Context: an optimization exercise on an open-source flow, tuned for small area and a short achievable clock period. The choices shown serve that exercise and are no tape-out recipe.
Some runs may be left out. An edit can pass the tests and still lose a function that they never use.
No functional check of the RTL was part of any run shown here.

### Logic cells by family, run 1

Scale: 1.5 px per um.
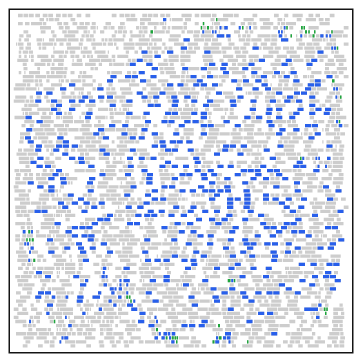
### Register map, names as in the netlist, run 1

Scale: 1.5 px per um.
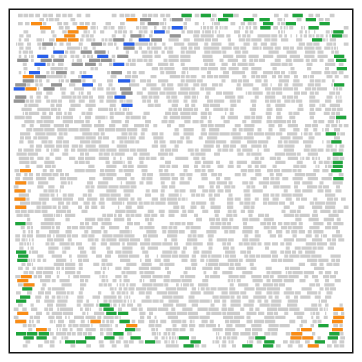
### Nets reached from selected ports, run 1

Scale: 1.5 px per um.
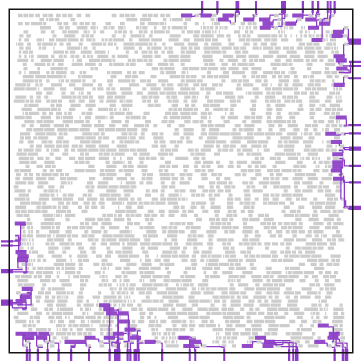
### The clock network, run 1

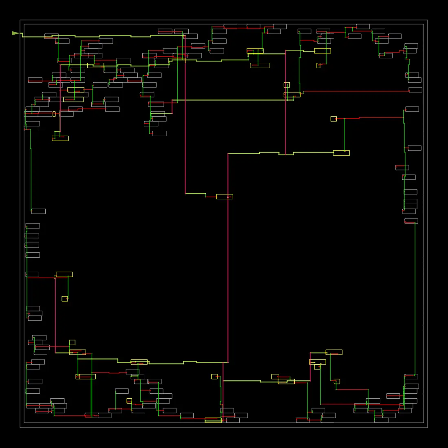
==> flow/design.v, too long to show whole: its modules and the start of the top module <==
// module Unsigned_Array_Multiplier_32_Bit: 2743 lines
// module mul_add64: 453 lines
// module mul_booth_enc: 9 lines
// module mul_fa: 4 lines
// module mul_ha: 4 lines
// module Unsigned_Array_Multiplier_32_Bit_Top: 30 lines
module Unsigned_Array_Multiplier_32_Bit_Top (
    input         Clock_In,
    input         Enable_In,
    input  [31:0] Data_A_In,
    input  [31:0] Data_B_In,
    output [63:0] Multiplied_Result_Out
);
  // ...
==> flow/run.sh <==
#!/bin/bash
# synth_recipe.tcl (not shown) runs the flow's synth.tcl, then flattens the netlist and writes it again
# the make line also repeats each setting of config.mk as NAME=value (left out here)
make -C /OpenROAD-flow-scripts/flow DESIGN_CONFIG=/design/flow/config.mk WORK_HOME=/design/flow/orfs CLKGATE_MAP_FILE= SYNTH_SCRIPT=/design/flow/synth_recipe.tcl finish
==> flow/config.mk <==
export PLATFORM = sky130hd
export DESIGN_NAME = Unsigned_Array_Multiplier_32_Bit_Top
export DESIGN_NICKNAME = Unsigned_Array_Multiplier_32_Bit_Top
export VERILOG_FILES = /design/flow/design.v
export SDC_FILE = /design/flow/constraint.sdc
export NUM_CORES = 4
export LEC_CHECK = 0
export CAP_MARGIN = 20
export CORE_MARGIN = 2
export CORE_UTILIZATION = 60
export SLEW_MARGIN = 20
export SYNTH_HIERARCHICAL = 1
export SYNTH_MINIMUM_KEEP_SIZE = 0
==> flow/constraint.sdc <==
create_clock -name core_clock -period 12.0 [get_ports {Clock_In}]
set_input_delay 2.4000 -clock core_clock [delete_from_list [all_inputs] [get_ports {Clock_In}]]
set_output_delay 2.4000 -clock core_clock [all_outputs]
set_load 0.01 [all_outputs]
==> metrics.md, run 1 <==
| Metric | Value |
|---|---|
| Max reg flops | 64 |
| Setup TNS | 0 ps |
| Post-Route M1 WL | 34.9 mm |
| Status | no timing/DRC/antenna violations |
| Min Tclk post-route | 7790 ps |
| DRC | 0 |
| Met3 Use GR | 8.41% |
| Number of placement rows | 82 |
| Drt wl/cell | 29.9 um |
| Commonest non-fill, non-tap cell in the layout | xnor2_1 |
| Root buffer cell | clkbuf_16 |
| Reg area | 0.00298 mm2 |
| Crit end category | flip-flop |
| Diode count | 0 |
| CTS clk-pin slew, worst paths | 80 ps |
| Met2 Track Usage GR | 60.5% |
| Max H-tree Level | 4 |
| Met1 GRT Util | 45.6% |
| Initial Util | 60.4% |
| TritonCTS clock tree | built |
| Post-route ant nets | 0 |
| Slew Viols, Final | 0 |
| Critical Path Stages | 19 |
| Final hold vios | 0 |
| Fin worst setup slack | 4210 ps |
## Picture notes: 'Logic cells by family'
inverting AOI/OAI gates -> blue  # cells 580, most used a22oi_2, where widely spread
NOR gates -> green  # cells 44, most used nor2_1, where widely spread
fraction of area in multi-input gates: 79.4%
Non-Filler Instances: 3128

## Picture notes: 'Register map, names as in the netlist'
Data_A_Reg -> orange  # placed flops 32, where widely spread
One_Reg -> blue  # placed flops 16
Result_Reg -> green  # placed flops 64, where widely spread
not colored = 32
final design utilization: 62.1%

## Picture notes: 'Nets reached from selected ports'
Multiplied_Result_Out -> purple  # bits 64, direction output, end cells 64, buffers 64, wire 1000 um
Ports: 130
IO buf count: 129

## Picture notes: 'The clock network'
clock skew: 24.1 ps
CTS Sinks: 144

-- run 1: per-stage QoR --
stage | cells | cell area [um2] | util, %
after floorplan | 2518 | 30200 | -
after global placement | 3096 | 30400 | 60.9
after detailed placement | 3097 | 30400 | 61.0
after CTS | 3128 | 31000 | 62.1
after global routing | 3128 | 31000 | 62.1
final | 3128 | 31000 | 62.1
-- run 1: worst register-to-register path, delay by kind of cell, from the launching register on --
family / cells / cell delay (ps)
fa+ha+maj: 8 / 3390
xor+xnor: 2 / 450
buf+inv: 1 / 140
flops: 1 / 1020
compound gates: 7 / 2280
simple gates: 1 / 400
-- run 1: final cells by class --
class,count,area share (%)
clock buffers,18,1.39
flip-flops and latches,144,9.63
clock inverters,13,0.485
multi-input cells,2049,79.4
inverters,27,0.327
repair buffers,205,6.03
well taps,672,2.71
==> run 2: changes to the inputs <==
--- a/flow/design.v
+++ b/flow/design.v
@@ -5,3 +5,4 @@
     input  [15:0] neg,
-    output [63:0] p
+    output [63:0] x,
+    output [63:0] y
 );
@@ -2737,7 +2738,4 @@
 mul_fa us1627 (.a(ns544), .b(pp576), .c(c1624), .s(s1627), .co(c1628));
-wire [63:0] x = {c1626, s1625, c1618, s1617, c1606, s1605, c1590, s1589, c1570, s1569, c1546, s1545, c1518, s1517, c1486, s1485, c1450, s1449, c1410, s1409, c1366, s1365, c1318, s1317, c1266, s1265, c1210, s1209, c1150, c1118, s1117, c1056, c1026, c996, c968, s965, c914, c888, c864, c840, c818, c796, c776, c756, s753, c720, c704, c688, c674, c660, s657, c636, c626, s623, s613, c600, s597, s591, s585, s581, c578, pp35, pp2, neg[0]};
-wire [63:0] y = {s1627, c1622, s1621, c1612, s1611, c1598, s1597, c1580, s1579, c1558, s1557, c1532, s1531, c1502, s1501, c1468, s1467, c1430, s1429, c1388, s1387, c1342, s1341, c1292, s1291, c1238, s1237, c1180, s1179, s1149, c1086, s1085, s1055, s1025, s995, s967, s939, s913, s887, s863, s839, s817, s795, s775, s755, s737, s719, s703, s687, s673, s659, s647, s635, s625, s615, s607, s599, s593, s587, s583, s579, s577, 1'b0, pp1};
-wire [64:0] sum;
-mul_add64 fin (.x(x), .y(y), .p(sum));
-assign p = sum[63:0];
+assign x = {c1626, s1625, c1618, s1617, c1606, s1605, c1590, s1589, c1570, s1569, c1546, s1545, c1518, s1517, c1486, s1485, c1450, s1449, c1410, s1409, c1366, s1365, c1318, s1317, c1266, s1265, c1210, s1209, c1150, c1118, s1117, c1056, c1026, c996, c968, s965, c914, c888, c864, c840, c818, c796, c776, c756, s753, c720, c704, c688, c674, c660, s657, c636, c626, s623, s613, c600, s597, s591, s585, s581, c578, pp35, pp2, neg[0]};
+assign y = {s1627, c1622, s1621, c1612, s1611, c1598, s1597, c1580, s1579, c1558, s1557, c1532, s1531, c1502, s1501, c1468, s1467, c1430, s1429, c1388, s1387, c1342, s1341, c1292, s1291, c1238, s1237, c1180, s1179, s1149, c1086, s1085, s1055, s1025, s995, s967, s939, s913, s887, s863, s839, s817, s795, s775, s755, s737, s719, s703, s687, s673, s659, s647, s635, s625, s615, s607, s599, s593, s587, s583, s579, s577, 1'b0, pp1};
 endmodule
@@ -3224,4 +3222,4 @@
 mul_booth_enc Booth_Enc_Inst (.b(Data_B_In), .en(Enable_In), .one(One_In), .two(Two_In), .neg(Neg_In));
-reg  [63:0] Result_Reg;
-wire [63:0] Product;
+reg  [63:0] Sum_Reg, Carry_Reg;
+wire [63:0] Sum, Carry;
 always @ (posedge Clock_In)
@@ -3232,3 +3230,4 @@
         Neg_Reg    <= Neg_In;
-        Result_Reg <= Product;
+        Sum_Reg    <= Sum;
+        Carry_Reg  <= Carry;
     end
@@ -3239,5 +3238,8 @@
     .neg (Neg_Reg),
-    .p (Product)
+    .x (Sum),
+    .y (Carry)
 );
-assign Multiplied_Result_Out = Result_Reg;
+wire [64:0] Result_Sum;
+mul_add64 Final_Add_Inst (.x(Sum_Reg), .y(Carry_Reg), .p(Result_Sum));
+assign Multiplied_Result_Out = Result_Sum[63:0];
 endmodule
--- a/flow/config.mk
+++ b/flow/config.mk
@@ -10,3 +10,3 @@
 export CORE_UTILIZATION = 60
-export SLEW_MARGIN = 20
+export SLEW_MARGIN = 70
 export SYNTH_HIERARCHICAL = 1
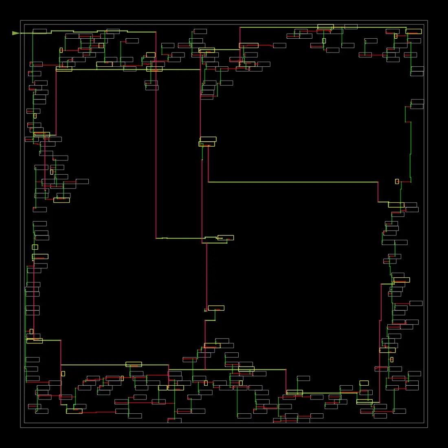
*The clock network, run 2*
Layout clock buffers: 34
sequential cells: 208

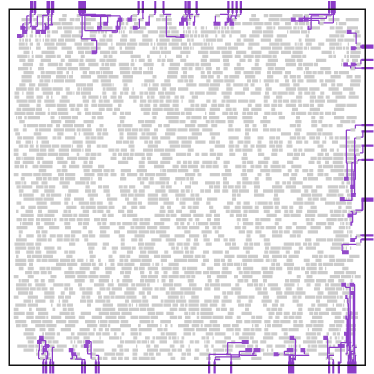
*Nets reached from selected ports, run 2*
Scale: 1.5 px per um.
Multiplied_Result_Out -> purple  # bits 64, direction output, end cells 64, buffers 64, wire 1400 um

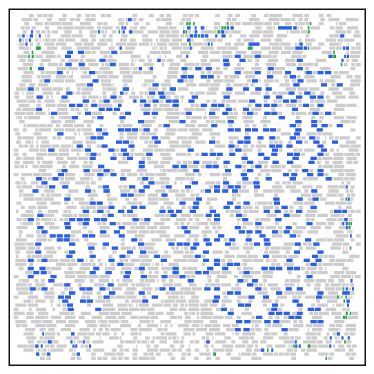
*Logic cells by family, run 2*
Scale: 1.5 px per um.
inverting AOI/OAI gates -> blue  # cells 580, most used a22oi_2, where widely spread
NOR gates -> green  # cells 44, most used nor2_1, where widely spread
Non-Filler Instances: 3266
commonest non-fill, non-tap cell in the layout: xnor2_1

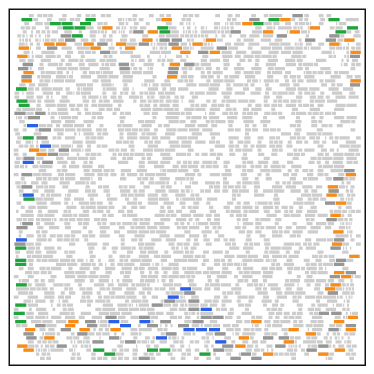
*Register map, names as in the netlist, run 2*
Scale: 1.5 px per um.
Data_A_Reg -> green  # placed flops 32, where widely spread
Sum_Reg -> orange  # placed flops 64, where widely spread
One_Reg -> blue  # placed flops 16
not colored = 96
final design utilization: 62.8%

==> run 2 against run 1 <==
Effect of this change: final area up 8.6%; fmax up 11%; hold slack worse by 420 ps; still clean.
==> metrics.md, run 2 <==
| Metric | Value |
|---|---|
| Final hold vios | 0 |
| Fin worst setup slack | 4970 ps |
| CTS Sinks | 208 |
| Die height | 236 um |
| Largest net degree at the start of global routing | 62 |
| Placed Instances | 3209 |
| Dpl cell area | 0.0326 mm2 |
| Drt pass-1 iters | 5 |
| Min Tclk post-route | 7030 ps |
| Post-route ant nets | 0 |
| Initial Util | 60.4% |
| Drt first-iter violations | 1815 |
| CTS clk-pin slew, worst paths | 60 ps |
| Diode count | 0 |
| Crit end category | primary output |
| First-pass GRT wire length | 149 mm |
| DRC | 0 |
| Max H-tree Level | 1 |
| Vias in the first global route | 24.0k |
| IO buf count | 129 |
| Number of placement rows | 85 |
| Worst Setup Start Kind | flip-flop |
| Design area | 0.0337 mm2 |
| Via count | 21.4k |
| GRT overflow | 0 |
| Clock latency (worst-skew pair) | 560 ps |
| Total Wirelength | 97.5 mm |
| Ports | 130 |
| Post-Route M1 WL | 37.9 mm |
| Clock buffer depth | 3 |
| Avg Inst Size Synth | 12.0 um2 |
| Layout area overhead | 3.98% |
| Drt wl/cell | 29.9 um |
| Slew Viols, Final | 0 |
| Clock skew | 23.0 ps |
| TritonCTS clock tree | built |
| Setup TNS | 0 ps |
| Root buffer cell | clkbuf_16 |
| Status | no timing/DRC/antenna violations |
## run 2: layer usage
layer  global-route usage (%)  up-vias
met5                    0.519        -
met3                     6.37      307
met2                     59.3     1100
met4                     17.6        4
met1                     45.0    11233
li1                         -     8740
## run 2: final cells by class
cell class	instances	area, um2	share of cell area [%]
Tap cell	696	871	2.59
Clock buffer	34	689	2.05
Sequential cell	208	4270	12.7
Clock inverter	9	76.3	0.227
Timing Repair Buffer	243	3020	8.96
Inverter	27	101	0.301
Multi-Input combinational cell	2049	24600	73.2
## run 2: worst max-delay path, cell delays in order (launching register included)
cell and delay [ps]:
dfxtp_1 300, ha_1 280, ha_1 190, o211ai_1 250
a21oi_1 160, o211ai_1 200, buf_1 200, buf_1 220
a2111oi_2 100, buf_4 180, nor2_1 310, o31ai_4 130
buf_4 190, buf_6 140, a21oi_1 360, o21bai_1 140
xor2_1 170, clkdlybuf4s50_1 560
==> run 3: too many edits to list; what changed since run 2 <==
flow/design.v: 3245 -> 2510 lines; modules unchanged: 3
  Unsigned_Array_Multiplier_32_Bit: edited, 2741 -> 1792 lines
  mul_booth_enc: edited, 9 -> 16 lines
  mul_add3a: new, 200 lines
  Unsigned_Array_Multiplier_32_Bit_Top: edited, 34 -> 41 lines
==> module mul_add3a as of run 3 <==
module mul_add3a (input [32:0] x, input [32:0] y, output [33:0] p);
wire [32:0] g0, p0;
mul_ha h0 (.a(x[0]), .b(y[0]), .s(p0[0]), .co(g0[0]));
mul_ha h1 (.a(x[1]), .b(y[1]), .s(p0[1]), .co(g0[1]));
mul_ha h2 (.a(x[2]), .b(y[2]), .s(p0[2]), .co(g0[2]));
mul_ha h3 (.a(x[3]), .b(y[3]), .s(p0[3]), .co(g0[3]));
mul_ha h4 (.a(x[4]), .b(y[4]), .s(p0[4]), .co(g0[4]));
mul_ha h5 (.a(x[5]), .b(y[5]), .s(p0[5]), .co(g0[5]));
mul_ha h6 (.a(x[6]), .b(y[6]), .s(p0[6]), .co(g0[6]));
mul_ha h7 (.a(x[7]), .b(y[7]), .s(p0[7]), .co(g0[7]));
mul_ha h8 (.a(x[8]), .b(y[8]), .s(p0[8]), .co(g0[8]));
mul_ha h9 (.a(x[9]), .b(y[9]), .s(p0[9]), .co(g0[9]));
mul_ha h10 (.a(x[10]), .b(y[10]), .s(p0[10]), .co(g0[10]));
mul_ha h11 (.a(x[11]), .b(y[11]), .s(p0[11]), .co(g0[11]));
mul_ha h12 (.a(x[12]), .b(y[12]), .s(p0[12]), .co(g0[12]));
mul_ha h13 (.a(x[13]), .b(y[13]), .s(p0[13]), .co(g0[13]));
mul_ha h14 (.a(x[14]), .b(y[14]), .s(p0[14]), .co(g0[14]));
mul_ha h15 (.a(x[15]), .b(y[15]), .s(p0[15]), .co(g0[15]));
mul_ha h16 (.a(x[16]), .b(y[16]), .s(p0[16]), .co(g0[16]));
mul_ha h17 (.a(x[17]), .b(y[17]), .s(p0[17]), .co(g0[17]));
mul_ha h18 (.a(x[18]), .b(y[18]), .s(p0[18]), .co(g0[18]));
mul_ha h19 (.a(x[19]), .b(y[19]), .s(p0[19]), .co(g0[19]));
mul_ha h20 (.a(x[20]), .b(y[20]), .s(p0[20]), .co(g0[20]));
mul_ha h21 (.a(x[21]), .b(y[21]), .s(p0[21]), .co(g0[21]));
mul_ha h22 (.a(x[22]), .b(y[22]), .s(p0[22]), .co(g0[22]));
mul_ha h23 (.a(x[23]), .b(y[23]), .s(p0[23]), .co(g0[23]));
mul_ha h24 (.a(x[24]), .b(y[24]), .s(p0[24]), .co(g0[24]));
mul_ha h25 (.a(x[25]), .b(y[25]), .s(p0[25]), .co(g0[25]));
mul_ha h26 (.a(x[26]), .b(y[26]), .s(p0[26]), .co(g0[26]));
mul_ha h27 (.a(x[27]), .b(y[27]), .s(p0[27]), .co(g0[27]));
mul_ha h28 (.a(x[28]), .b(y[28]), .s(p0[28]), .co(g0[28]));
mul_ha h29 (.a(x[29]), .b(y[29]), .s(p0[29]), .co(g0[29]));
mul_ha h30 (.a(x[30]), .b(y[30]), .s(p0[30]), .co(g0[30]));
mul_ha h31 (.a(x[31]), .b(y[31]), .s(p0[31]), .co(g0[31]));
mul_ha h32 (.a(x[32]), .b(y[32]), .s(p0[32]), .co(g0[32]));
wire gg1 = g0[1] | (p0[1] & g0[0]);
wire gg2 = g0[3] | (p0[3] & g0[2]);
wire pp2 = p0[3] & p0[2];
wire gg3 = g0[5] | (p0[5] & g0[4]);
wire pp3 = p0[5] & p0[4];
wire gg4 = g0[7] | (p0[7] & g0[6]);
wire pp4 = p0[7] & p0[6];
wire gg5 = g0[9] | (p0[9] & g0[8]);
wire pp5 = p0[9] & p0[8];
wire gg6 = g0[11] | (p0[11] & g0[10]);
wire pp6 = p0[11] & p0[10];
wire gg7 = g0[13] | (p0[13] & g0[12]);
wire pp7 = p0[13] & p0[12];
wire gg8 = g0[15] | (p0[15] & g0[14]);
wire pp8 = p0[15] & p0[14];
wire gg9 = g0[17] | (p0[17] & g0[16]);
wire pp9 = p0[17] & p0[16];
wire gg10 = g0[19] | (p0[19] & g0[18]);
wire pp10 = p0[19] & p0[18];
wire gg11 = g0[21] | (p0[21] & g0[20]);
wire pp11 = p0[21] & p0[20];
wire gg12 = g0[23] | (p0[23] & g0[22]);
wire pp12 = p0[23] & p0[22];
wire gg13 = g0[25] | (p0[25] & g0[24]);
wire pp13 = p0[25] & p0[24];
wire gg14 = g0[27] | (p0[27] & g0[26]);
wire pp14 = p0[27] & p0[26];
wire gg15 = g0[29] | (p0[29] & g0[28]);
wire pp15 = p0[29] & p0[28];
wire gg16 = g0[31] | (p0[31] & g0[30]);
wire pp16 = p0[31] & p0[30];
wire gg17 = g0[2] | (p0[2] & gg1);
wire gg18 = gg2 | (pp2 & gg1);
wire gg19 = g0[6] | (p0[6] & gg3);
wire pp19 = p0[6] & pp3;
wire gg20 = gg4 | (pp4 & gg3);
wire pp20 = pp4 & pp3;
wire gg21 = g0[10] | (p0[10] & gg5);
wire pp21 = p0[10] & pp5;
wire gg22 = gg6 | (pp6 & gg5);
wire pp22 = pp6 & pp5;
wire gg23 = g0[14] | (p0[14] & gg7);
wire pp23 = p0[14] & pp7;
wire gg24 = gg8 | (pp8 & gg7);
wire pp24 = pp8 & pp7;
wire gg25 = g0[18] | (p0[18] & gg9);
wire pp25 = p0[18] & pp9;
wire gg26 = gg10 | (pp10 & gg9);
wire pp26 = pp10 & pp9;
wire gg27 = g0[22] | (p0[22] & gg11);
wire pp27 = p0[22] & pp11;
wire gg28 = gg12 | (pp12 & gg11);
wire pp28 = pp12 & pp11;
wire gg29 = g0[26] | (p0[26] & gg13);
wire pp29 = p0[26] & pp13;
wire gg30 = gg14 | (pp14 & gg13);
wire pp30 = pp14 & pp13;
wire gg31 = g0[30] | (p0[30] & gg15);
wire pp31 = p0[30] & pp15;
wire gg32 = gg16 | (pp16 & gg15);
wire pp32 = pp16 & pp15;
wire gg33 = g0[4] | (p0[4] & gg18);
wire gg34 = gg3 | (pp3 & gg18);
wire gg35 = gg19 | (pp19 & gg18);
wire gg36 = gg20 | (pp20 & gg18);
wire gg37 = g0[12] | (p0[12] & gg22);
wire pp37 = p0[12] & pp22;
wire gg38 = gg7 | (pp7 & gg22);
wire pp38 = pp7 & pp22;
wire gg39 = gg23 | (pp23 & gg22);
wire pp39 = pp23 & pp22;
wire gg40 = gg24 | (pp24 & gg22);
wire pp40 = pp24 & pp22;
wire gg41 = g0[20] | (p0[20] & gg26);
wire pp41 = p0[20] & pp26;
wire gg42 = gg11 | (pp11 & gg26);
wire pp42 = pp11 & pp26;
wire gg43 = gg27 | (pp27 & gg26);
wire pp43 = pp27 & pp26;
wire gg44 = gg28 | (pp28 & gg26);
wire pp44 = pp28 & pp26;
wire gg45 = g0[28] | (p0[28] & gg30);
wire pp45 = p0[28] & pp30;
wire gg46 = gg15 | (pp15 & gg30);
wire pp46 = pp15 & pp30;
wire gg47 = gg31 | (pp31 & gg30);
wire pp47 = pp31 & pp30;
wire gg48 = gg32 | (pp32 & gg30);
wire pp48 = pp32 & pp30;
wire gg49 = g0[8] | (p0[8] & gg36);
wire gg50 = gg5 | (pp5 & gg36);
wire gg51 = gg21 | (pp21 & gg36);
wire gg52 = gg22 | (pp22 & gg36);
wire gg53 = gg37 | (pp37 & gg36);
wire gg54 = gg38 | (pp38 & gg36);
wire gg55 = gg39 | (pp39 & gg36);
wire gg56 = gg40 | (pp40 & gg36);
wire gg57 = g0[24] | (p0[24] & gg44);
wire pp57 = p0[24] & pp44;
wire gg58 = gg13 | (pp13 & gg44);
wire pp58 = pp13 & pp44;
wire gg59 = gg29 | (pp29 & gg44);
wire pp59 = pp29 & pp44;
wire gg60 = gg30 | (pp30 & gg44);
wire pp60 = pp30 & pp44;
wire gg61 = gg45 | (pp45 & gg44);
wire pp61 = pp45 & pp44;
wire gg62 = gg46 | (pp46 & gg44);
wire pp62 = pp46 & pp44;
wire gg63 = gg47 | (pp47 & gg44);
wire pp63 = pp47 & pp44;
wire gg64 = gg48 | (pp48 & gg44);
wire pp64 = pp48 & pp44;
wire gg65 = g0[16] | (p0[16] & gg56);
wire gg66 = gg9 | (pp9 & gg56);
wire gg67 = gg25 | (pp25 & gg56);
wire gg68 = gg26 | (pp26 & gg56);
wire gg69 = gg41 | (pp41 & gg56);
wire gg70 = gg42 | (pp42 & gg56);
wire gg71 = gg43 | (pp43 & gg56);
wire gg72 = gg44 | (pp44 & gg56);
wire gg73 = gg57 | (pp57 & gg56);
wire gg74 = gg58 | (pp58 & gg56);
wire gg75 = gg59 | (pp59 & gg56);
wire gg76 = gg60 | (pp60 & gg56);
wire gg77 = gg61 | (pp61 & gg56);
wire gg78 = gg62 | (pp62 & gg56);
wire gg79 = gg63 | (pp63 & gg56);
wire gg80 = gg64 | (pp64 & gg56);
wire gg81 = g0[32] | (p0[32] & gg80);
assign p[0] = p0[0];
assign p[1] = p0[1] ^ g0[0];
assign p[2] = p0[2] ^ gg1;
assign p[3] = p0[3] ^ gg17;
assign p[4] = p0[4] ^ gg18;
assign p[5] = p0[5] ^ gg33;
assign p[6] = p0[6] ^ gg34;
assign p[7] = p0[7] ^ gg35;
assign p[8] = p0[8] ^ gg36;
assign p[9] = p0[9] ^ gg49;
assign p[10] = p0[10] ^ gg50;
assign p[11] = p0[11] ^ gg51;
assign p[12] = p0[12] ^ gg52;
assign p[13] = p0[13] ^ gg53;
assign p[14] = p0[14] ^ gg54;
assign p[15] = p0[15] ^ gg55;
assign p[16] = p0[16] ^ gg56;
assign p[17] = p0[17] ^ gg65;
assign p[18] = p0[18] ^ gg66;
assign p[19] = p0[19] ^ gg67;
assign p[20] = p0[20] ^ gg68;
assign p[21] = p0[21] ^ gg69;
assign p[22] = p0[22] ^ gg70;
assign p[23] = p0[23] ^ gg71;
assign p[24] = p0[24] ^ gg72;
assign p[25] = p0[25] ^ gg73;
assign p[26] = p0[26] ^ gg74;
assign p[27] = p0[27] ^ gg75;
assign p[28] = p0[28] ^ gg76;
assign p[29] = p0[29] ^ gg77;
assign p[30] = p0[30] ^ gg78;
assign p[31] = p0[31] ^ gg79;
assign p[32] = p0[32] ^ gg80;
assign p[33] = gg81;
endmodule
==> module mul_booth_enc as of run 3 <==
module mul_booth_enc (input [31:0] b, input en, output [10:0] s1, output [10:0] s2,
                      output [10:0] s3, output [10:0] s4, output [9:0] neg);
wire [34:0] bx = {2'b00, b, 1'b0};
genvar i;
generate for (i = 0; i < 11; i = i + 1) begin : g
    wire [2:0] m = bx[3*i+3] ? ~(bx[3*i+2:3*i+1] + bx[3*i]) : (bx[3*i+2:3*i+1] + bx[3*i]);
    wire [3:0] d = {bx[3*i+3], bx[3*i+2], bx[3*i+1], bx[3*i]};
    assign s1[i] = en & ((d == 4'b0001) | (d == 4'b0010) | (d == 4'b1101) | (d == 4'b1110));
    assign s2[i] = en & ((d == 4'b0011) | (d == 4'b0100) | (d == 4'b1011) | (d == 4'b1100));
    assign s3[i] = en & ((d == 4'b0101) | (d == 4'b0110) | (d == 4'b1001) | (d == 4'b1010));
    assign s4[i] = en & ((d == 4'b0111) | (d == 4'b1000));
    if (i < 10) begin : gn
        assign neg[i] = en & bx[3*i+3];
    end
end endgenerate
endmodule
==> module Unsigned_Array_Multiplier_32_Bit_Top as of run 3 <==
module Unsigned_Array_Multiplier_32_Bit_Top (
    input         Clock_In,
    input         Enable_In,
    input  [31:0] Data_A_In,
    input  [31:0] Data_B_In,
    output [63:0] Multiplied_Result_Out
);
reg  [31:0] Data_A_Reg;
wire [10:0] S1_In, S2_In, S3_In, S4_In;
wire [9:0]  Neg_In;
reg  [10:0] S1_Reg, S2_Reg, S3_Reg, S4_Reg;
reg  [9:0]  Neg_Reg;
wire [33:0] Triple_In;
reg  [33:1] Triple_Reg;
mul_booth_enc Booth_Enc_Inst (.b(Data_B_In), .en(Enable_In), .s1(S1_In), .s2(S2_In), .s3(S3_In), .s4(S4_In), .neg(Neg_In));
mul_add3a Triple_Inst (.x({1'b0, Data_A_In}), .y({Data_A_In, 1'b0}), .p(Triple_In));
reg  [63:0] Result_Reg;
wire [63:0] Product;
always @ (posedge Clock_In)
    begin
        Data_A_Reg <= Data_A_In;
        S1_Reg     <= S1_In;
        S2_Reg     <= S2_In;
        S3_Reg     <= S3_In;
        S4_Reg     <= S4_In;
        Neg_Reg    <= Neg_In;
        Triple_Reg <= Triple_In[33:1];
        Result_Reg <= Product;
    end
Unsigned_Array_Multiplier_32_Bit Unsigned_Array_Multiplier_32_Bit_Inst (
    .a (Data_A_Reg),
    .t ({Triple_Reg, Data_A_Reg[0]}),
    .s1 (S1_Reg),
    .s2 (S2_Reg),
    .s3 (S3_Reg),
    .s4 (S4_Reg),
    .neg (Neg_Reg),
    .p (Product)
);
assign Multiplied_Result_Out = Result_Reg;
endmodule
--- a/flow/config.mk
+++ b/flow/config.mk
@@ -9,5 +9,5 @@
 export CORE_MARGIN = 2
 export CORE_UTILIZATION = 60
-export SLEW_MARGIN = 70
+export SLEW_MARGIN = 20
 export SYNTH_HIERARCHICAL = 1
 export SYNTH_MINIMUM_KEEP_SIZE = 0
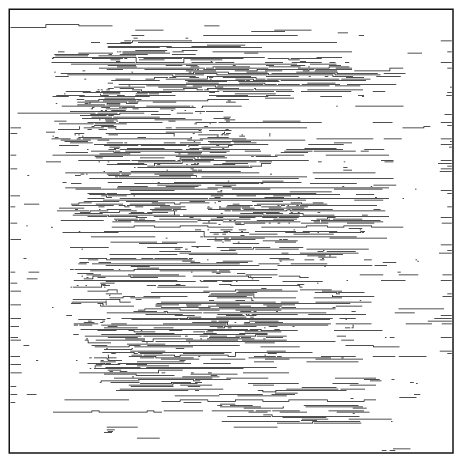
*Met3 routing, run 3*
Scale: 2 px per um.
main direction = horizontal
wire length on this layer = 16300 um
longest straight run = 125 um
via count: 23.4k
met3 Use GR: 18.4%
Total Wirelength: 102 mm

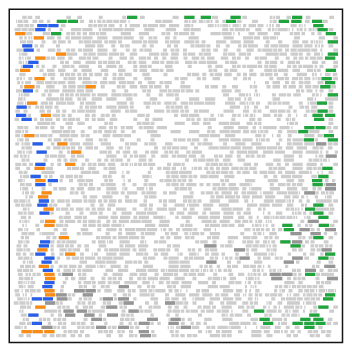
*Register map, names as in the netlist, run 3*
Scale: 1.5 px per um.
Triple_Reg -> orange  # placed flops 33, where a vertical strip on the left
Result_Reg -> green  # placed flops 64
Data_A_Reg -> blue  # placed flops 32, where a vertical strip on the left
not colored = 54
final design utilization: 63.3%
sequential cell area share: 12.6%
Reg area: 0.00370 mm2

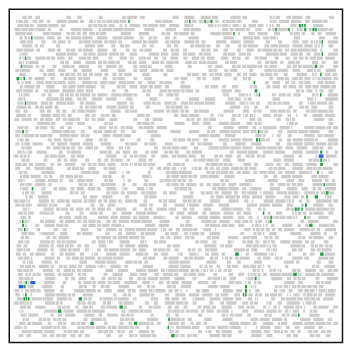
*Logic cells by family, run 3*
Scale: 1.5 px per um.
multiplexers -> blue  # cells 3, most used mux2i_1
NOR gates -> green  # cells 75, most used nor2_1, where widely spread
fraction of area in multi-input gates: 75.5%
Non-Filler Instances: 3115

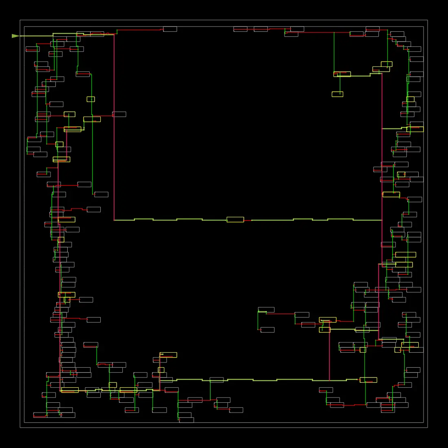
*The clock network, run 3*
CTS Sinks: 183
clock skew: 26.3 ps

==> run 3 against run 2 <==
Effect of this change: still clean on timing, DRC and antenna; sequential share of layout area down 0.12 points; first-iteration DRC count up 84%; final cell count down 4.6%; critical path type is now flip-flop to flip-flop; critical endpoint is now Result_Reg[63].
==> metrics.md, run 3 <==
| Metric | Value |
|---|---|
| Drt first-iter violations | 3335 |
| Max reg flops | 64 |
| Slowest CP cell | dfxtp_2 |
| Commonest cells after routing, fill and taps aside | 392 x xnor2_1, 303 x a22o_1, 301 x a221oi_2, 288 x fa_1, 157 x ha_1 |
| Max H-tree Level | 4 |
| Critical Path Stages | 19 |
| Crit path buf inv count | 1 |
| Crit end category | flip-flop |
| Post-route ant nets | 0 |
| Root buffer cell | clkbuf_16 |
| Status | no timing/DRC/antenna violations |
| Ports | 130 |
| Design area | 0.0295 mm2 |
| Clock latency (worst-skew pair) | 520 ps |
| Number of placement rows | 79 |
| Crit path DAT | 7630 ps |
| Post-Route M1 WL | 39.7 mm |
| Drt wl/cell | 32.9 um |
| Drt pass-1 iters | 8 |
| CTS clk-pin slew, worst paths | 80 ps |
| Gr busiest metal | met2 |
| Met2 Track Usage GR | 56.2% |
| Met2 routed WL | 41.0 mm |
| Setup TNS | 0 ps |
| Commonest non-fill, non-tap cell in the layout | xnor2_1 |
| First-pass GRT wire length | 151 mm |
| Highest metal used | met5 |
| Placed Instances | 3079 |
| Initial Util | 60.8% |
| CTS Buf Count | 17 |
| Slew Viols, Final | 0 |
| Layout area overhead | 4.16% |
| TritonCTS clock tree | built |
| Final hold vios | 0 |
| Footprint of the multi-input gates | 0.0223 mm2 |
| Clock buffer depth | 2 |
| CP delay by family, top | adder cells |
| DRC | 0 |
| GRT overflow | 0 |
| CP max stage delay | 1090 ps |
| Vias in the first global route | 23.3k |
| Worst Setup Start Kind | flip-flop |
| Met1 GRT Util | 54.5% |
| CP cell instances | a22o_1 > a221oi_2 > xnor2_1 > fa_1 > fa_1 > fa_1 > fa_1 > fa_1 > fa_1 > ha_1 > nand4_1 > inv_1 > a221oi_4 > o211ai_1 > a31oi_1 > a21oi_1 > o41a_1 > a221o_1 > xor2_1 |
| Avg Inst Size Synth | 10.9 um2 |
| Fin worst setup slack | 4770 ps |
| CP dominant cell by count | fa_1 |
| Min Tclk post-route | 7230 ps |
| IO buf count | 129 |
| Die height | 221 um |
-- run 3: cell count changes in the layout (fill, tap and decap cells not counted), sizes merged, moves of 22 or more --
cell / change
ha: +41
fa: -192
a222oi: +22
a221oi: +300
a22oi: -416
dfxtp: -25
and2: -53
xnor2: -161
a22o: +302
-- run 3: cell type report --
class                           count  share of cell area, %
Timing Repair Buffer              225                   6.83
Sequential cell                   183                   12.6
Clock inverter                     15                  0.662
Clock buffer                       17                   1.44
Multi-Input combinational cell   2035                   75.5
Inverter                           29                  0.369
Tap cell                          607                   2.58
Antenna cell                        4                 0.0340
-- run 3: through the flow --
step	utilization, %	hold slack (ps)
3_3_place_gp	61.9	1040
2_1_floorplan	-	540
6_report	63.3	1110
5_1_grt	63.3	1130
3_5_place_dp	61.9	1060
4_1_cts	63.3	1090
==> run 4: changes to the inputs <==
--- a/flow/design.v
+++ b/flow/design.v
@@ -8,3 +8,4 @@
     input  [9:0]  neg,
-    output [63:0] p
+    output [63:0] x,
+    output [63:0] y
 );
@@ -1786,7 +1787,4 @@
 mul_ha us1055 (.a(1'b1), .b(pp384), .s(s1055), .co(c1056));
-wire [63:0] x = {c1054, s1053, c1050, c1046, s1045, c1038, c1032, s1031, c1020, c1012, s1011, c996, c986, s985, c966, c954, s953, c930, c916, s915, c888, c872, s871, c840, c822, s821, c786, c766, c746, c726, c708, c690, s689, c654, c636, s633, c600, c584, c568, c552, c538, c524, c510, c498, s495, c474, c464, c454, c444, c436, s433, c420, c414, s411, s405, c398, s395, s391, c388, c386, pp4, pp3, pp2, neg[0]};
-wire [63:0] y = {s1055, c1052, s1051, s1049, c1042, s1041, s1037, c1026, s1025, s1019, c1004, s1003, s995, c976, s975, s965, c942, s941, s929, c902, s901, s887, c856, s855, s839, c804, s803, s785, s765, s745, s725, s707, c672, s671, s653, s635, s617, s599, s583, s567, s551, s537, s523, s509, s497, s485, s473, s463, s453, s443, s435, s427, s419, s413, s407, s401, s397, s393, s389, s387, s385, 1'b0, 1'b0, pp1};
-wire [64:0] sum;
-mul_add64 fin (.x(x), .y(y), .p(sum));
-assign p = sum[63:0];
+assign x = {c1054, s1053, c1050, c1046, s1045, c1038, c1032, s1031, c1020, c1012, s1011, c996, c986, s985, c966, c954, s953, c930, c916, s915, c888, c872, s871, c840, c822, s821, c786, c766, c746, c726, c708, c690, s689, c654, c636, s633, c600, c584, c568, c552, c538, c524, c510, c498, s495, c474, c464, c454, c444, c436, s433, c420, c414, s411, s405, c398, s395, s391, c388, c386, pp4, pp3, pp2, neg[0]};
+assign y = {s1055, c1052, s1051, s1049, c1042, s1041, s1037, c1026, s1025, s1019, c1004, s1003, s995, c976, s975, s965, c942, s941, s929, c902, s901, s887, c856, s855, s839, c804, s803, s785, s765, s745, s725, s707, c672, s671, s653, s635, s617, s599, s583, s567, s551, s537, s523, s509, s497, s485, s473, s463, s453, s443, s435, s427, s419, s413, s407, s401, s397, s393, s389, s387, s385, 1'b0, 1'b0, pp1};
 endmodule
@@ -2485,4 +2483,4 @@
 mul_add3a Triple_Inst (.x({1'b0, Data_A_In}), .y({Data_A_In, 1'b0}), .p(Triple_In));
-reg  [63:0] Result_Reg;
-wire [63:0] Product;
+reg  [63:0] Sum_Reg, Carry_Reg;
+wire [63:0] Sum, Carry;
 always @ (posedge Clock_In)
@@ -2496,3 +2494,4 @@
         Triple_Reg <= Triple_In[33:1];
-        Result_Reg <= Product;
+        Sum_Reg    <= Sum;
+        Carry_Reg  <= Carry;
     end
@@ -2506,5 +2505,8 @@
     .neg (Neg_Reg),
-    .p (Product)
+    .x (Sum),
+    .y (Carry)
 );
-assign Multiplied_Result_Out = Result_Reg;
+wire [64:0] Result_Sum;
+mul_add64 Final_Add_Inst (.x(Sum_Reg), .y(Carry_Reg), .p(Result_Sum));
+assign Multiplied_Result_Out = Result_Sum[63:0];
 endmodule
--- a/flow/config.mk
+++ b/flow/config.mk
@@ -10,3 +10,3 @@
 export CORE_UTILIZATION = 60
-export SLEW_MARGIN = 20
+export SLEW_MARGIN = 70
 export SYNTH_HIERARCHICAL = 1
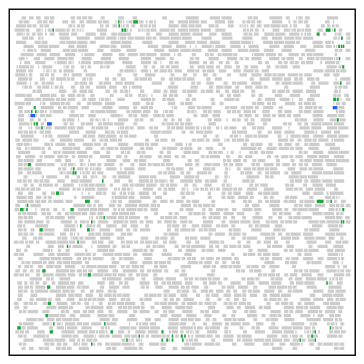
*Logic cells by family, run 4*
Scale: 1.5 px per um.
NOR gates -> green  # cells 75, most used nor2_1, where widely spread
multiplexers -> blue  # cells 3, most used mux2i_1
fraction of area in multi-input gates: 69.8%
Non-Filler Instances: 3284

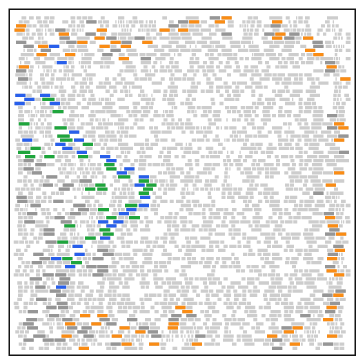
*Register map, names as in the netlist, run 4*
Scale: 1.5 px per um.
Data_A_Reg -> blue  # placed flops 32
Sum_Reg -> orange  # placed flops 64, where widely spread
Triple_Reg -> green  # placed flops 33, where west
Reg area: 0.00504 mm2
final design utilization: 63.8%
sequential cell area share: 15.7%

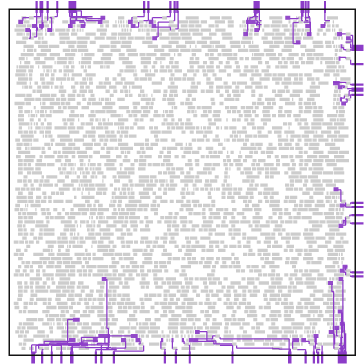
*Nets reached from selected ports, run 4*
Scale: 1.5 px per um.
Multiplied_Result_Out -> purple  # bits 64, direction output, end cells 64, buffers 64, wire 1410 um

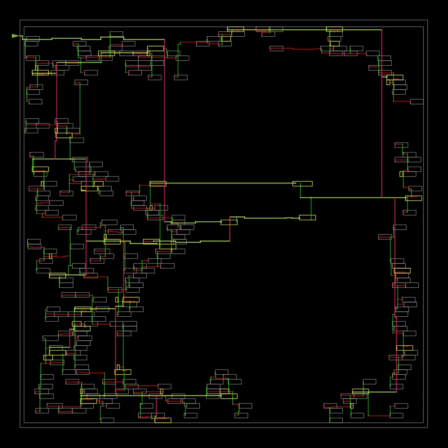
*The clock network, run 4*
Layout clock buffers: 46
clock latency (worst-skew pair): 600 ps
sequential cells: 247

==> run 4 against run 3 <==
Effect of this change: still clean; sequential cell count up 64; non-clock buffer count is 26 higher; fmax decreased by 5.6%; area after synthesis grew 7.9%; hold slack worse by 520 ps.
==> metrics.md, run 4 <==
| Metric | Value |
|---|---|
| Largest net degree at the start of global routing | 52 |
| Commonest non-fill, non-tap cell in the layout | xnor2_1 |
| Number of placement rows | 82 |
| Syn Std Cell Area | 0.0305 mm2 |
| GRT overflow | 0 |
| First-pass GRT wire length | 153 mm |
| Slew Viols, Final | 0 |
| CTS clk-pin slew, worst paths | 60 ps |
| CTS Buf Count | 28 |
| Slowest CP cell | clkdlybuf4s50_1 |
| Crit end category | primary output |
| Clock buffer depth | 3 |
| Placed Instances | 3226 |
| Crit path DAT | 5260 ps |
| IO buf count | 129 |
| Avg Inst Size Synth | 11.0 um2 |
| Highest metal used | met5 |
| Drt first-iter violations | 3165 |
| Ports | 130 |
| Post-route ant nets | 0 |
| Syn. warnings | 7 |
| Commonest cells after routing, fill and taps aside | 390 x xnor2_1, 303 x a22o_1, 300 x a221oi_2, 288 x fa_1, 196 x dfxtp_1 |
| Worst Hold Margin | 595 ps |
| Initial Util | 60.9% |
| Clock skew | 18.5 ps |
| Worst Setup Start Kind | flip-flop |
| Drt pass-1 iters | 9 |
| CP cell instances | ha_1 > ha_1 > o211ai_1 > a21oi_1 > o211ai_1 > buf_2 > buf_1 > a2111oi_4 > clkdlybuf4s15_2 > buf_2 > clkdlybuf4s15_2 > o2111ai_2 > a21oi_1 > o41a_1 > a221o_1 > xor2_1 > clkdlybuf4s50_1 |
| Drt wl/cell | 31.2 um |
| Final hold vios | 0 |
| Critical Path Stages | 17 |
| Max H-tree Level | 1 |
| CP max stage delay | 560 ps |
| CTS Sinks | 247 |
| TritonCTS clock tree | built |
| Root buffer cell | clkbuf_16 |
| Status | no timing/DRC/antenna violations |
| Crit path buf inv count | 6 |
| Vias in the first global route | 24.1k |
| Die height | 230 um |
| Setup TNS | 0 ps |
| Layout area overhead | 4.81% |
| Fin worst setup slack | 4340 ps |
| Total Wirelength | 102 mm |
| Dpl cell area | 0.0309 mm2 |
| Design area | 0.0320 mm2 |
-- run 4: cell count changes in the layout (fill, tap and decap cells not counted), sizes merged --
cell,previous run,this run
buf,96,108
bufinv,1,0
clkbuf,17,57
clkdlybuf4s15,0,2
clkdlybuf4s25,0,1
clkinv,6,3
dfxtp,183,247
diode,4,1
inv,37,29
-- run 4: cell type report --
| cell class | count | area [um2] |
|---|---|---|
| sequential | 247 | 5040 |
| tap | 672 | 841 |
| fill | 4063 | 18200 |
| multi-input combinational | 2035 | 22400 |
| clock buffer | 46 | 828 |
| antenna | 1 | 2.50 |
| clock inverter | 3 | 40.0 |
| timing repair buffer | 251 | 2800 |
| inverter | 29 | 109 |
-- run 4: routing by layer --
metal	GRT usage (%)	up-vias
li1	-	9826
met5	0.827	-
met2	56.7	1724
met3	12.6	403
met1	50.5	11799
met4	17.0	4
## Run 5: large edit since run 4, in outline
flow/design.v: 2512 -> 2560 lines; modules unchanged: 3
  Unsigned_Array_Multiplier_32_Bit: edited, 1790 -> 1854 lines
  mul_add64: edited, 453 -> 404 lines
  mul_add3a: edited, 200 -> 227 lines
  mul_aoi: new, 3 lines
  mul_oai: new, 3 lines
  Unsigned_Array_Multiplier_32_Bit_Top: edited, 45 -> 45 lines
==> module mul_add3a as of run 5 <==
module mul_add3a (input [32:0] x, input [32:0] y, output [33:0] p);
wire [32:0] g0, p0;
mul_ha h0 (.a(x[0]), .b(y[0]), .s(p0[0]), .co(g0[0]));
mul_ha h1 (.a(x[1]), .b(y[1]), .s(p0[1]), .co(g0[1]));
mul_ha h2 (.a(x[2]), .b(y[2]), .s(p0[2]), .co(g0[2]));
mul_ha h3 (.a(x[3]), .b(y[3]), .s(p0[3]), .co(g0[3]));
mul_ha h4 (.a(x[4]), .b(y[4]), .s(p0[4]), .co(g0[4]));
mul_ha h5 (.a(x[5]), .b(y[5]), .s(p0[5]), .co(g0[5]));
mul_ha h6 (.a(x[6]), .b(y[6]), .s(p0[6]), .co(g0[6]));
mul_ha h7 (.a(x[7]), .b(y[7]), .s(p0[7]), .co(g0[7]));
mul_ha h8 (.a(x[8]), .b(y[8]), .s(p0[8]), .co(g0[8]));
mul_ha h9 (.a(x[9]), .b(y[9]), .s(p0[9]), .co(g0[9]));
mul_ha h10 (.a(x[10]), .b(y[10]), .s(p0[10]), .co(g0[10]));
mul_ha h11 (.a(x[11]), .b(y[11]), .s(p0[11]), .co(g0[11]));
mul_ha h12 (.a(x[12]), .b(y[12]), .s(p0[12]), .co(g0[12]));
mul_ha h13 (.a(x[13]), .b(y[13]), .s(p0[13]), .co(g0[13]));
mul_ha h14 (.a(x[14]), .b(y[14]), .s(p0[14]), .co(g0[14]));
mul_ha h15 (.a(x[15]), .b(y[15]), .s(p0[15]), .co(g0[15]));
mul_ha h16 (.a(x[16]), .b(y[16]), .s(p0[16]), .co(g0[16]));
mul_ha h17 (.a(x[17]), .b(y[17]), .s(p0[17]), .co(g0[17]));
mul_ha h18 (.a(x[18]), .b(y[18]), .s(p0[18]), .co(g0[18]));
mul_ha h19 (.a(x[19]), .b(y[19]), .s(p0[19]), .co(g0[19]));
mul_ha h20 (.a(x[20]), .b(y[20]), .s(p0[20]), .co(g0[20]));
mul_ha h21 (.a(x[21]), .b(y[21]), .s(p0[21]), .co(g0[21]));
mul_ha h22 (.a(x[22]), .b(y[22]), .s(p0[22]), .co(g0[22]));
mul_ha h23 (.a(x[23]), .b(y[23]), .s(p0[23]), .co(g0[23]));
mul_ha h24 (.a(x[24]), .b(y[24]), .s(p0[24]), .co(g0[24]));
mul_ha h25 (.a(x[25]), .b(y[25]), .s(p0[25]), .co(g0[25]));
mul_ha h26 (.a(x[26]), .b(y[26]), .s(p0[26]), .co(g0[26]));
mul_ha h27 (.a(x[27]), .b(y[27]), .s(p0[27]), .co(g0[27]));
mul_ha h28 (.a(x[28]), .b(y[28]), .s(p0[28]), .co(g0[28]));
mul_ha h29 (.a(x[29]), .b(y[29]), .s(p0[29]), .co(g0[29]));
mul_ha h30 (.a(x[30]), .b(y[30]), .s(p0[30]), .co(g0[30]));
mul_ha h31 (.a(x[31]), .b(y[31]), .s(p0[31]), .co(g0[31]));
mul_ha h32 (.a(x[32]), .b(y[32]), .s(p0[32]), .co(g0[32]));
wire G1; mul_aoi n1 (.g1(g0[1]), .p1(p0[1]), .g0(g0[0]), .y(G1));
wire G2; mul_aoi n2 (.g1(g0[3]), .p1(p0[3]), .g0(g0[2]), .y(G2));
wire P2 = ~(p0[3] & p0[2]);
wire G3; mul_aoi n3 (.g1(g0[5]), .p1(p0[5]), .g0(g0[4]), .y(G3));
wire P3 = ~(p0[5] & p0[4]);
wire G4; mul_aoi n4 (.g1(g0[7]), .p1(p0[7]), .g0(g0[6]), .y(G4));
wire P4 = ~(p0[7] & p0[6]);
wire G5; mul_aoi n5 (.g1(g0[9]), .p1(p0[9]), .g0(g0[8]), .y(G5));
wire P5 = ~(p0[9] & p0[8]);
wire G6; mul_aoi n6 (.g1(g0[11]), .p1(p0[11]), .g0(g0[10]), .y(G6));
wire P6 = ~(p0[11] & p0[10]);
wire G7; mul_aoi n7 (.g1(g0[13]), .p1(p0[13]), .g0(g0[12]), .y(G7));
wire P7 = ~(p0[13] & p0[12]);
wire G8; mul_aoi n8 (.g1(g0[15]), .p1(p0[15]), .g0(g0[14]), .y(G8));
wire P8 = ~(p0[15] & p0[14]);
wire G9; mul_aoi n9 (.g1(g0[17]), .p1(p0[17]), .g0(g0[16]), .y(G9));
wire P9 = ~(p0[17] & p0[16]);
wire G10; mul_aoi n10 (.g1(g0[19]), .p1(p0[19]), .g0(g0[18]), .y(G10));
wire P10 = ~(p0[19] & p0[18]);
wire G11; mul_aoi n11 (.g1(g0[21]), .p1(p0[21]), .g0(g0[20]), .y(G11));
wire P11 = ~(p0[21] & p0[20]);
wire G12; mul_aoi n12 (.g1(g0[23]), .p1(p0[23]), .g0(g0[22]), .y(G12));
wire P12 = ~(p0[23] & p0[22]);
wire G13; mul_aoi n13 (.g1(g0[25]), .p1(p0[25]), .g0(g0[24]), .y(G13));
wire P13 = ~(p0[25] & p0[24]);
wire G14; mul_aoi n14 (.g1(g0[27]), .p1(p0[27]), .g0(g0[26]), .y(G14));
wire P14 = ~(p0[27] & p0[26]);
wire G15; mul_aoi n15 (.g1(g0[29]), .p1(p0[29]), .g0(g0[28]), .y(G15));
wire P15 = ~(p0[29] & p0[28]);
wire G16; mul_aoi n16 (.g1(g0[31]), .p1(p0[31]), .g0(g0[30]), .y(G16));
wire P16 = ~(p0[31] & p0[30]);
wire iv18 = ~G1;
wire G17; mul_aoi n18 (.g1(g0[2]), .p1(p0[2]), .g0(iv18), .y(G17));
wire G19; mul_oai n19 (.g1(G2), .p1(P2), .g0(G1), .y(G19));
wire iv21 = ~G3;
wire G20; mul_aoi n21 (.g1(g0[6]), .p1(p0[6]), .g0(iv21), .y(G20));
wire iv22 = ~P3;
wire P20 = ~(p0[6] & iv22);
wire G23; mul_oai n23 (.g1(G4), .p1(P4), .g0(G3), .y(G23));
wire P23 = ~(P4 | P3);
wire iv25 = ~G5;
wire G24; mul_aoi n25 (.g1(g0[10]), .p1(p0[10]), .g0(iv25), .y(G24));
wire iv26 = ~P5;
wire P24 = ~(p0[10] & iv26);
wire G27; mul_oai n27 (.g1(G6), .p1(P6), .g0(G5), .y(G27));
wire P27 = ~(P6 | P5);
wire iv29 = ~G7;
wire G28; mul_aoi n29 (.g1(g0[14]), .p1(p0[14]), .g0(iv29), .y(G28));
wire iv30 = ~P7;
wire P28 = ~(p0[14] & iv30);
wire G31; mul_oai n31 (.g1(G8), .p1(P8), .g0(G7), .y(G31));
wire P31 = ~(P8 | P7);
wire iv33 = ~G9;
wire G32; mul_aoi n33 (.g1(g0[18]), .p1(p0[18]), .g0(iv33), .y(G32));
wire iv34 = ~P9;
wire P32 = ~(p0[18] & iv34);
wire G35; mul_oai n35 (.g1(G10), .p1(P10), .g0(G9), .y(G35));
wire P35 = ~(P10 | P9);
wire iv37 = ~G11;
wire G36; mul_aoi n37 (.g1(g0[22]), .p1(p0[22]), .g0(iv37), .y(G36));
wire iv38 = ~P11;
wire P36 = ~(p0[22] & iv38);
wire G39; mul_oai n39 (.g1(G12), .p1(P12), .g0(G11), .y(G39));
wire P39 = ~(P12 | P11);
wire iv41 = ~G13;
wire G40; mul_aoi n41 (.g1(g0[26]), .p1(p0[26]), .g0(iv41), .y(G40));
wire iv42 = ~P13;
wire P40 = ~(p0[26] & iv42);
wire G43; mul_oai n43 (.g1(G14), .p1(P14), .g0(G13), .y(G43));
wire P43 = ~(P14 | P13);
wire iv45 = ~G15;
wire G44; mul_aoi n45 (.g1(g0[30]), .p1(p0[30]), .g0(iv45), .y(G44));
wire iv46 = ~P15;
wire P44 = ~(p0[30] & iv46);
wire G47; mul_oai n47 (.g1(G16), .p1(P16), .g0(G15), .y(G47));
wire P47 = ~(P16 | P15);
wire G48; mul_aoi n48 (.g1(g0[4]), .p1(p0[4]), .g0(G19), .y(G48));
wire iv50 = ~G19;
wire G49; mul_oai n50 (.g1(G3), .p1(P3), .g0(iv50), .y(G49));
wire G51; mul_oai n51 (.g1(G20), .p1(P20), .g0(iv50), .y(G51));
wire G52; mul_aoi n52 (.g1(G23), .p1(P23), .g0(G19), .y(G52));
wire G53; mul_aoi n53 (.g1(g0[12]), .p1(p0[12]), .g0(G27), .y(G53));
wire P53 = ~(p0[12] & P27);
wire iv55 = ~G27;
wire G54; mul_oai n55 (.g1(G7), .p1(P7), .g0(iv55), .y(G54));
wire iv56 = ~P27;
wire P54 = ~(P7 | iv56);
wire G57; mul_oai n57 (.g1(G28), .p1(P28), .g0(iv55), .y(G57));
wire P57 = ~(P28 | iv56);
wire G58; mul_aoi n58 (.g1(G31), .p1(P31), .g0(G27), .y(G58));
wire P58 = ~(P31 & P27);
wire G59; mul_aoi n59 (.g1(g0[20]), .p1(p0[20]), .g0(G35), .y(G59));
wire P59 = ~(p0[20] & P35);
wire iv61 = ~G35;
wire G60; mul_oai n61 (.g1(G11), .p1(P11), .g0(iv61), .y(G60));
wire iv62 = ~P35;
wire P60 = ~(P11 | iv62);
wire G63; mul_oai n63 (.g1(G36), .p1(P36), .g0(iv61), .y(G63));
wire P63 = ~(P36 | iv62);
wire G64; mul_aoi n64 (.g1(G39), .p1(P39), .g0(G35), .y(G64));
wire P64 = ~(P39 & P35);
wire G65; mul_aoi n65 (.g1(g0[28]), .p1(p0[28]), .g0(G43), .y(G65));
wire P65 = ~(p0[28] & P43);
wire iv67 = ~G43;
wire G66; mul_oai n67 (.g1(G15), .p1(P15), .g0(iv67), .y(G66));
wire iv68 = ~P43;
wire P66 = ~(P15 | iv68);
wire G69; mul_oai n69 (.g1(G44), .p1(P44), .g0(iv67), .y(G69));
wire P69 = ~(P44 | iv68);
wire G70; mul_aoi n70 (.g1(G47), .p1(P47), .g0(G43), .y(G70));
wire P70 = ~(P47 & P43);
wire iv72 = ~G52;
wire G71; mul_aoi n72 (.g1(g0[8]), .p1(p0[8]), .g0(iv72), .y(G71));
wire G73; mul_oai n73 (.g1(G5), .p1(P5), .g0(G52), .y(G73));
wire G74; mul_oai n74 (.g1(G24), .p1(P24), .g0(G52), .y(G74));
wire G75; mul_aoi n75 (.g1(G27), .p1(P27), .g0(iv72), .y(G75));
wire G76; mul_oai n76 (.g1(G53), .p1(P53), .g0(G52), .y(G76));
wire G77; mul_aoi n77 (.g1(G54), .p1(P54), .g0(iv72), .y(G77));
wire G78; mul_aoi n78 (.g1(G57), .p1(P57), .g0(iv72), .y(G78));
wire G79; mul_oai n79 (.g1(G58), .p1(P58), .g0(G52), .y(G79));
wire iv81 = ~G64;
wire G80; mul_aoi n81 (.g1(g0[24]), .p1(p0[24]), .g0(iv81), .y(G80));
wire iv82 = ~P64;
wire P80 = ~(p0[24] & iv82);
wire G83; mul_oai n83 (.g1(G13), .p1(P13), .g0(G64), .y(G83));
wire P83 = ~(P13 | P64);
wire G84; mul_oai n84 (.g1(G40), .p1(P40), .g0(G64), .y(G84));
wire P84 = ~(P40 | P64);
wire G85; mul_aoi n85 (.g1(G43), .p1(P43), .g0(iv81), .y(G85));
wire P85 = ~(P43 & iv82);
wire G86; mul_oai n86 (.g1(G65), .p1(P65), .g0(G64), .y(G86));
wire P86 = ~(P65 | P64);
wire G87; mul_aoi n87 (.g1(G66), .p1(P66), .g0(iv81), .y(G87));
wire P87 = ~(P66 & iv82);
wire G88; mul_aoi n88 (.g1(G69), .p1(P69), .g0(iv81), .y(G88));
wire P88 = ~(P69 & iv82);
wire G89; mul_oai n89 (.g1(G70), .p1(P70), .g0(G64), .y(G89));
wire P89 = ~(P70 | P64);
wire G90; mul_aoi n90 (.g1(g0[16]), .p1(p0[16]), .g0(G79), .y(G90));
wire iv92 = ~G79;
wire G91; mul_oai n92 (.g1(G9), .p1(P9), .g0(iv92), .y(G91));
wire G93; mul_oai n93 (.g1(G32), .p1(P32), .g0(iv92), .y(G93));
wire G94; mul_aoi n94 (.g1(G35), .p1(P35), .g0(G79), .y(G94));
wire G95; mul_oai n95 (.g1(G59), .p1(P59), .g0(iv92), .y(G95));
wire G96; mul_aoi n96 (.g1(G60), .p1(P60), .g0(G79), .y(G96));
wire G97; mul_aoi n97 (.g1(G63), .p1(P63), .g0(G79), .y(G97));
wire G98; mul_oai n98 (.g1(G64), .p1(P64), .g0(iv92), .y(G98));
wire G99; mul_oai n99 (.g1(G80), .p1(P80), .g0(iv92), .y(G99));
wire G100; mul_aoi n100 (.g1(G83), .p1(P83), .g0(G79), .y(G100));
wire G101; mul_aoi n101 (.g1(G84), .p1(P84), .g0(G79), .y(G101));
wire G102; mul_oai n102 (.g1(G85), .p1(P85), .g0(iv92), .y(G102));
wire G103; mul_aoi n103 (.g1(G86), .p1(P86), .g0(G79), .y(G103));
wire G104; mul_oai n104 (.g1(G87), .p1(P87), .g0(iv92), .y(G104));
wire G105; mul_oai n105 (.g1(G88), .p1(P88), .g0(iv92), .y(G105));
wire G106; mul_aoi n106 (.g1(G89), .p1(P89), .g0(G79), .y(G106));
wire iv108 = ~G106;
wire G107; mul_aoi n108 (.g1(g0[32]), .p1(p0[32]), .g0(iv108), .y(G107));
assign p[0] = p0[0];
assign p[1] = p0[1] ^ g0[0];
assign p[2] = p0[2] ^ ~G1;
assign p[3] = p0[3] ^ ~G17;
assign p[4] = p0[4] ^ G19;
assign p[5] = p0[5] ^ ~G48;
assign p[6] = p0[6] ^ G49;
assign p[7] = p0[7] ^ G51;
assign p[8] = p0[8] ^ ~G52;
assign p[9] = p0[9] ^ ~G71;
assign p[10] = p0[10] ^ G73;
assign p[11] = p0[11] ^ G74;
assign p[12] = p0[12] ^ ~G75;
assign p[13] = p0[13] ^ G76;
assign p[14] = p0[14] ^ ~G77;
assign p[15] = p0[15] ^ ~G78;
assign p[16] = p0[16] ^ G79;
assign p[17] = p0[17] ^ ~G90;
assign p[18] = p0[18] ^ G91;
assign p[19] = p0[19] ^ G93;
assign p[20] = p0[20] ^ ~G94;
assign p[21] = p0[21] ^ G95;
assign p[22] = p0[22] ^ ~G96;
assign p[23] = p0[23] ^ ~G97;
assign p[24] = p0[24] ^ G98;
assign p[25] = p0[25] ^ G99;
assign p[26] = p0[26] ^ ~G100;
assign p[27] = p0[27] ^ ~G101;
assign p[28] = p0[28] ^ G102;
assign p[29] = p0[29] ^ ~G103;
assign p[30] = p0[30] ^ G104;
assign p[31] = p0[31] ^ G105;
assign p[32] = p0[32] ^ ~G106;
assign p[33] = ~G107;
endmodule
==> module mul_aoi as of run 5 <==
module mul_aoi (input g1, input p1, input g0, output y);
assign y = ~(g1 | (p1 & g0));
endmodule
==> module Unsigned_Array_Multiplier_32_Bit_Top as of run 5 <==
module Unsigned_Array_Multiplier_32_Bit_Top (
    input         Clock_In,
    input         Enable_In,
    input  [31:0] Data_A_In,
    input  [31:0] Data_B_In,
    output [63:0] Multiplied_Result_Out
);
reg  [31:0] Data_A_Reg;
wire [10:0] S1_In, S2_In, S3_In, S4_In;
wire [9:0]  Neg_In;
reg  [10:0] S1_Reg, S2_Reg, S3_Reg, S4_Reg;
reg  [9:0]  Neg_Reg;
wire [33:0] Triple_In;
reg  [33:1] Triple_Reg;
mul_booth_enc Booth_Enc_Inst (.b(Data_B_In), .en(Enable_In), .s1(S1_In), .s2(S2_In), .s3(S3_In), .s4(S4_In), .neg(Neg_In));
mul_add3a Triple_Inst (.x({1'b0, Data_A_In}), .y({Data_A_In, 1'b0}), .p(Triple_In));
reg  [63:0] Sum_Reg, Carry_Reg;
wire [63:0] Sum, Carry;
always @ (posedge Clock_In)
    begin
        Data_A_Reg <= Data_A_In;
        S1_Reg     <= S1_In;
        S2_Reg     <= S2_In;
        S3_Reg     <= S3_In;
        S4_Reg     <= S4_In;
        Neg_Reg    <= Neg_In;
        Triple_Reg <= Triple_In[33:1];
        Sum_Reg    <= Sum;
        Carry_Reg  <= Carry;
    end
Unsigned_Array_Multiplier_32_Bit Unsigned_Array_Multiplier_32_Bit_Inst (
    .a (Data_A_Reg),
    .t ({Triple_Reg, Data_A_Reg[0]}),
    .s1 (S1_Reg),
    .s2 (S2_Reg),
    .s3 (S3_Reg),
    .s4 (S4_Reg),
    .neg (Neg_Reg),
    .x (Sum),
    .y (Carry)
);
wire [64:0] Result_Sum;
mul_add64 Final_Add_Inst (.g0(Carry_Reg), .p0(Sum_Reg), .p(Result_Sum));
assign Multiplied_Result_Out = Result_Sum[63:0];
endmodule
==> module mul_oai as of run 5 <==
module mul_oai (input g1, input p1, input g0, output y);
assign y = ~(g1 & (p1 | g0));
endmodule
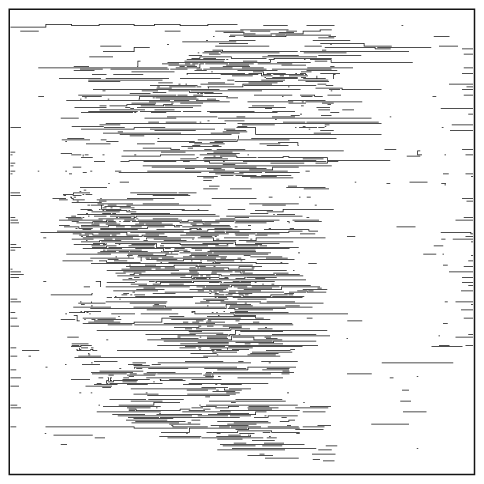
*Met3 routing, run 5*
Scale: 2 px per um.
longest straight run = 110 um
share of all routed wire = 14%
main direction = horizontal
wire length on this layer = 15100 um
via count: 25.1k
Total Wirelength: 106 mm
met3 Use GR: 14.0%

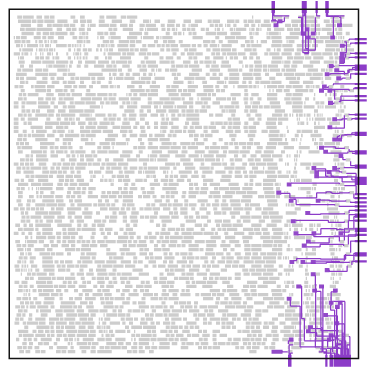
*Nets reached from selected ports, run 5*
Scale: 1.5 px per um.
Multiplied_Result_Out -> purple  # bits 64, direction output, end cells 64, buffers 64, wire 1840 um

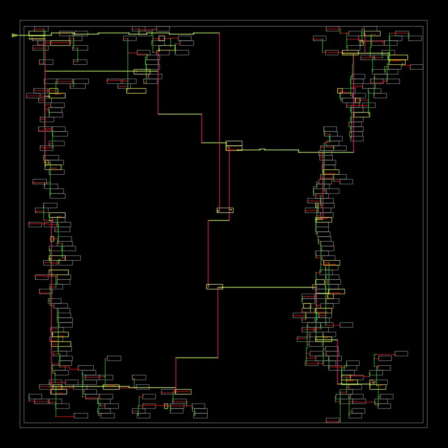
*The clock network, run 5*
CTS Sinks: 246
Layout clock buffers: 32
clock skew: 14.7 ps

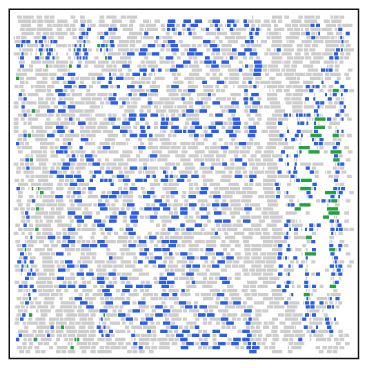
*Logic cells by family, run 5*
Scale: 1.5 px per um.
NOR gates -> green  # cells 49, most used nor4_4, where widely spread
inverting AOI/OAI gates -> blue  # cells 688, most used a221oi_2, where widely spread
fraction of area in multi-input gates: 70.4%
Non-Filler Instances: 3473

==> run 5 against run 4 <==
Effect of this change: register-to-register slack worse by 330 ps; area after synthesis up 2.0%; hold slack better by 120 ps; final cell count up 5.8%; final area up 5.7%; via count up 5.5%; critical endpoint is now Multiplied_Result_Out[61]; sequential cell count down 1; still clean; utilization up 2.2 points; first-iteration DRC count up 7.6%.
==> metrics.md, run 5 <==
| Metric | Value |
|---|---|
| CTS Buf Count | 26 |
| CP dominant cell by count | a21oi_2 |
| Syn Std Cell Area | 0.0312 mm2 |
| Die height | 232 um |
| Commonest non-fill, non-tap cell in the layout | xnor2_1 |
| Slew Viols, Final | 0 |
| CTS clk-pin slew, worst paths | 60 ps |
| Final hold vios | 0 |
| Initial Util | 60.7% |
| Max H-tree Level | 1 |
| Layout area overhead | 8.59% |
| Worst Hold Margin | 715 ps |
| Min Tclk post-route | 5810 ps |
| DRC | 0 |
| Max reg flops | 64 |
| Setup TNS | 0 ps |
| Vias in the first global route | 25.3k |
| TritonCTS clock tree | built |
| Number of placement rows | 83 |
| Footprint of the multi-input gates | 0.0238 mm2 |
| Clock latency (worst-skew pair) | 560 ps |
| IO buf count | 129 |
| Drt wl/cell | 30.6 um |
| Ports | 130 |
| Status | no timing/DRC/antenna violations |
| Diode count | 0 |
| Fin worst setup slack | 6190 ps |
| First-pass GRT wire length | 161 mm |
| Drt pass-1 iters | 9 |
| Clock buffer depth | 3 |
| Drt first-iter violations | 3407 |
| DP HPWL | 71.4 mm |
| Largest net degree at the start of global routing | 52 |
| Commonest cells after routing, fill and taps aside | 407 x xnor2_1, 302 x a22o_1, 300 x a221oi_2, 288 x fa_1, 177 x dfxtp_1 |
| CP max stage delay | 590 ps |
| Root buffer cell | clkbuf_16 |
| Worst Setup Start Kind | flip-flop |
-- run 5: routing by layer --
layer / wire [um] / track usage [%] / part of all wire (%)
met5: 13 / 0 / 0.012
met4: 5570 / 17.4 / 5.2
met3: 15100 / 14.0 / 14
met2: 44900 / 58.3 / 42
met1: 40800 / 51.8 / 38
-- run 5: stage by stage --
stage / instance area, um2 / utilization [%] / std cells
final: 33800 / 66.0 / 3473
after detailed placement: 32600 / 63.6 / 3420
after CTS: 33600 / 65.5 / 3467
after global placement: 31700 / 61.8 / 3402
after global routing: 33800 / 66.0 / 3473
after floorplan: 31200 / - / 2875
-- run 5: worst max-delay path, delay by kind of cell, from the launching register on --
| kind | cells | cell delay [ps] |
|---|---|---|
| xor+xnor | 1 | 180 |
| flops | 1 | 450 |
| compound gates | 5 | 980 |
| simple gates | 1 | 410 |
| buf+inv | 2 | 840 |
-- run 5: layout make-up --
class                   instances  area share [%]
inverters                      80           0.887
flip-flops and latches        246            14.9
clock inverters                15           0.647
multi-input cells            2183            70.4
well taps                     680            2.51
repair buffers                237            8.45
clock buffers                  32            2.17
==> run 6: changes to the inputs <==
==> flow/flow/run.sh (new file) <==
#!/bin/bash
# Own layout flow: the standard ORFS layout (standard.sh, standard synthesis
# unchanged), with area recovery on paths that have slack at global routing
# (RECOVER_POWER, cells may change footprint), and faster port buffers.
# Every tool's output goes to make.log in the work folder; ORFS's own per-step
# logs stay under orfs/logs/.
set -euo pipefail
export RECOVER_POWER=100
export BUFFER_PORTS_ARGS="-buffer_cell sky130_fd_sc_hd__buf_2"
bash standard.sh MATCH_CELL_FOOTPRINT=0 finish > make.log 2>&1
==> flow/standard.sh (new file) <==
#!/bin/bash
# synth_recipe.tcl (not shown) runs the flow's synth.tcl, then flattens the netlist and writes it again
# the make line also repeats each setting of config.mk as NAME=value (left out here)
make -C /OpenROAD-flow-scripts/flow DESIGN_CONFIG=/design/flow/config.mk WORK_HOME=/design/flow/orfs CLKGATE_MAP_FILE= SYNTH_SCRIPT=/design/flow/synth_recipe.tcl "${@:-finish}"
removed: flow/run.sh
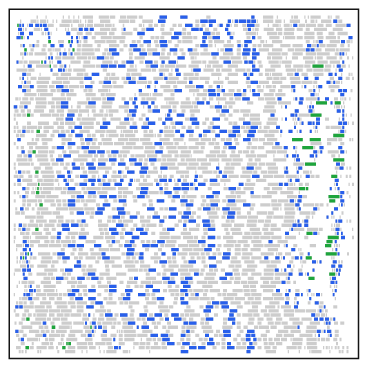
*Logic cells by family, run 6*
Scale: 1.5 px per um.
NOR gates -> green  # cells 49, most used nor4_4, where widely spread
inverting AOI/OAI gates -> blue  # cells 688, most used a221oi_2, where widely spread
fraction of area in multi-input gates: 71.8%
Non-Filler Instances: 3482

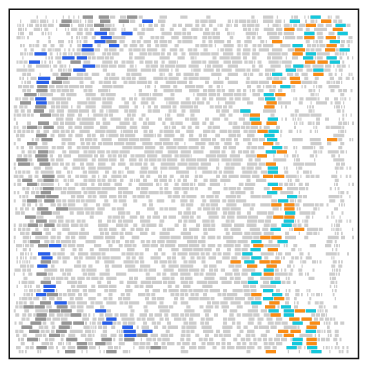
*Register map, names as in the netlist, run 6*
Scale: 1.5 px per um.
Carry_Reg -> cyan  # placed flops 63, where a vertical strip on the right
Sum_Reg -> orange  # placed flops 64, where a vertical strip on the right
Triple_Reg -> blue  # placed flops 33
not colored = 86
Reg area: 0.00505 mm2
final design utilization: 63.9%
sequential cell area share: 15.4%

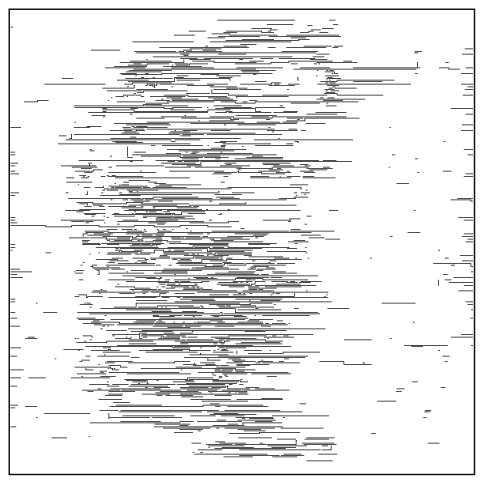
*Met3 routing, run 6*
Scale: 2 px per um.
share of all routed wire = 14%
nets with wire on the layer = 381
met3 Use GR: 13.7%
via count: 25.5k
Total Wirelength: 110 mm

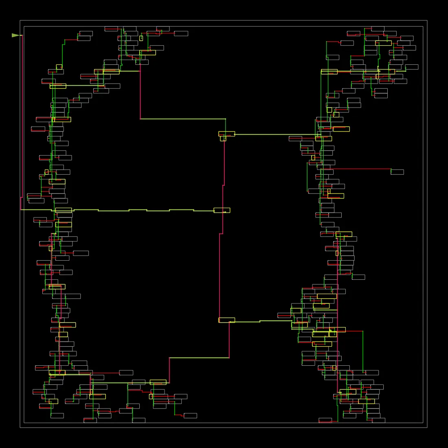
*The clock network, run 6*
CTS Buf Count: 27
Layout clock buffers: 36
clock latency (worst-skew pair): 570 ps

==> run 6 against run 5 <==
Effect of this change: the layout now fails its checks (max-capacitance violations, max-slew violations); non-clock buffer count is 5 higher; worst setup slack worse by 670 ps; synthesized cell count stayed put; clock skew is 4.0 ps higher; via count is 1.7% higher; sequential cell count stayed put; hold slack better by 100 ps; critical path depth stayed put; die area stayed put; sequential share of layout area is 0.50 points higher; critical path type unchanged; highest routed layer is now met4.
==> metrics.md, run 6 <==
| Metric | Value |
|---|---|
| Status | complete, but fails checks |
| Violated checks | max-capacitance violations, max-slew violations |
| Met3 routed WL | 15.1 mm |
| Slew Viols, Final | 118 |
| First-pass GRT wire length | 165 mm |
| Worst Setup Start Kind | flip-flop |
| Fin worst setup slack | 5520 ps |
| Clock skew | 18.7 ps |
| Largest net degree at the start of global routing | 52 |
| CP delay by family, top | compound AO/OA/AOI/OAI gates |
| Max H-tree Level | 1 |
| Crit path buf inv count | 2 |
| Vias in the first global route | 25.7k |
| DRC | 0 |
| Drt wl/cell | 31.7 um |
| GRT overflow | 0 |
| Die height | 232 um |
| Met2 Track Usage GR | 60.0% |
| Ports | 130 |
| CP dominant cell by count | a21oi_1 |
| Drt first-iter violations | 3577 |
| CTS clk-pin slew, worst paths | 60 ps |
| Initial Util | 60.7% |
| Syn. warnings | 7 |
| Syn Std Cell Area | 0.0312 mm2 |
| Crit end category | primary output |
| Max reg flops | 64 |
| Gr busiest metal | met2 |
| CP cell instances | a21oi_1 > inv_1 > a21oi_1 > o21ai_0 > a21oi_1 > o21ai_0 > a21oi_2 > xnor2_1 > clkbuf_1 |
| Highest metal used | met4 |
| Dpl cell area | 0.0320 mm2 |
| IO buf count | 129 |
| Slowest CP cell | a21oi_1 |
| Max Cap Violations | 3 |
| Min Tclk post-route | 6480 ps |
| Root buffer cell | clkbuf_16 |
| Layout area overhead | 5.19% |
| Post-Route M1 WL | 42.2 mm |
| CP max stage delay | 580 ps |
| Crit path DAT | 4080 ps |
| Avg Inst Size Synth | 10.9 um2 |
| TritonCTS clock tree | built |
| Clock buffer depth | 3 |
| Met1 GRT Util | 52.8% |
[run 6: worst reg2reg max path, delay by kind of cell, from the launching register on]
kind            cells  cell delay [ps]
compound gates      1              390
buf+inv             1             1890
flops               1              320
xor+xnor            1              350
fa+ha+maj           7             3110
[run 6: cell type report]
cell class | count | area (um2)
Antenna cell | 1 | 2.50
Clock buffer | 36 | 761
Clock inverter | 14 | 151
Fill cell | 4266 | 18500
Inverter | 80 | 300
Multi-Input combinational cell | 2183 | 23500
Sequential cell | 246 | 5050
Tap cell | 680 | 851
Timing Repair Buffer | 242 | 2130
[run 6: metrics by stage]
stage / std cells / utilization [%] / hold WS, ps
after floorplan: 2875 / - / 450
after detailed placement: 3422 / 62.3 / 872
after global routing: 3481 / 63.9 / 834
final: 3482 / 63.9 / 819
after global placement: 3407 / 60.6 / 884
after CTS: 3472 / 64.1 / 891
==> run 7: too many edits to list; what changed since run 6 <==
flow/design.v: 2560 -> 2523 lines; modules unchanged: 5
  mul_add64: edited, 404 -> 388 lines
  mul_add3a: edited, 227 -> 200 lines
  mul_pn_nnn: new, 3 lines
  mul_pn_nnp: new, 3 lines
  mul_pn_ppn: new, 3 lines
  mul_pn_ppp: new, 3 lines
  removed: mul_aoi, mul_oai
==> module mul_pn_nnp as of run 7 <==
module mul_pn_nnp (input g1, input p1, input g0, output y);
assign y = (~g1 | (~p1 & g0));
endmodule
==> module mul_pn_ppn as of run 7 <==
module mul_pn_ppn (input g1, input p1, input g0, output y);
assign y = ~(g1 | (p1 & ~g0));
endmodule
==> module mul_pn_ppp as of run 7 <==
module mul_pn_ppp (input g1, input p1, input g0, output y);
assign y = ~(g1 | (p1 & g0));
endmodule
==> module mul_pn_nnn as of run 7 <==
module mul_pn_nnn (input g1, input p1, input g0, output y);
assign y = (~g1 | (~p1 & ~g0));
endmodule
==> flow/run.sh (new file) <==
#!/bin/bash
# synth_recipe.tcl (not shown) runs the flow's synth.tcl, then flattens the netlist and writes it again
# the make line also repeats each setting of config.mk as NAME=value (left out here)
make -C /OpenROAD-flow-scripts/flow DESIGN_CONFIG=/design/flow/config.mk WORK_HOME=/design/flow/orfs CLKGATE_MAP_FILE= SYNTH_SCRIPT=/design/flow/synth_recipe.tcl finish
--- a/flow/config.mk
+++ b/flow/config.mk
@@ -8,5 +8,5 @@
 export CAP_MARGIN = 20
 export CORE_MARGIN = 2
-export CORE_UTILIZATION = 60
+export CORE_UTILIZATION = 50
 export SLEW_MARGIN = 70
 export SYNTH_HIERARCHICAL = 1
removed: flow/flow/run.sh
removed: flow/standard.sh
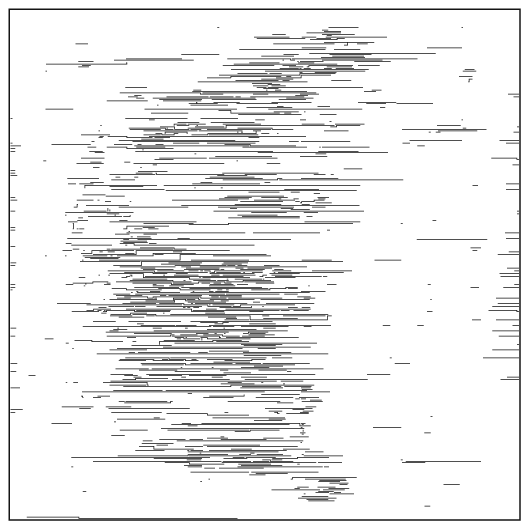
*Met3 routing, run 7*
Scale: 2 px per um.
nets with wire on the layer = 356
share of all routed wire = 13%
wire length on this layer = 14500 um
longest straight run = 116 um
main direction = horizontal
via count: 24.8k
Total Wirelength: 112 mm

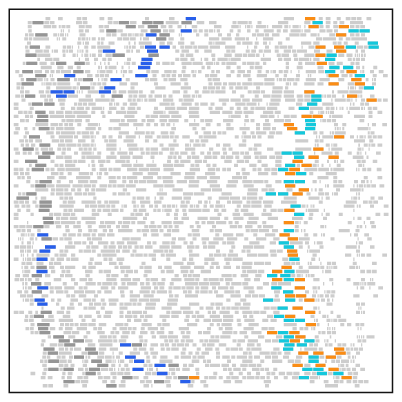
*Register map, names as in the netlist, run 7*
Scale: 1.5 px per um.
Triple_Reg -> blue  # placed flops 33
Carry_Reg -> cyan  # placed flops 63, where a vertical strip on the right
Sum_Reg -> orange  # placed flops 64, where a vertical strip on the right
not colored = 86
Reg area: 0.00506 mm2
final design utilization: 55.9%
sequential cell area share: 14.6%

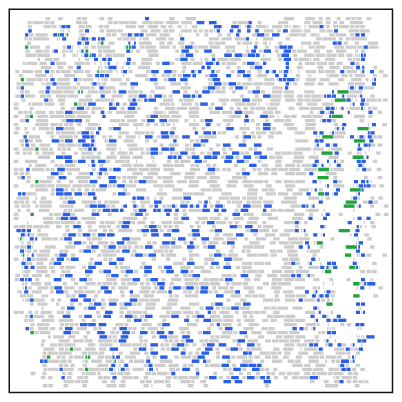
*Logic cells by family, run 7*
Scale: 1.5 px per um.
NOR gates -> green  # cells 49, most used nor4_4, where widely spread
inverting AOI/OAI gates -> blue  # cells 688, most used a221oi_2, where widely spread
fraction of area in multi-input gates: 69.3%
Non-Filler Instances: 3671

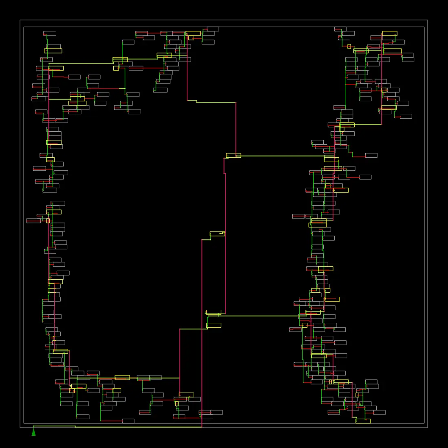
*The clock network, run 7*
Layout clock buffers: 34

==> run 7 against run 6 <==
Effect of this change: the run now finishes clean; die area increased by 21%; routed wire length up 1.3%; final area is 5.6% higher; non-clock buffer count up 9; utilization decreased by 8.0 points; highest routed layer is now met5.
==> metrics.md, run 7 <==
| Metric | Value |
|---|---|
| Drt first-iter violations | 2938 |
| Max Cap Violations | 0 |
| Clock latency (worst-skew pair) | 580 ps |
| Clock buffer depth | 3 |
| CP cell instances | nand4_1 > inv_1 > nand2_1 > o21ai_1 > a21oi_2 > o21ai_1 > a21oi_2 > xnor2_1 > clkdlybuf4s50_1 |
| Initial Util | 50.7% |
| Crit path DAT | 3500 ps |
| Clock skew | 10.4 ps |
| Drt wl/cell | 30.4 um |
| First-pass GRT wire length | 167 mm |
| Die height | 255 um |
| CTS Buf Count | 28 |
| Drt pass-1 iters | 9 |
| Largest net degree at the start of global routing | 52 |
| GRT overflow | 0 |
| Vias in the first global route | 25.2k |
| DRC | 0 |
| IO buf count | 129 |
| Setup TNS | 0 ps |
| Min Tclk post-route | 5900 ps |
| Status | no timing/DRC/antenna violations |
| Final hold vios | 0 |
| Max reg flops | 64 |
| CTS Sinks | 246 |
-- run 7: layer usage --
metal  wire length [um]  share of wire (%)  vias up  track usage [%]
met3              14500                 13      308             12.0
met5                145               0.13        -             1.35
met1              45600                 41    12337             46.3
li1                   -                  -    10523                -
met2              47700                 43     1665             51.0
met4               3750                3.4        8             10.3
-- run 7: cell type report --
cell class	instances	area, um2
clock inverter	18	241
clock buffer	34	785
tap	837	1050
timing repair buffer	251	3100
fill	5369	27300
sequential	246	5060
inverter	102	383
multi-input combinational	2183	24000
-- run 7: through the flow --
stage	instance area (um2)
after floorplan	31500
after global placement	32100
after detailed placement	33300
after CTS	34300
after global routing	34600
final	34600
-- run 7: worst max-delay path, delay by kind of cell (launching register included) --
kind | cells | cell delay [ps]
AOI/OAI and AO/OA | 4 | 970
DFF | 1 | 450
buffers and inverters | 2 | 840
xor gates and xnor gates | 1 | 220
and+or+nand+nor | 2 | 450
==> run 8: changes to the inputs <==
==> flow/flow/run.sh (new file) <==
#!/bin/bash
# Own layout flow: the standard ORFS layout (standard.sh, with the standard
# synthesis unchanged); the only change is the cell used for the port buffers
# (buf_2 instead of the default pick, a slow delay buffer). make's full output
# goes to make.log in the work folder; ORFS's per-step logs stay in orfs/logs/.
set -euo pipefail
export BUFFER_PORTS_ARGS="-buffer_cell sky130_fd_sc_hd__buf_2"
bash standard.sh finish > make.log 2>&1
==> flow/standard.sh (new file) <==
#!/bin/bash
# synth_recipe.tcl (not shown) runs the flow's synth.tcl, then flattens the netlist and writes it again
# the make line also repeats each setting of config.mk as NAME=value (left out here)
make -C /OpenROAD-flow-scripts/flow DESIGN_CONFIG=/design/flow/config.mk WORK_HOME=/design/flow/orfs CLKGATE_MAP_FILE= SYNTH_SCRIPT=/design/flow/synth_recipe.tcl "${@:-finish}"
removed: flow/run.sh
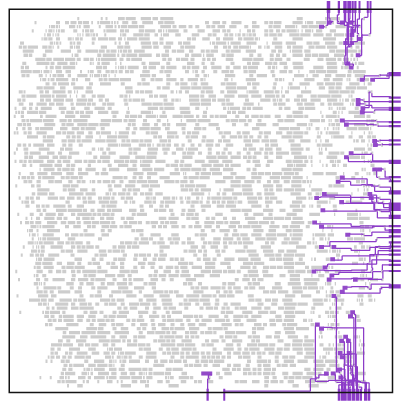
*Nets reached from selected ports, run 8*
Scale: 1.5 px per um.
Multiplied_Result_Out -> purple  # bits 64, direction output, end cells 64, buffers 64, wire 2140 um

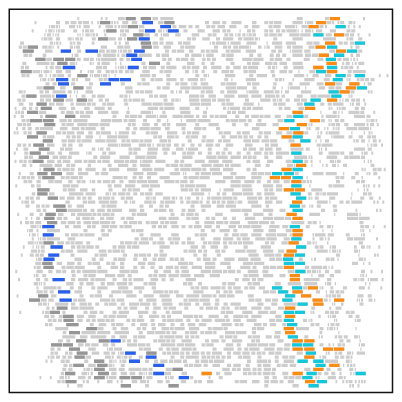
*Register map, names as in the netlist, run 8*
Scale: 1.5 px per um.
Carry_Reg -> cyan  # placed flops 63, where a vertical strip on the right
Sum_Reg -> orange  # placed flops 64, where a vertical strip on the right
Triple_Reg -> blue  # placed flops 33
not colored = 86
sequential cell area share: 15.0%
Reg area: 0.00504 mm2
final design utilization: 54.3%

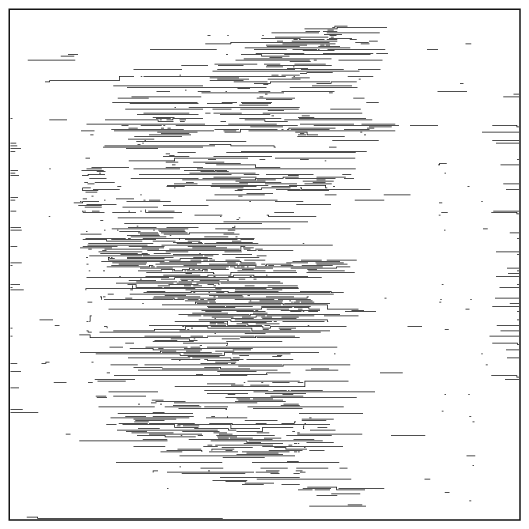
*Met3 routing, run 8*
Scale: 2 px per um.
wire length on this layer = 14300 um
longest straight run = 110 um
nets with wire on the layer = 337
share of all routed wire = 13%
main direction = horizontal
via count: 24.8k
Total Wirelength: 112 mm

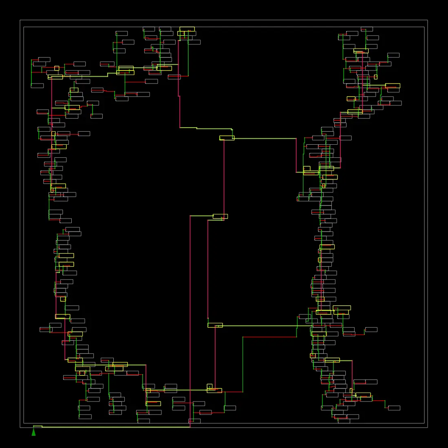
*The clock network, run 8*
sequential cells: 246
clock skew: 18.0 ps
CTS Buf Count: 29
Layout clock buffers: 37

==> run 8 against run 7 <==
Effect of this change: worst setup slack improved by 460 ps; sequential cell count did not move; critical path depth did not move; sequential share of layout area rose by 0.38 points; hold slack improved by 35 ps; via count barely moved; global-route usage rose by 0.12 points; highest routed layer is now met4; still clean on timing, DRC and antenna; final area fell by 2.8%; routed wire length barely moved; area after synthesis did not move.
==> metrics.md, run 8 <==
| Metric | Value |
|---|---|
| Vias/cell | 6.79 |
| Max H-tree Level | 1 |
| FILL cells | 5501 |
| Min Tclk post-route | 5440 ps |
| Final hold vios | 0 |
| Commonest cells after routing, fill and taps aside | 407 x xnor2_1, 302 x a22o_1, 300 x a221oi_2, 288 x fa_1, 177 x dfxtp_1 |
| Crit end category | primary output |
| Root buffer cell | clkbuf_16 |
| Diode count | 0 |
| Drt pass-1 iters | 8 |
| Post-route ant nets | 0 |
| TritonCTS clock tree | built |
| IO buf count | 129 |
| Die height | 255 um |
| Avg Inst Size Synth | 10.9 um2 |
| DP HPWL | 74.4 mm |
| Worst Setup Start Kind | flip-flop |
| Number of placement rows | 91 |
| Status | no timing/DRC/antenna violations |
| Initial Util | 50.7% |
| CP cell instances | nand4_1 > inv_1 > a21oi_2 > o21ai_1 > a21oi_2 > o21ai_1 > a21oi_2 > xnor2_1 > buf_2 |
| Non-Filler Instances | 3660 |
| Syn Std Cell Area | 0.0314 mm2 |
| Clock buffer depth | 3 |
| CTS Sinks | 246 |
| Post-Route M1 WL | 45.6 mm |
| Layout area overhead | 7.15% |
| Largest net degree at the start of global routing | 52 |
| DRC | 0 |
| Slowest CP cell | dfxtp_1 |
| Footprint of the multi-input gates | 0.0240 mm2 |
| Placed Instances | 3598 |
| Drt first-iter violations | 3093 |
| Drt wl/cell | 30.5 um |
| Max reg flops | 64 |
| CP max stage delay | 440 ps |
| Max Cap Violations | 0 |
| Top achievable clock speed | 184 MHz |
| CTS clk-pin slew, worst paths | 60 ps |
| Fin worst setup slack | 6560 ps |
| Highest metal used | met4 |
| Met3 routed WL | 14.3 mm |
| Critical Path Stages | 9 |
| Commonest non-fill, non-tap cell in the layout | xnor2_1 |
| Setup TNS | 0 ps |
| Vias in the first global route | 25.6k |
| Design area | 0.0336 mm2 |
| First-pass GRT wire length | 167 mm |
| Met2 routed WL | 46.9 mm |
| GRT overflow | 0 |
-- run 8: cell type report --
class                      count  share of cell area [%]
tap                          837                    3.11
sequential                   246                    15.0
clock buffer                  37                    2.46
inverter                     102                    1.14
multi-input combinational   2183                    71.2
timing repair buffer         241                    6.53
clock inverter                14                   0.532
-- run 8: tightest hold or removal path, cell delays in order, from the launching register on --
cell,delay [ps]
dfxtp_2,320
buf_8,170
xnor2_1,170
-- run 8: through the flow --
step | util [%] | hold slack, ps
2_1_floorplan | - | 450
3_3_place_gp | 50.8 | 890
3_5_place_dp | 52.2 | 817
4_1_cts | 53.8 | 822
5_1_grt | 54.3 | 747
6_report | 54.3 | 730
-- run 8: layer usage --
metal | global-route usage, % | vias to the layer above
li1 | - | 10519
met5 | 0 | -
met4 | 14.5 | 0
met2 | 50.2 | 1713
met1 | 46.1 | 12285
met3 | 11.6 | 329
## Run 9: large edit since run 8, in outline
flow/design.v: 2523 -> 2513 lines; modules unchanged: 8
  Unsigned_Array_Multiplier_32_Bit: edited, 1854 -> 1973 lines
  mul_add64: edited, 388 -> 263 lines
  Unsigned_Array_Multiplier_32_Bit_Top: edited, 45 -> 41 lines
==> module Unsigned_Array_Multiplier_32_Bit_Top as of run 9 <==
module Unsigned_Array_Multiplier_32_Bit_Top (
    input         Clock_In,
    input         Enable_In,
    input  [31:0] Data_A_In,
    input  [31:0] Data_B_In,
    output [63:0] Multiplied_Result_Out
);
reg  [31:0] Data_A_Reg;
wire [10:0] S1_In, S2_In, S3_In, S4_In;
wire [9:0]  Neg_In;
reg  [10:0] S1_Reg, S2_Reg, S3_Reg, S4_Reg;
reg  [9:0]  Neg_Reg;
wire [33:0] Triple_In;
reg  [33:1] Triple_Reg;
mul_booth_enc Booth_Enc_Inst (.b(Data_B_In), .en(Enable_In), .s1(S1_In), .s2(S2_In), .s3(S3_In), .s4(S4_In), .neg(Neg_In));
mul_add3a Triple_Inst (.x({1'b0, Data_A_In}), .y({Data_A_In, 1'b0}), .p(Triple_In));
reg  [156:0] Cut_Reg;
wire [156:0] Cut;
always @ (posedge Clock_In)
    begin
        Data_A_Reg <= Data_A_In;
        S1_Reg     <= S1_In;
        S2_Reg     <= S2_In;
        S3_Reg     <= S3_In;
        S4_Reg     <= S4_In;
        Neg_Reg    <= Neg_In;
        Triple_Reg <= Triple_In[33:1];
        Cut_Reg    <= Cut;
    end
Unsigned_Array_Multiplier_32_Bit Unsigned_Array_Multiplier_32_Bit_Inst (
    .a (Data_A_Reg),
    .t ({Triple_Reg, Data_A_Reg[0]}),
    .s1 (S1_Reg),
    .s2 (S2_Reg),
    .s3 (S3_Reg),
    .s4 (S4_Reg),
    .neg (Neg_Reg),
    .cut (Cut)
);
mul_add64 Final_Add_Inst (.c(Cut_Reg), .p(Multiplied_Result_Out));
endmodule
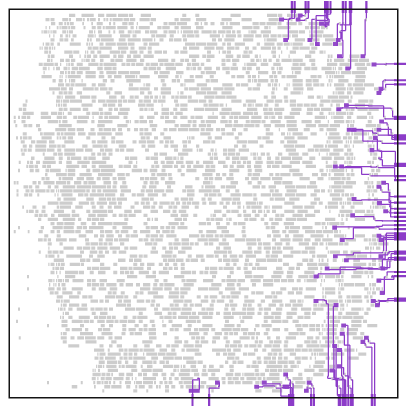
*Nets reached from selected ports, run 9*
Scale: 1.5 px per um.
Multiplied_Result_Out -> purple  # bits 64, direction output, end cells 64, buffers 64, wire 1740 um

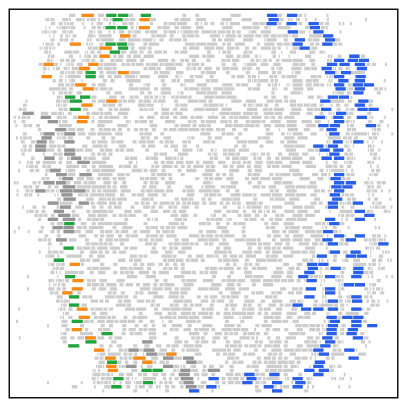
*Register map, names as in the netlist, run 9*
Scale: 1.5 px per um.
Data_A_Reg -> green  # placed flops 32, where a vertical strip on the left
Cut_Reg -> blue  # placed flops 155, where a vertical strip on the right
Triple_Reg -> orange  # placed flops 33, where a vertical strip on the left
sequential cell area share: 16.6%

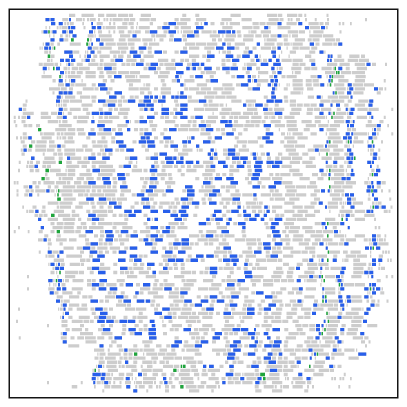
*Logic cells by family, run 9*
Scale: 1.5 px per um.
NOR gates -> green  # cells 66, most used nor2_1, where widely spread
inverting AOI/OAI gates -> blue  # cells 687, most used a221oi_2, where widely spread
fraction of area in multi-input gates: 69.4%
Non-Filler Instances: 3694

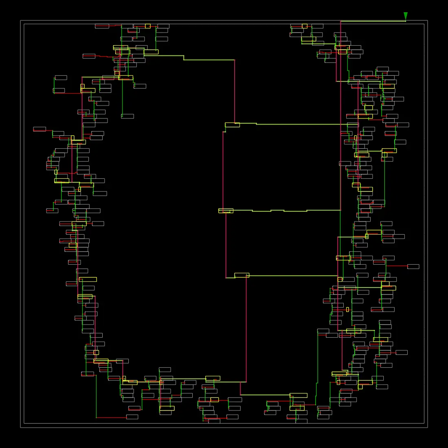
*The clock network, run 9*
Layout clock buffers: 42

==> run 9 against run 8 <==
Effect of this change: non-clock buffer count increased by 5; routed wire length increased by 0.13%; critical path depth decreased by 2; final area increased by 0.16%; sequential share of layout area increased by 1.6 points; area after synthesis increased by 2.7%; largest cell class unchanged.
==> metrics.md, run 9 <==
| Metric | Value |
|---|---|
| Clock skew | 17.9 ps |
| CTS Sinks | 274 |
| Slowest CP cell | dfxtp_1 |
| CTS Buf Count | 31 |
| Final design utilization | 52.5% |
| Syn. warnings | 7 |
| First-pass GRT wire length | 167 mm |
| Worst Setup Start Kind | flip-flop |
| Commonest cells after routing, fill and taps aside | 405 x xnor2_1, 301 x a22o_1, 297 x a221oi_2, 288 x fa_1, 215 x dfxtp_1 |
| CP max stage delay | 400 ps |
| CP cell instances | a21oi_2 > o21ai_2 > a21oi_2 > o21ai_1 > a21oi_2 > xnor2_1 > buf_2 |
| Syn Std Cell Area | 0.0322 mm2 |
| Top achievable clock speed | 198 MHz |
| Total Wirelength | 112 mm |
| CTS clk-pin slew, worst paths | 60 ps |
| Drt first-iter violations | 2986 |
| Status | no timing/DRC/antenna violations |
| Setup TNS | 0 ps |
| Max H-tree Level | 1 |
| GRT overflow | 0 |
| Layout area overhead | 4.47% |
| Slew Viols, Final | 0 |
| Worst Hold Margin | 890 ps |
| Vias/cell | 6.73 |
| Initial Util | 50.3% |
| Crit path DAT | 2650 ps |
| Via count | 24.9k |
| Drt wl/cell | 30.2 um |
| DP HPWL | 76.2 mm |
| Critical Path Stages | 7 |
| Root buffer cell | clkbuf_16 |
| Clock latency (worst-skew pair) | 590 ps |
| CP delay by family, top | compound AO/OA/AOI/OAI gates |
| Avg Inst Size Synth | 10.7 um2 |
[run 9: layout make-up]
| type | count | area [um2] | share of cell area [%] |
|---|---|---|---|
| inverters | 77 | 289 | 0.858 |
| flip-flops and latches | 274 | 5590 | 16.6 |
| clock inverters | 15 | 149 | 0.442 |
| diodes | 4 | 10.0 | 0.0297 |
| well taps | 855 | 1070 | 3.18 |
| repair buffers | 246 | 2290 | 6.80 |
| multi-input cells | 2181 | 23400 | 69.4 |
| clock buffers | 42 | 898 | 2.67 |
[run 9: per-layer routing]
layer | vias up | routed length (um) | global-route usage (%)
met4 | 2 | 5790 | 13.6
met1 | 12189 | 44500 | 44.4
li1 | 10547 | - | -
met2 | 1713 | 46900 | 49.1
met3 | 405 | 14500 | 10.3
met5 | - | 8 | 0
--- run 10: outline of the changes from run 9 ---
flow/design.v: 2513 -> 2513 lines; modules unchanged: 8
  Unsigned_Array_Multiplier_32_Bit: edited, 1973 -> 1912 lines
  mul_add64: edited, 263 -> 324 lines
  Unsigned_Array_Multiplier_32_Bit_Top: edited, 41 -> 41 lines
==> module Unsigned_Array_Multiplier_32_Bit_Top as of run 10 <==
module Unsigned_Array_Multiplier_32_Bit_Top (
    input         Clock_In,
    input         Enable_In,
    input  [31:0] Data_A_In,
    input  [31:0] Data_B_In,
    output [63:0] Multiplied_Result_Out
);
reg  [31:0] Data_A_Reg;
wire [10:0] S1_In, S2_In, S3_In, S4_In;
wire [9:0]  Neg_In;
reg  [10:0] S1_Reg, S2_Reg, S3_Reg, S4_Reg;
reg  [9:0]  Neg_Reg;
wire [33:0] Triple_In;
reg  [33:1] Triple_Reg;
mul_booth_enc Booth_Enc_Inst (.b(Data_B_In), .en(Enable_In), .s1(S1_In), .s2(S2_In), .s3(S3_In), .s4(S4_In), .neg(Neg_In));
mul_add3a Triple_Inst (.x({1'b0, Data_A_In}), .y({Data_A_In, 1'b0}), .p(Triple_In));
reg  [157:0] Cut_Reg;
wire [157:0] Cut;
always @ (posedge Clock_In)
    begin
        Data_A_Reg <= Data_A_In;
        S1_Reg     <= S1_In;
        S2_Reg     <= S2_In;
        S3_Reg     <= S3_In;
        S4_Reg     <= S4_In;
        Neg_Reg    <= Neg_In;
        Triple_Reg <= Triple_In[33:1];
        Cut_Reg    <= Cut;
    end
Unsigned_Array_Multiplier_32_Bit Unsigned_Array_Multiplier_32_Bit_Inst (
    .a (Data_A_Reg),
    .t ({Triple_Reg, Data_A_Reg[0]}),
    .s1 (S1_Reg),
    .s2 (S2_Reg),
    .s3 (S3_Reg),
    .s4 (S4_Reg),
    .neg (Neg_Reg),
    .cut (Cut)
);
mul_add64 Final_Add_Inst (.c(Cut_Reg), .p(Multiplied_Result_Out));
endmodule
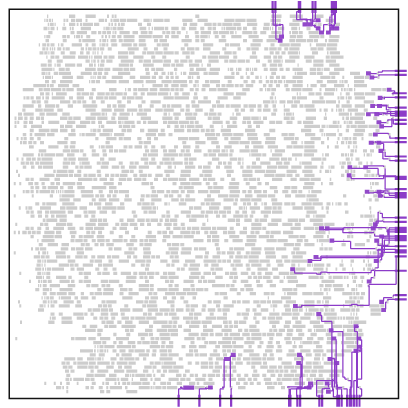
*Nets reached from selected ports, run 10*
Scale: 1.5 px per um.
Multiplied_Result_Out -> purple  # bits 64, direction output, end cells 64, buffers 64, wire 1770 um

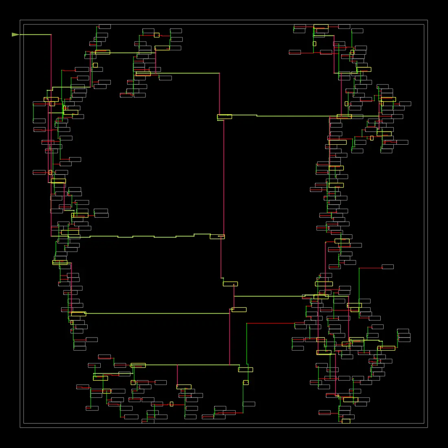
*The clock network, run 10*
CTS Buf Count: 30
sequential cells: 275

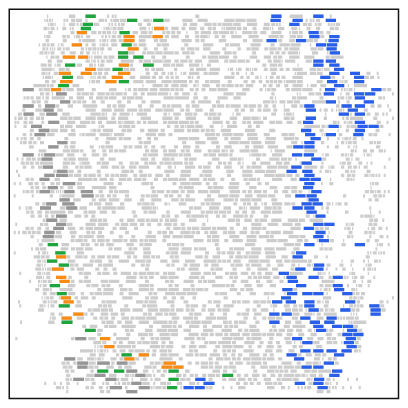
*Register map, names as in the netlist, run 10*
Scale: 1.5 px per um.
Cut_Reg -> blue  # placed flops 156, where a vertical strip on the right
Data_A_Reg -> green  # placed flops 32
Triple_Reg -> orange  # placed flops 33
final design utilization: 52.6%
Reg area: 0.00561 mm2
sequential cell area share: 16.6%

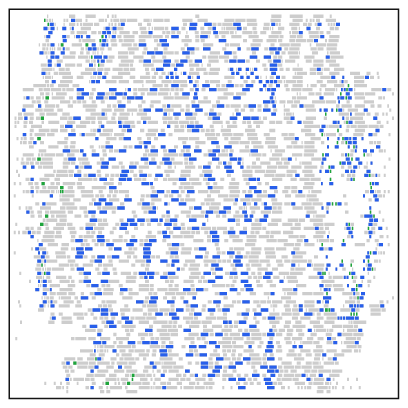
*Logic cells by family, run 10*
Scale: 1.5 px per um.
NOR gates -> green  # cells 78, most used nor2_1, where widely spread
inverting AOI/OAI gates -> blue  # cells 685, most used a221oi_2, where widely spread
fraction of area in multi-input gates: 69.5%
Non-Filler Instances: 3691

==> run 10 against run 9 <==
Effect of this change: fmax decreased by 6.5%; worst setup slack lost 350 ps; routed wire length grew 3.4%; highest routed layer unchanged.
==> metrics.md, run 10 <==
| Metric | Value |
|---|---|
| Post-Route M1 WL | 45.2 mm |
| TritonCTS clock tree | built |
| Min Tclk post-route | 5400 ps |
| Largest net degree at the start of global routing | 52 |
| Max H-tree Level | 1 |
| IO buf count | 129 |
| DRC | 0 |
| Layout area overhead | 4.39% |
| DP HPWL | 76.6 mm |
| GRT overflow | 0 |
| Root buffer cell | clkbuf_16 |
| FILL cells | 5664 |
| Status | no timing/DRC/antenna violations |
| CTS clk-pin slew, worst paths | 70 ps |
| Drt pass-1 iters | 9 |
| Drt first-iter violations | 2877 |
| Fin worst setup slack | 6600 ps |
| Avg Inst Size Synth | 10.6 um2 |
| Clock buffer depth | 3 |
| Via count | 25.4k |
| Vias in the first global route | 25.7k |
| Initial Util | 50.4% |
| Syn Std Cell Area | 0.0324 mm2 |
| Met3 routed WL | 15.3 mm |
| Crit end category | primary output |
| Slew Viols, Final | 0 |
| Design area | 0.0338 mm2 |
| Total Wirelength | 116 mm |
| Ports | 130 |
| Footprint of the multi-input gates | 0.0235 mm2 |
| Syn. warnings | 7 |
| Crit path DAT | 3000 ps |
| Final hold vios | 0 |
| Drt wl/cell | 31.3 um |
| Diode count | 0 |
| Worst Hold Margin | 655 ps |
| Worst Setup Start Kind | flip-flop |
| Die height | 258 um |
| First-pass GRT wire length | 171 mm |
| Vias/cell | 6.88 |
| Clock latency (worst-skew pair) | 610 ps |
| Post-route ant nets | 0 |
| Setup TNS | 0 ps |
| Clock skew | 25.1 ps |
| Commonest cells after routing, fill and taps aside | 404 x xnor2_1, 302 x a22o_1, 297 x a221oi_2, 288 x fa_1, 216 x dfxtp_1 |
| Commonest non-fill, non-tap cell in the layout | xnor2_1 |
[run 10: stage by stage]
step           utilization, %  instances
2_1_floorplan               -       3067
3_3_place_gp             49.3       3613
3_5_place_dp             50.7       3628
4_1_cts                  52.3       3683
5_1_grt                  52.6       3691
6_report                 52.6       3691
[run 10: layer usage]
metal,up-vias,global-route usage [%]
li1,10547,-
met1,12474,44.2
met2,1901,51.0
met3,478,11.4
met4,6,14.8
met5,-,0
[run 10: layout make-up]
cell class,instances,share of cell area [%]
well taps,855,3.16
clock buffers,40,2.54
repair buffers,251,6.91
multi-input cells,2181,69.5
clock inverters,15,0.492
inverters,74,0.822
flip-flops and latches,275,16.6
[run 10: critical path: stages (launching register included)]
cell     delay, ps
dfxtp_1        380
or4_1          740
or4_1          590
o21ai_1        310
a21oi_2        100
xnor2_1        140
buf_2          150

-- static timing again, ports no longer ideal --
How much do the figures lean on ideal ports? The routed layouts below were timed once more, with nothing changed but the port constraints. Step 1: set_driving_cell puts a clkbuf_16 on Clock_In and a buf_2 on each other input, an assumption about the parent block. Step 2 also shifts input and output timing later by t, the mid clock arrival at the registers, as if the neighbouring blocks saw the same clock. Three values: ideal ports, drivers, drivers and shift; two values: the first two.
| run | shift t [ns] | setup slack, ns | hold slack, ns | slew at the worst register clock pin (ns) | cell pins on the clock port's net |
|---|---|---|---|---|---|
| run 1 | 0.553 | 4.213 / 4.213 / 4.213 | 1.064 / 1.064 / 1.064 | 0.09 / 0.09 | 1 |
| run 2 | 0.617 | 4.966 / 4.902 / 5.519 | 0.642 / 0.642 / 0.642 | 0.06 / 0.06 | 1 |
| run 3 | 0.566 | 4.765 / 4.765 / 4.765 | 1.115 / 1.115 / 1.115 | 0.09 / 0.09 | 1 |
| run 4 | 0.649 | 4.340 / 4.278 / 4.927 | 0.595 / 0.595 / 0.595 | 0.06 / 0.06 | 1 |
| run 5 | 0.615 | 6.187 / 6.124 / 6.739 | 0.715 / 0.715 / 0.715 | 0.06 / 0.06 | 1 |
| run 6 | 0.615 | 5.516 / 5.458 / 5.832 | 0.819 / 0.819 / 0.819 | 0.06 / 0.06 | 1 |
| run 7 | 0.631 | 6.100 / 6.042 / 6.673 | 0.694 / 0.694 / 0.694 | 0.06 / 0.06 | 1 |
| run 8 | 0.626 | 6.558 / 6.497 / 7.123 | 0.730 / 0.730 / 0.730 | 0.07 / 0.07 | 1 |
| run 9 | 0.647 | 6.945 / 6.885 / 7.168 | 0.890 / 0.890 / 0.890 | 0.06 / 0.06 | 1 |
| run 10 | 0.663 | 6.596 / 6.527 / 7.190 | 0.655 / 0.655 / 0.655 | 0.07 / 0.07 | 1 |
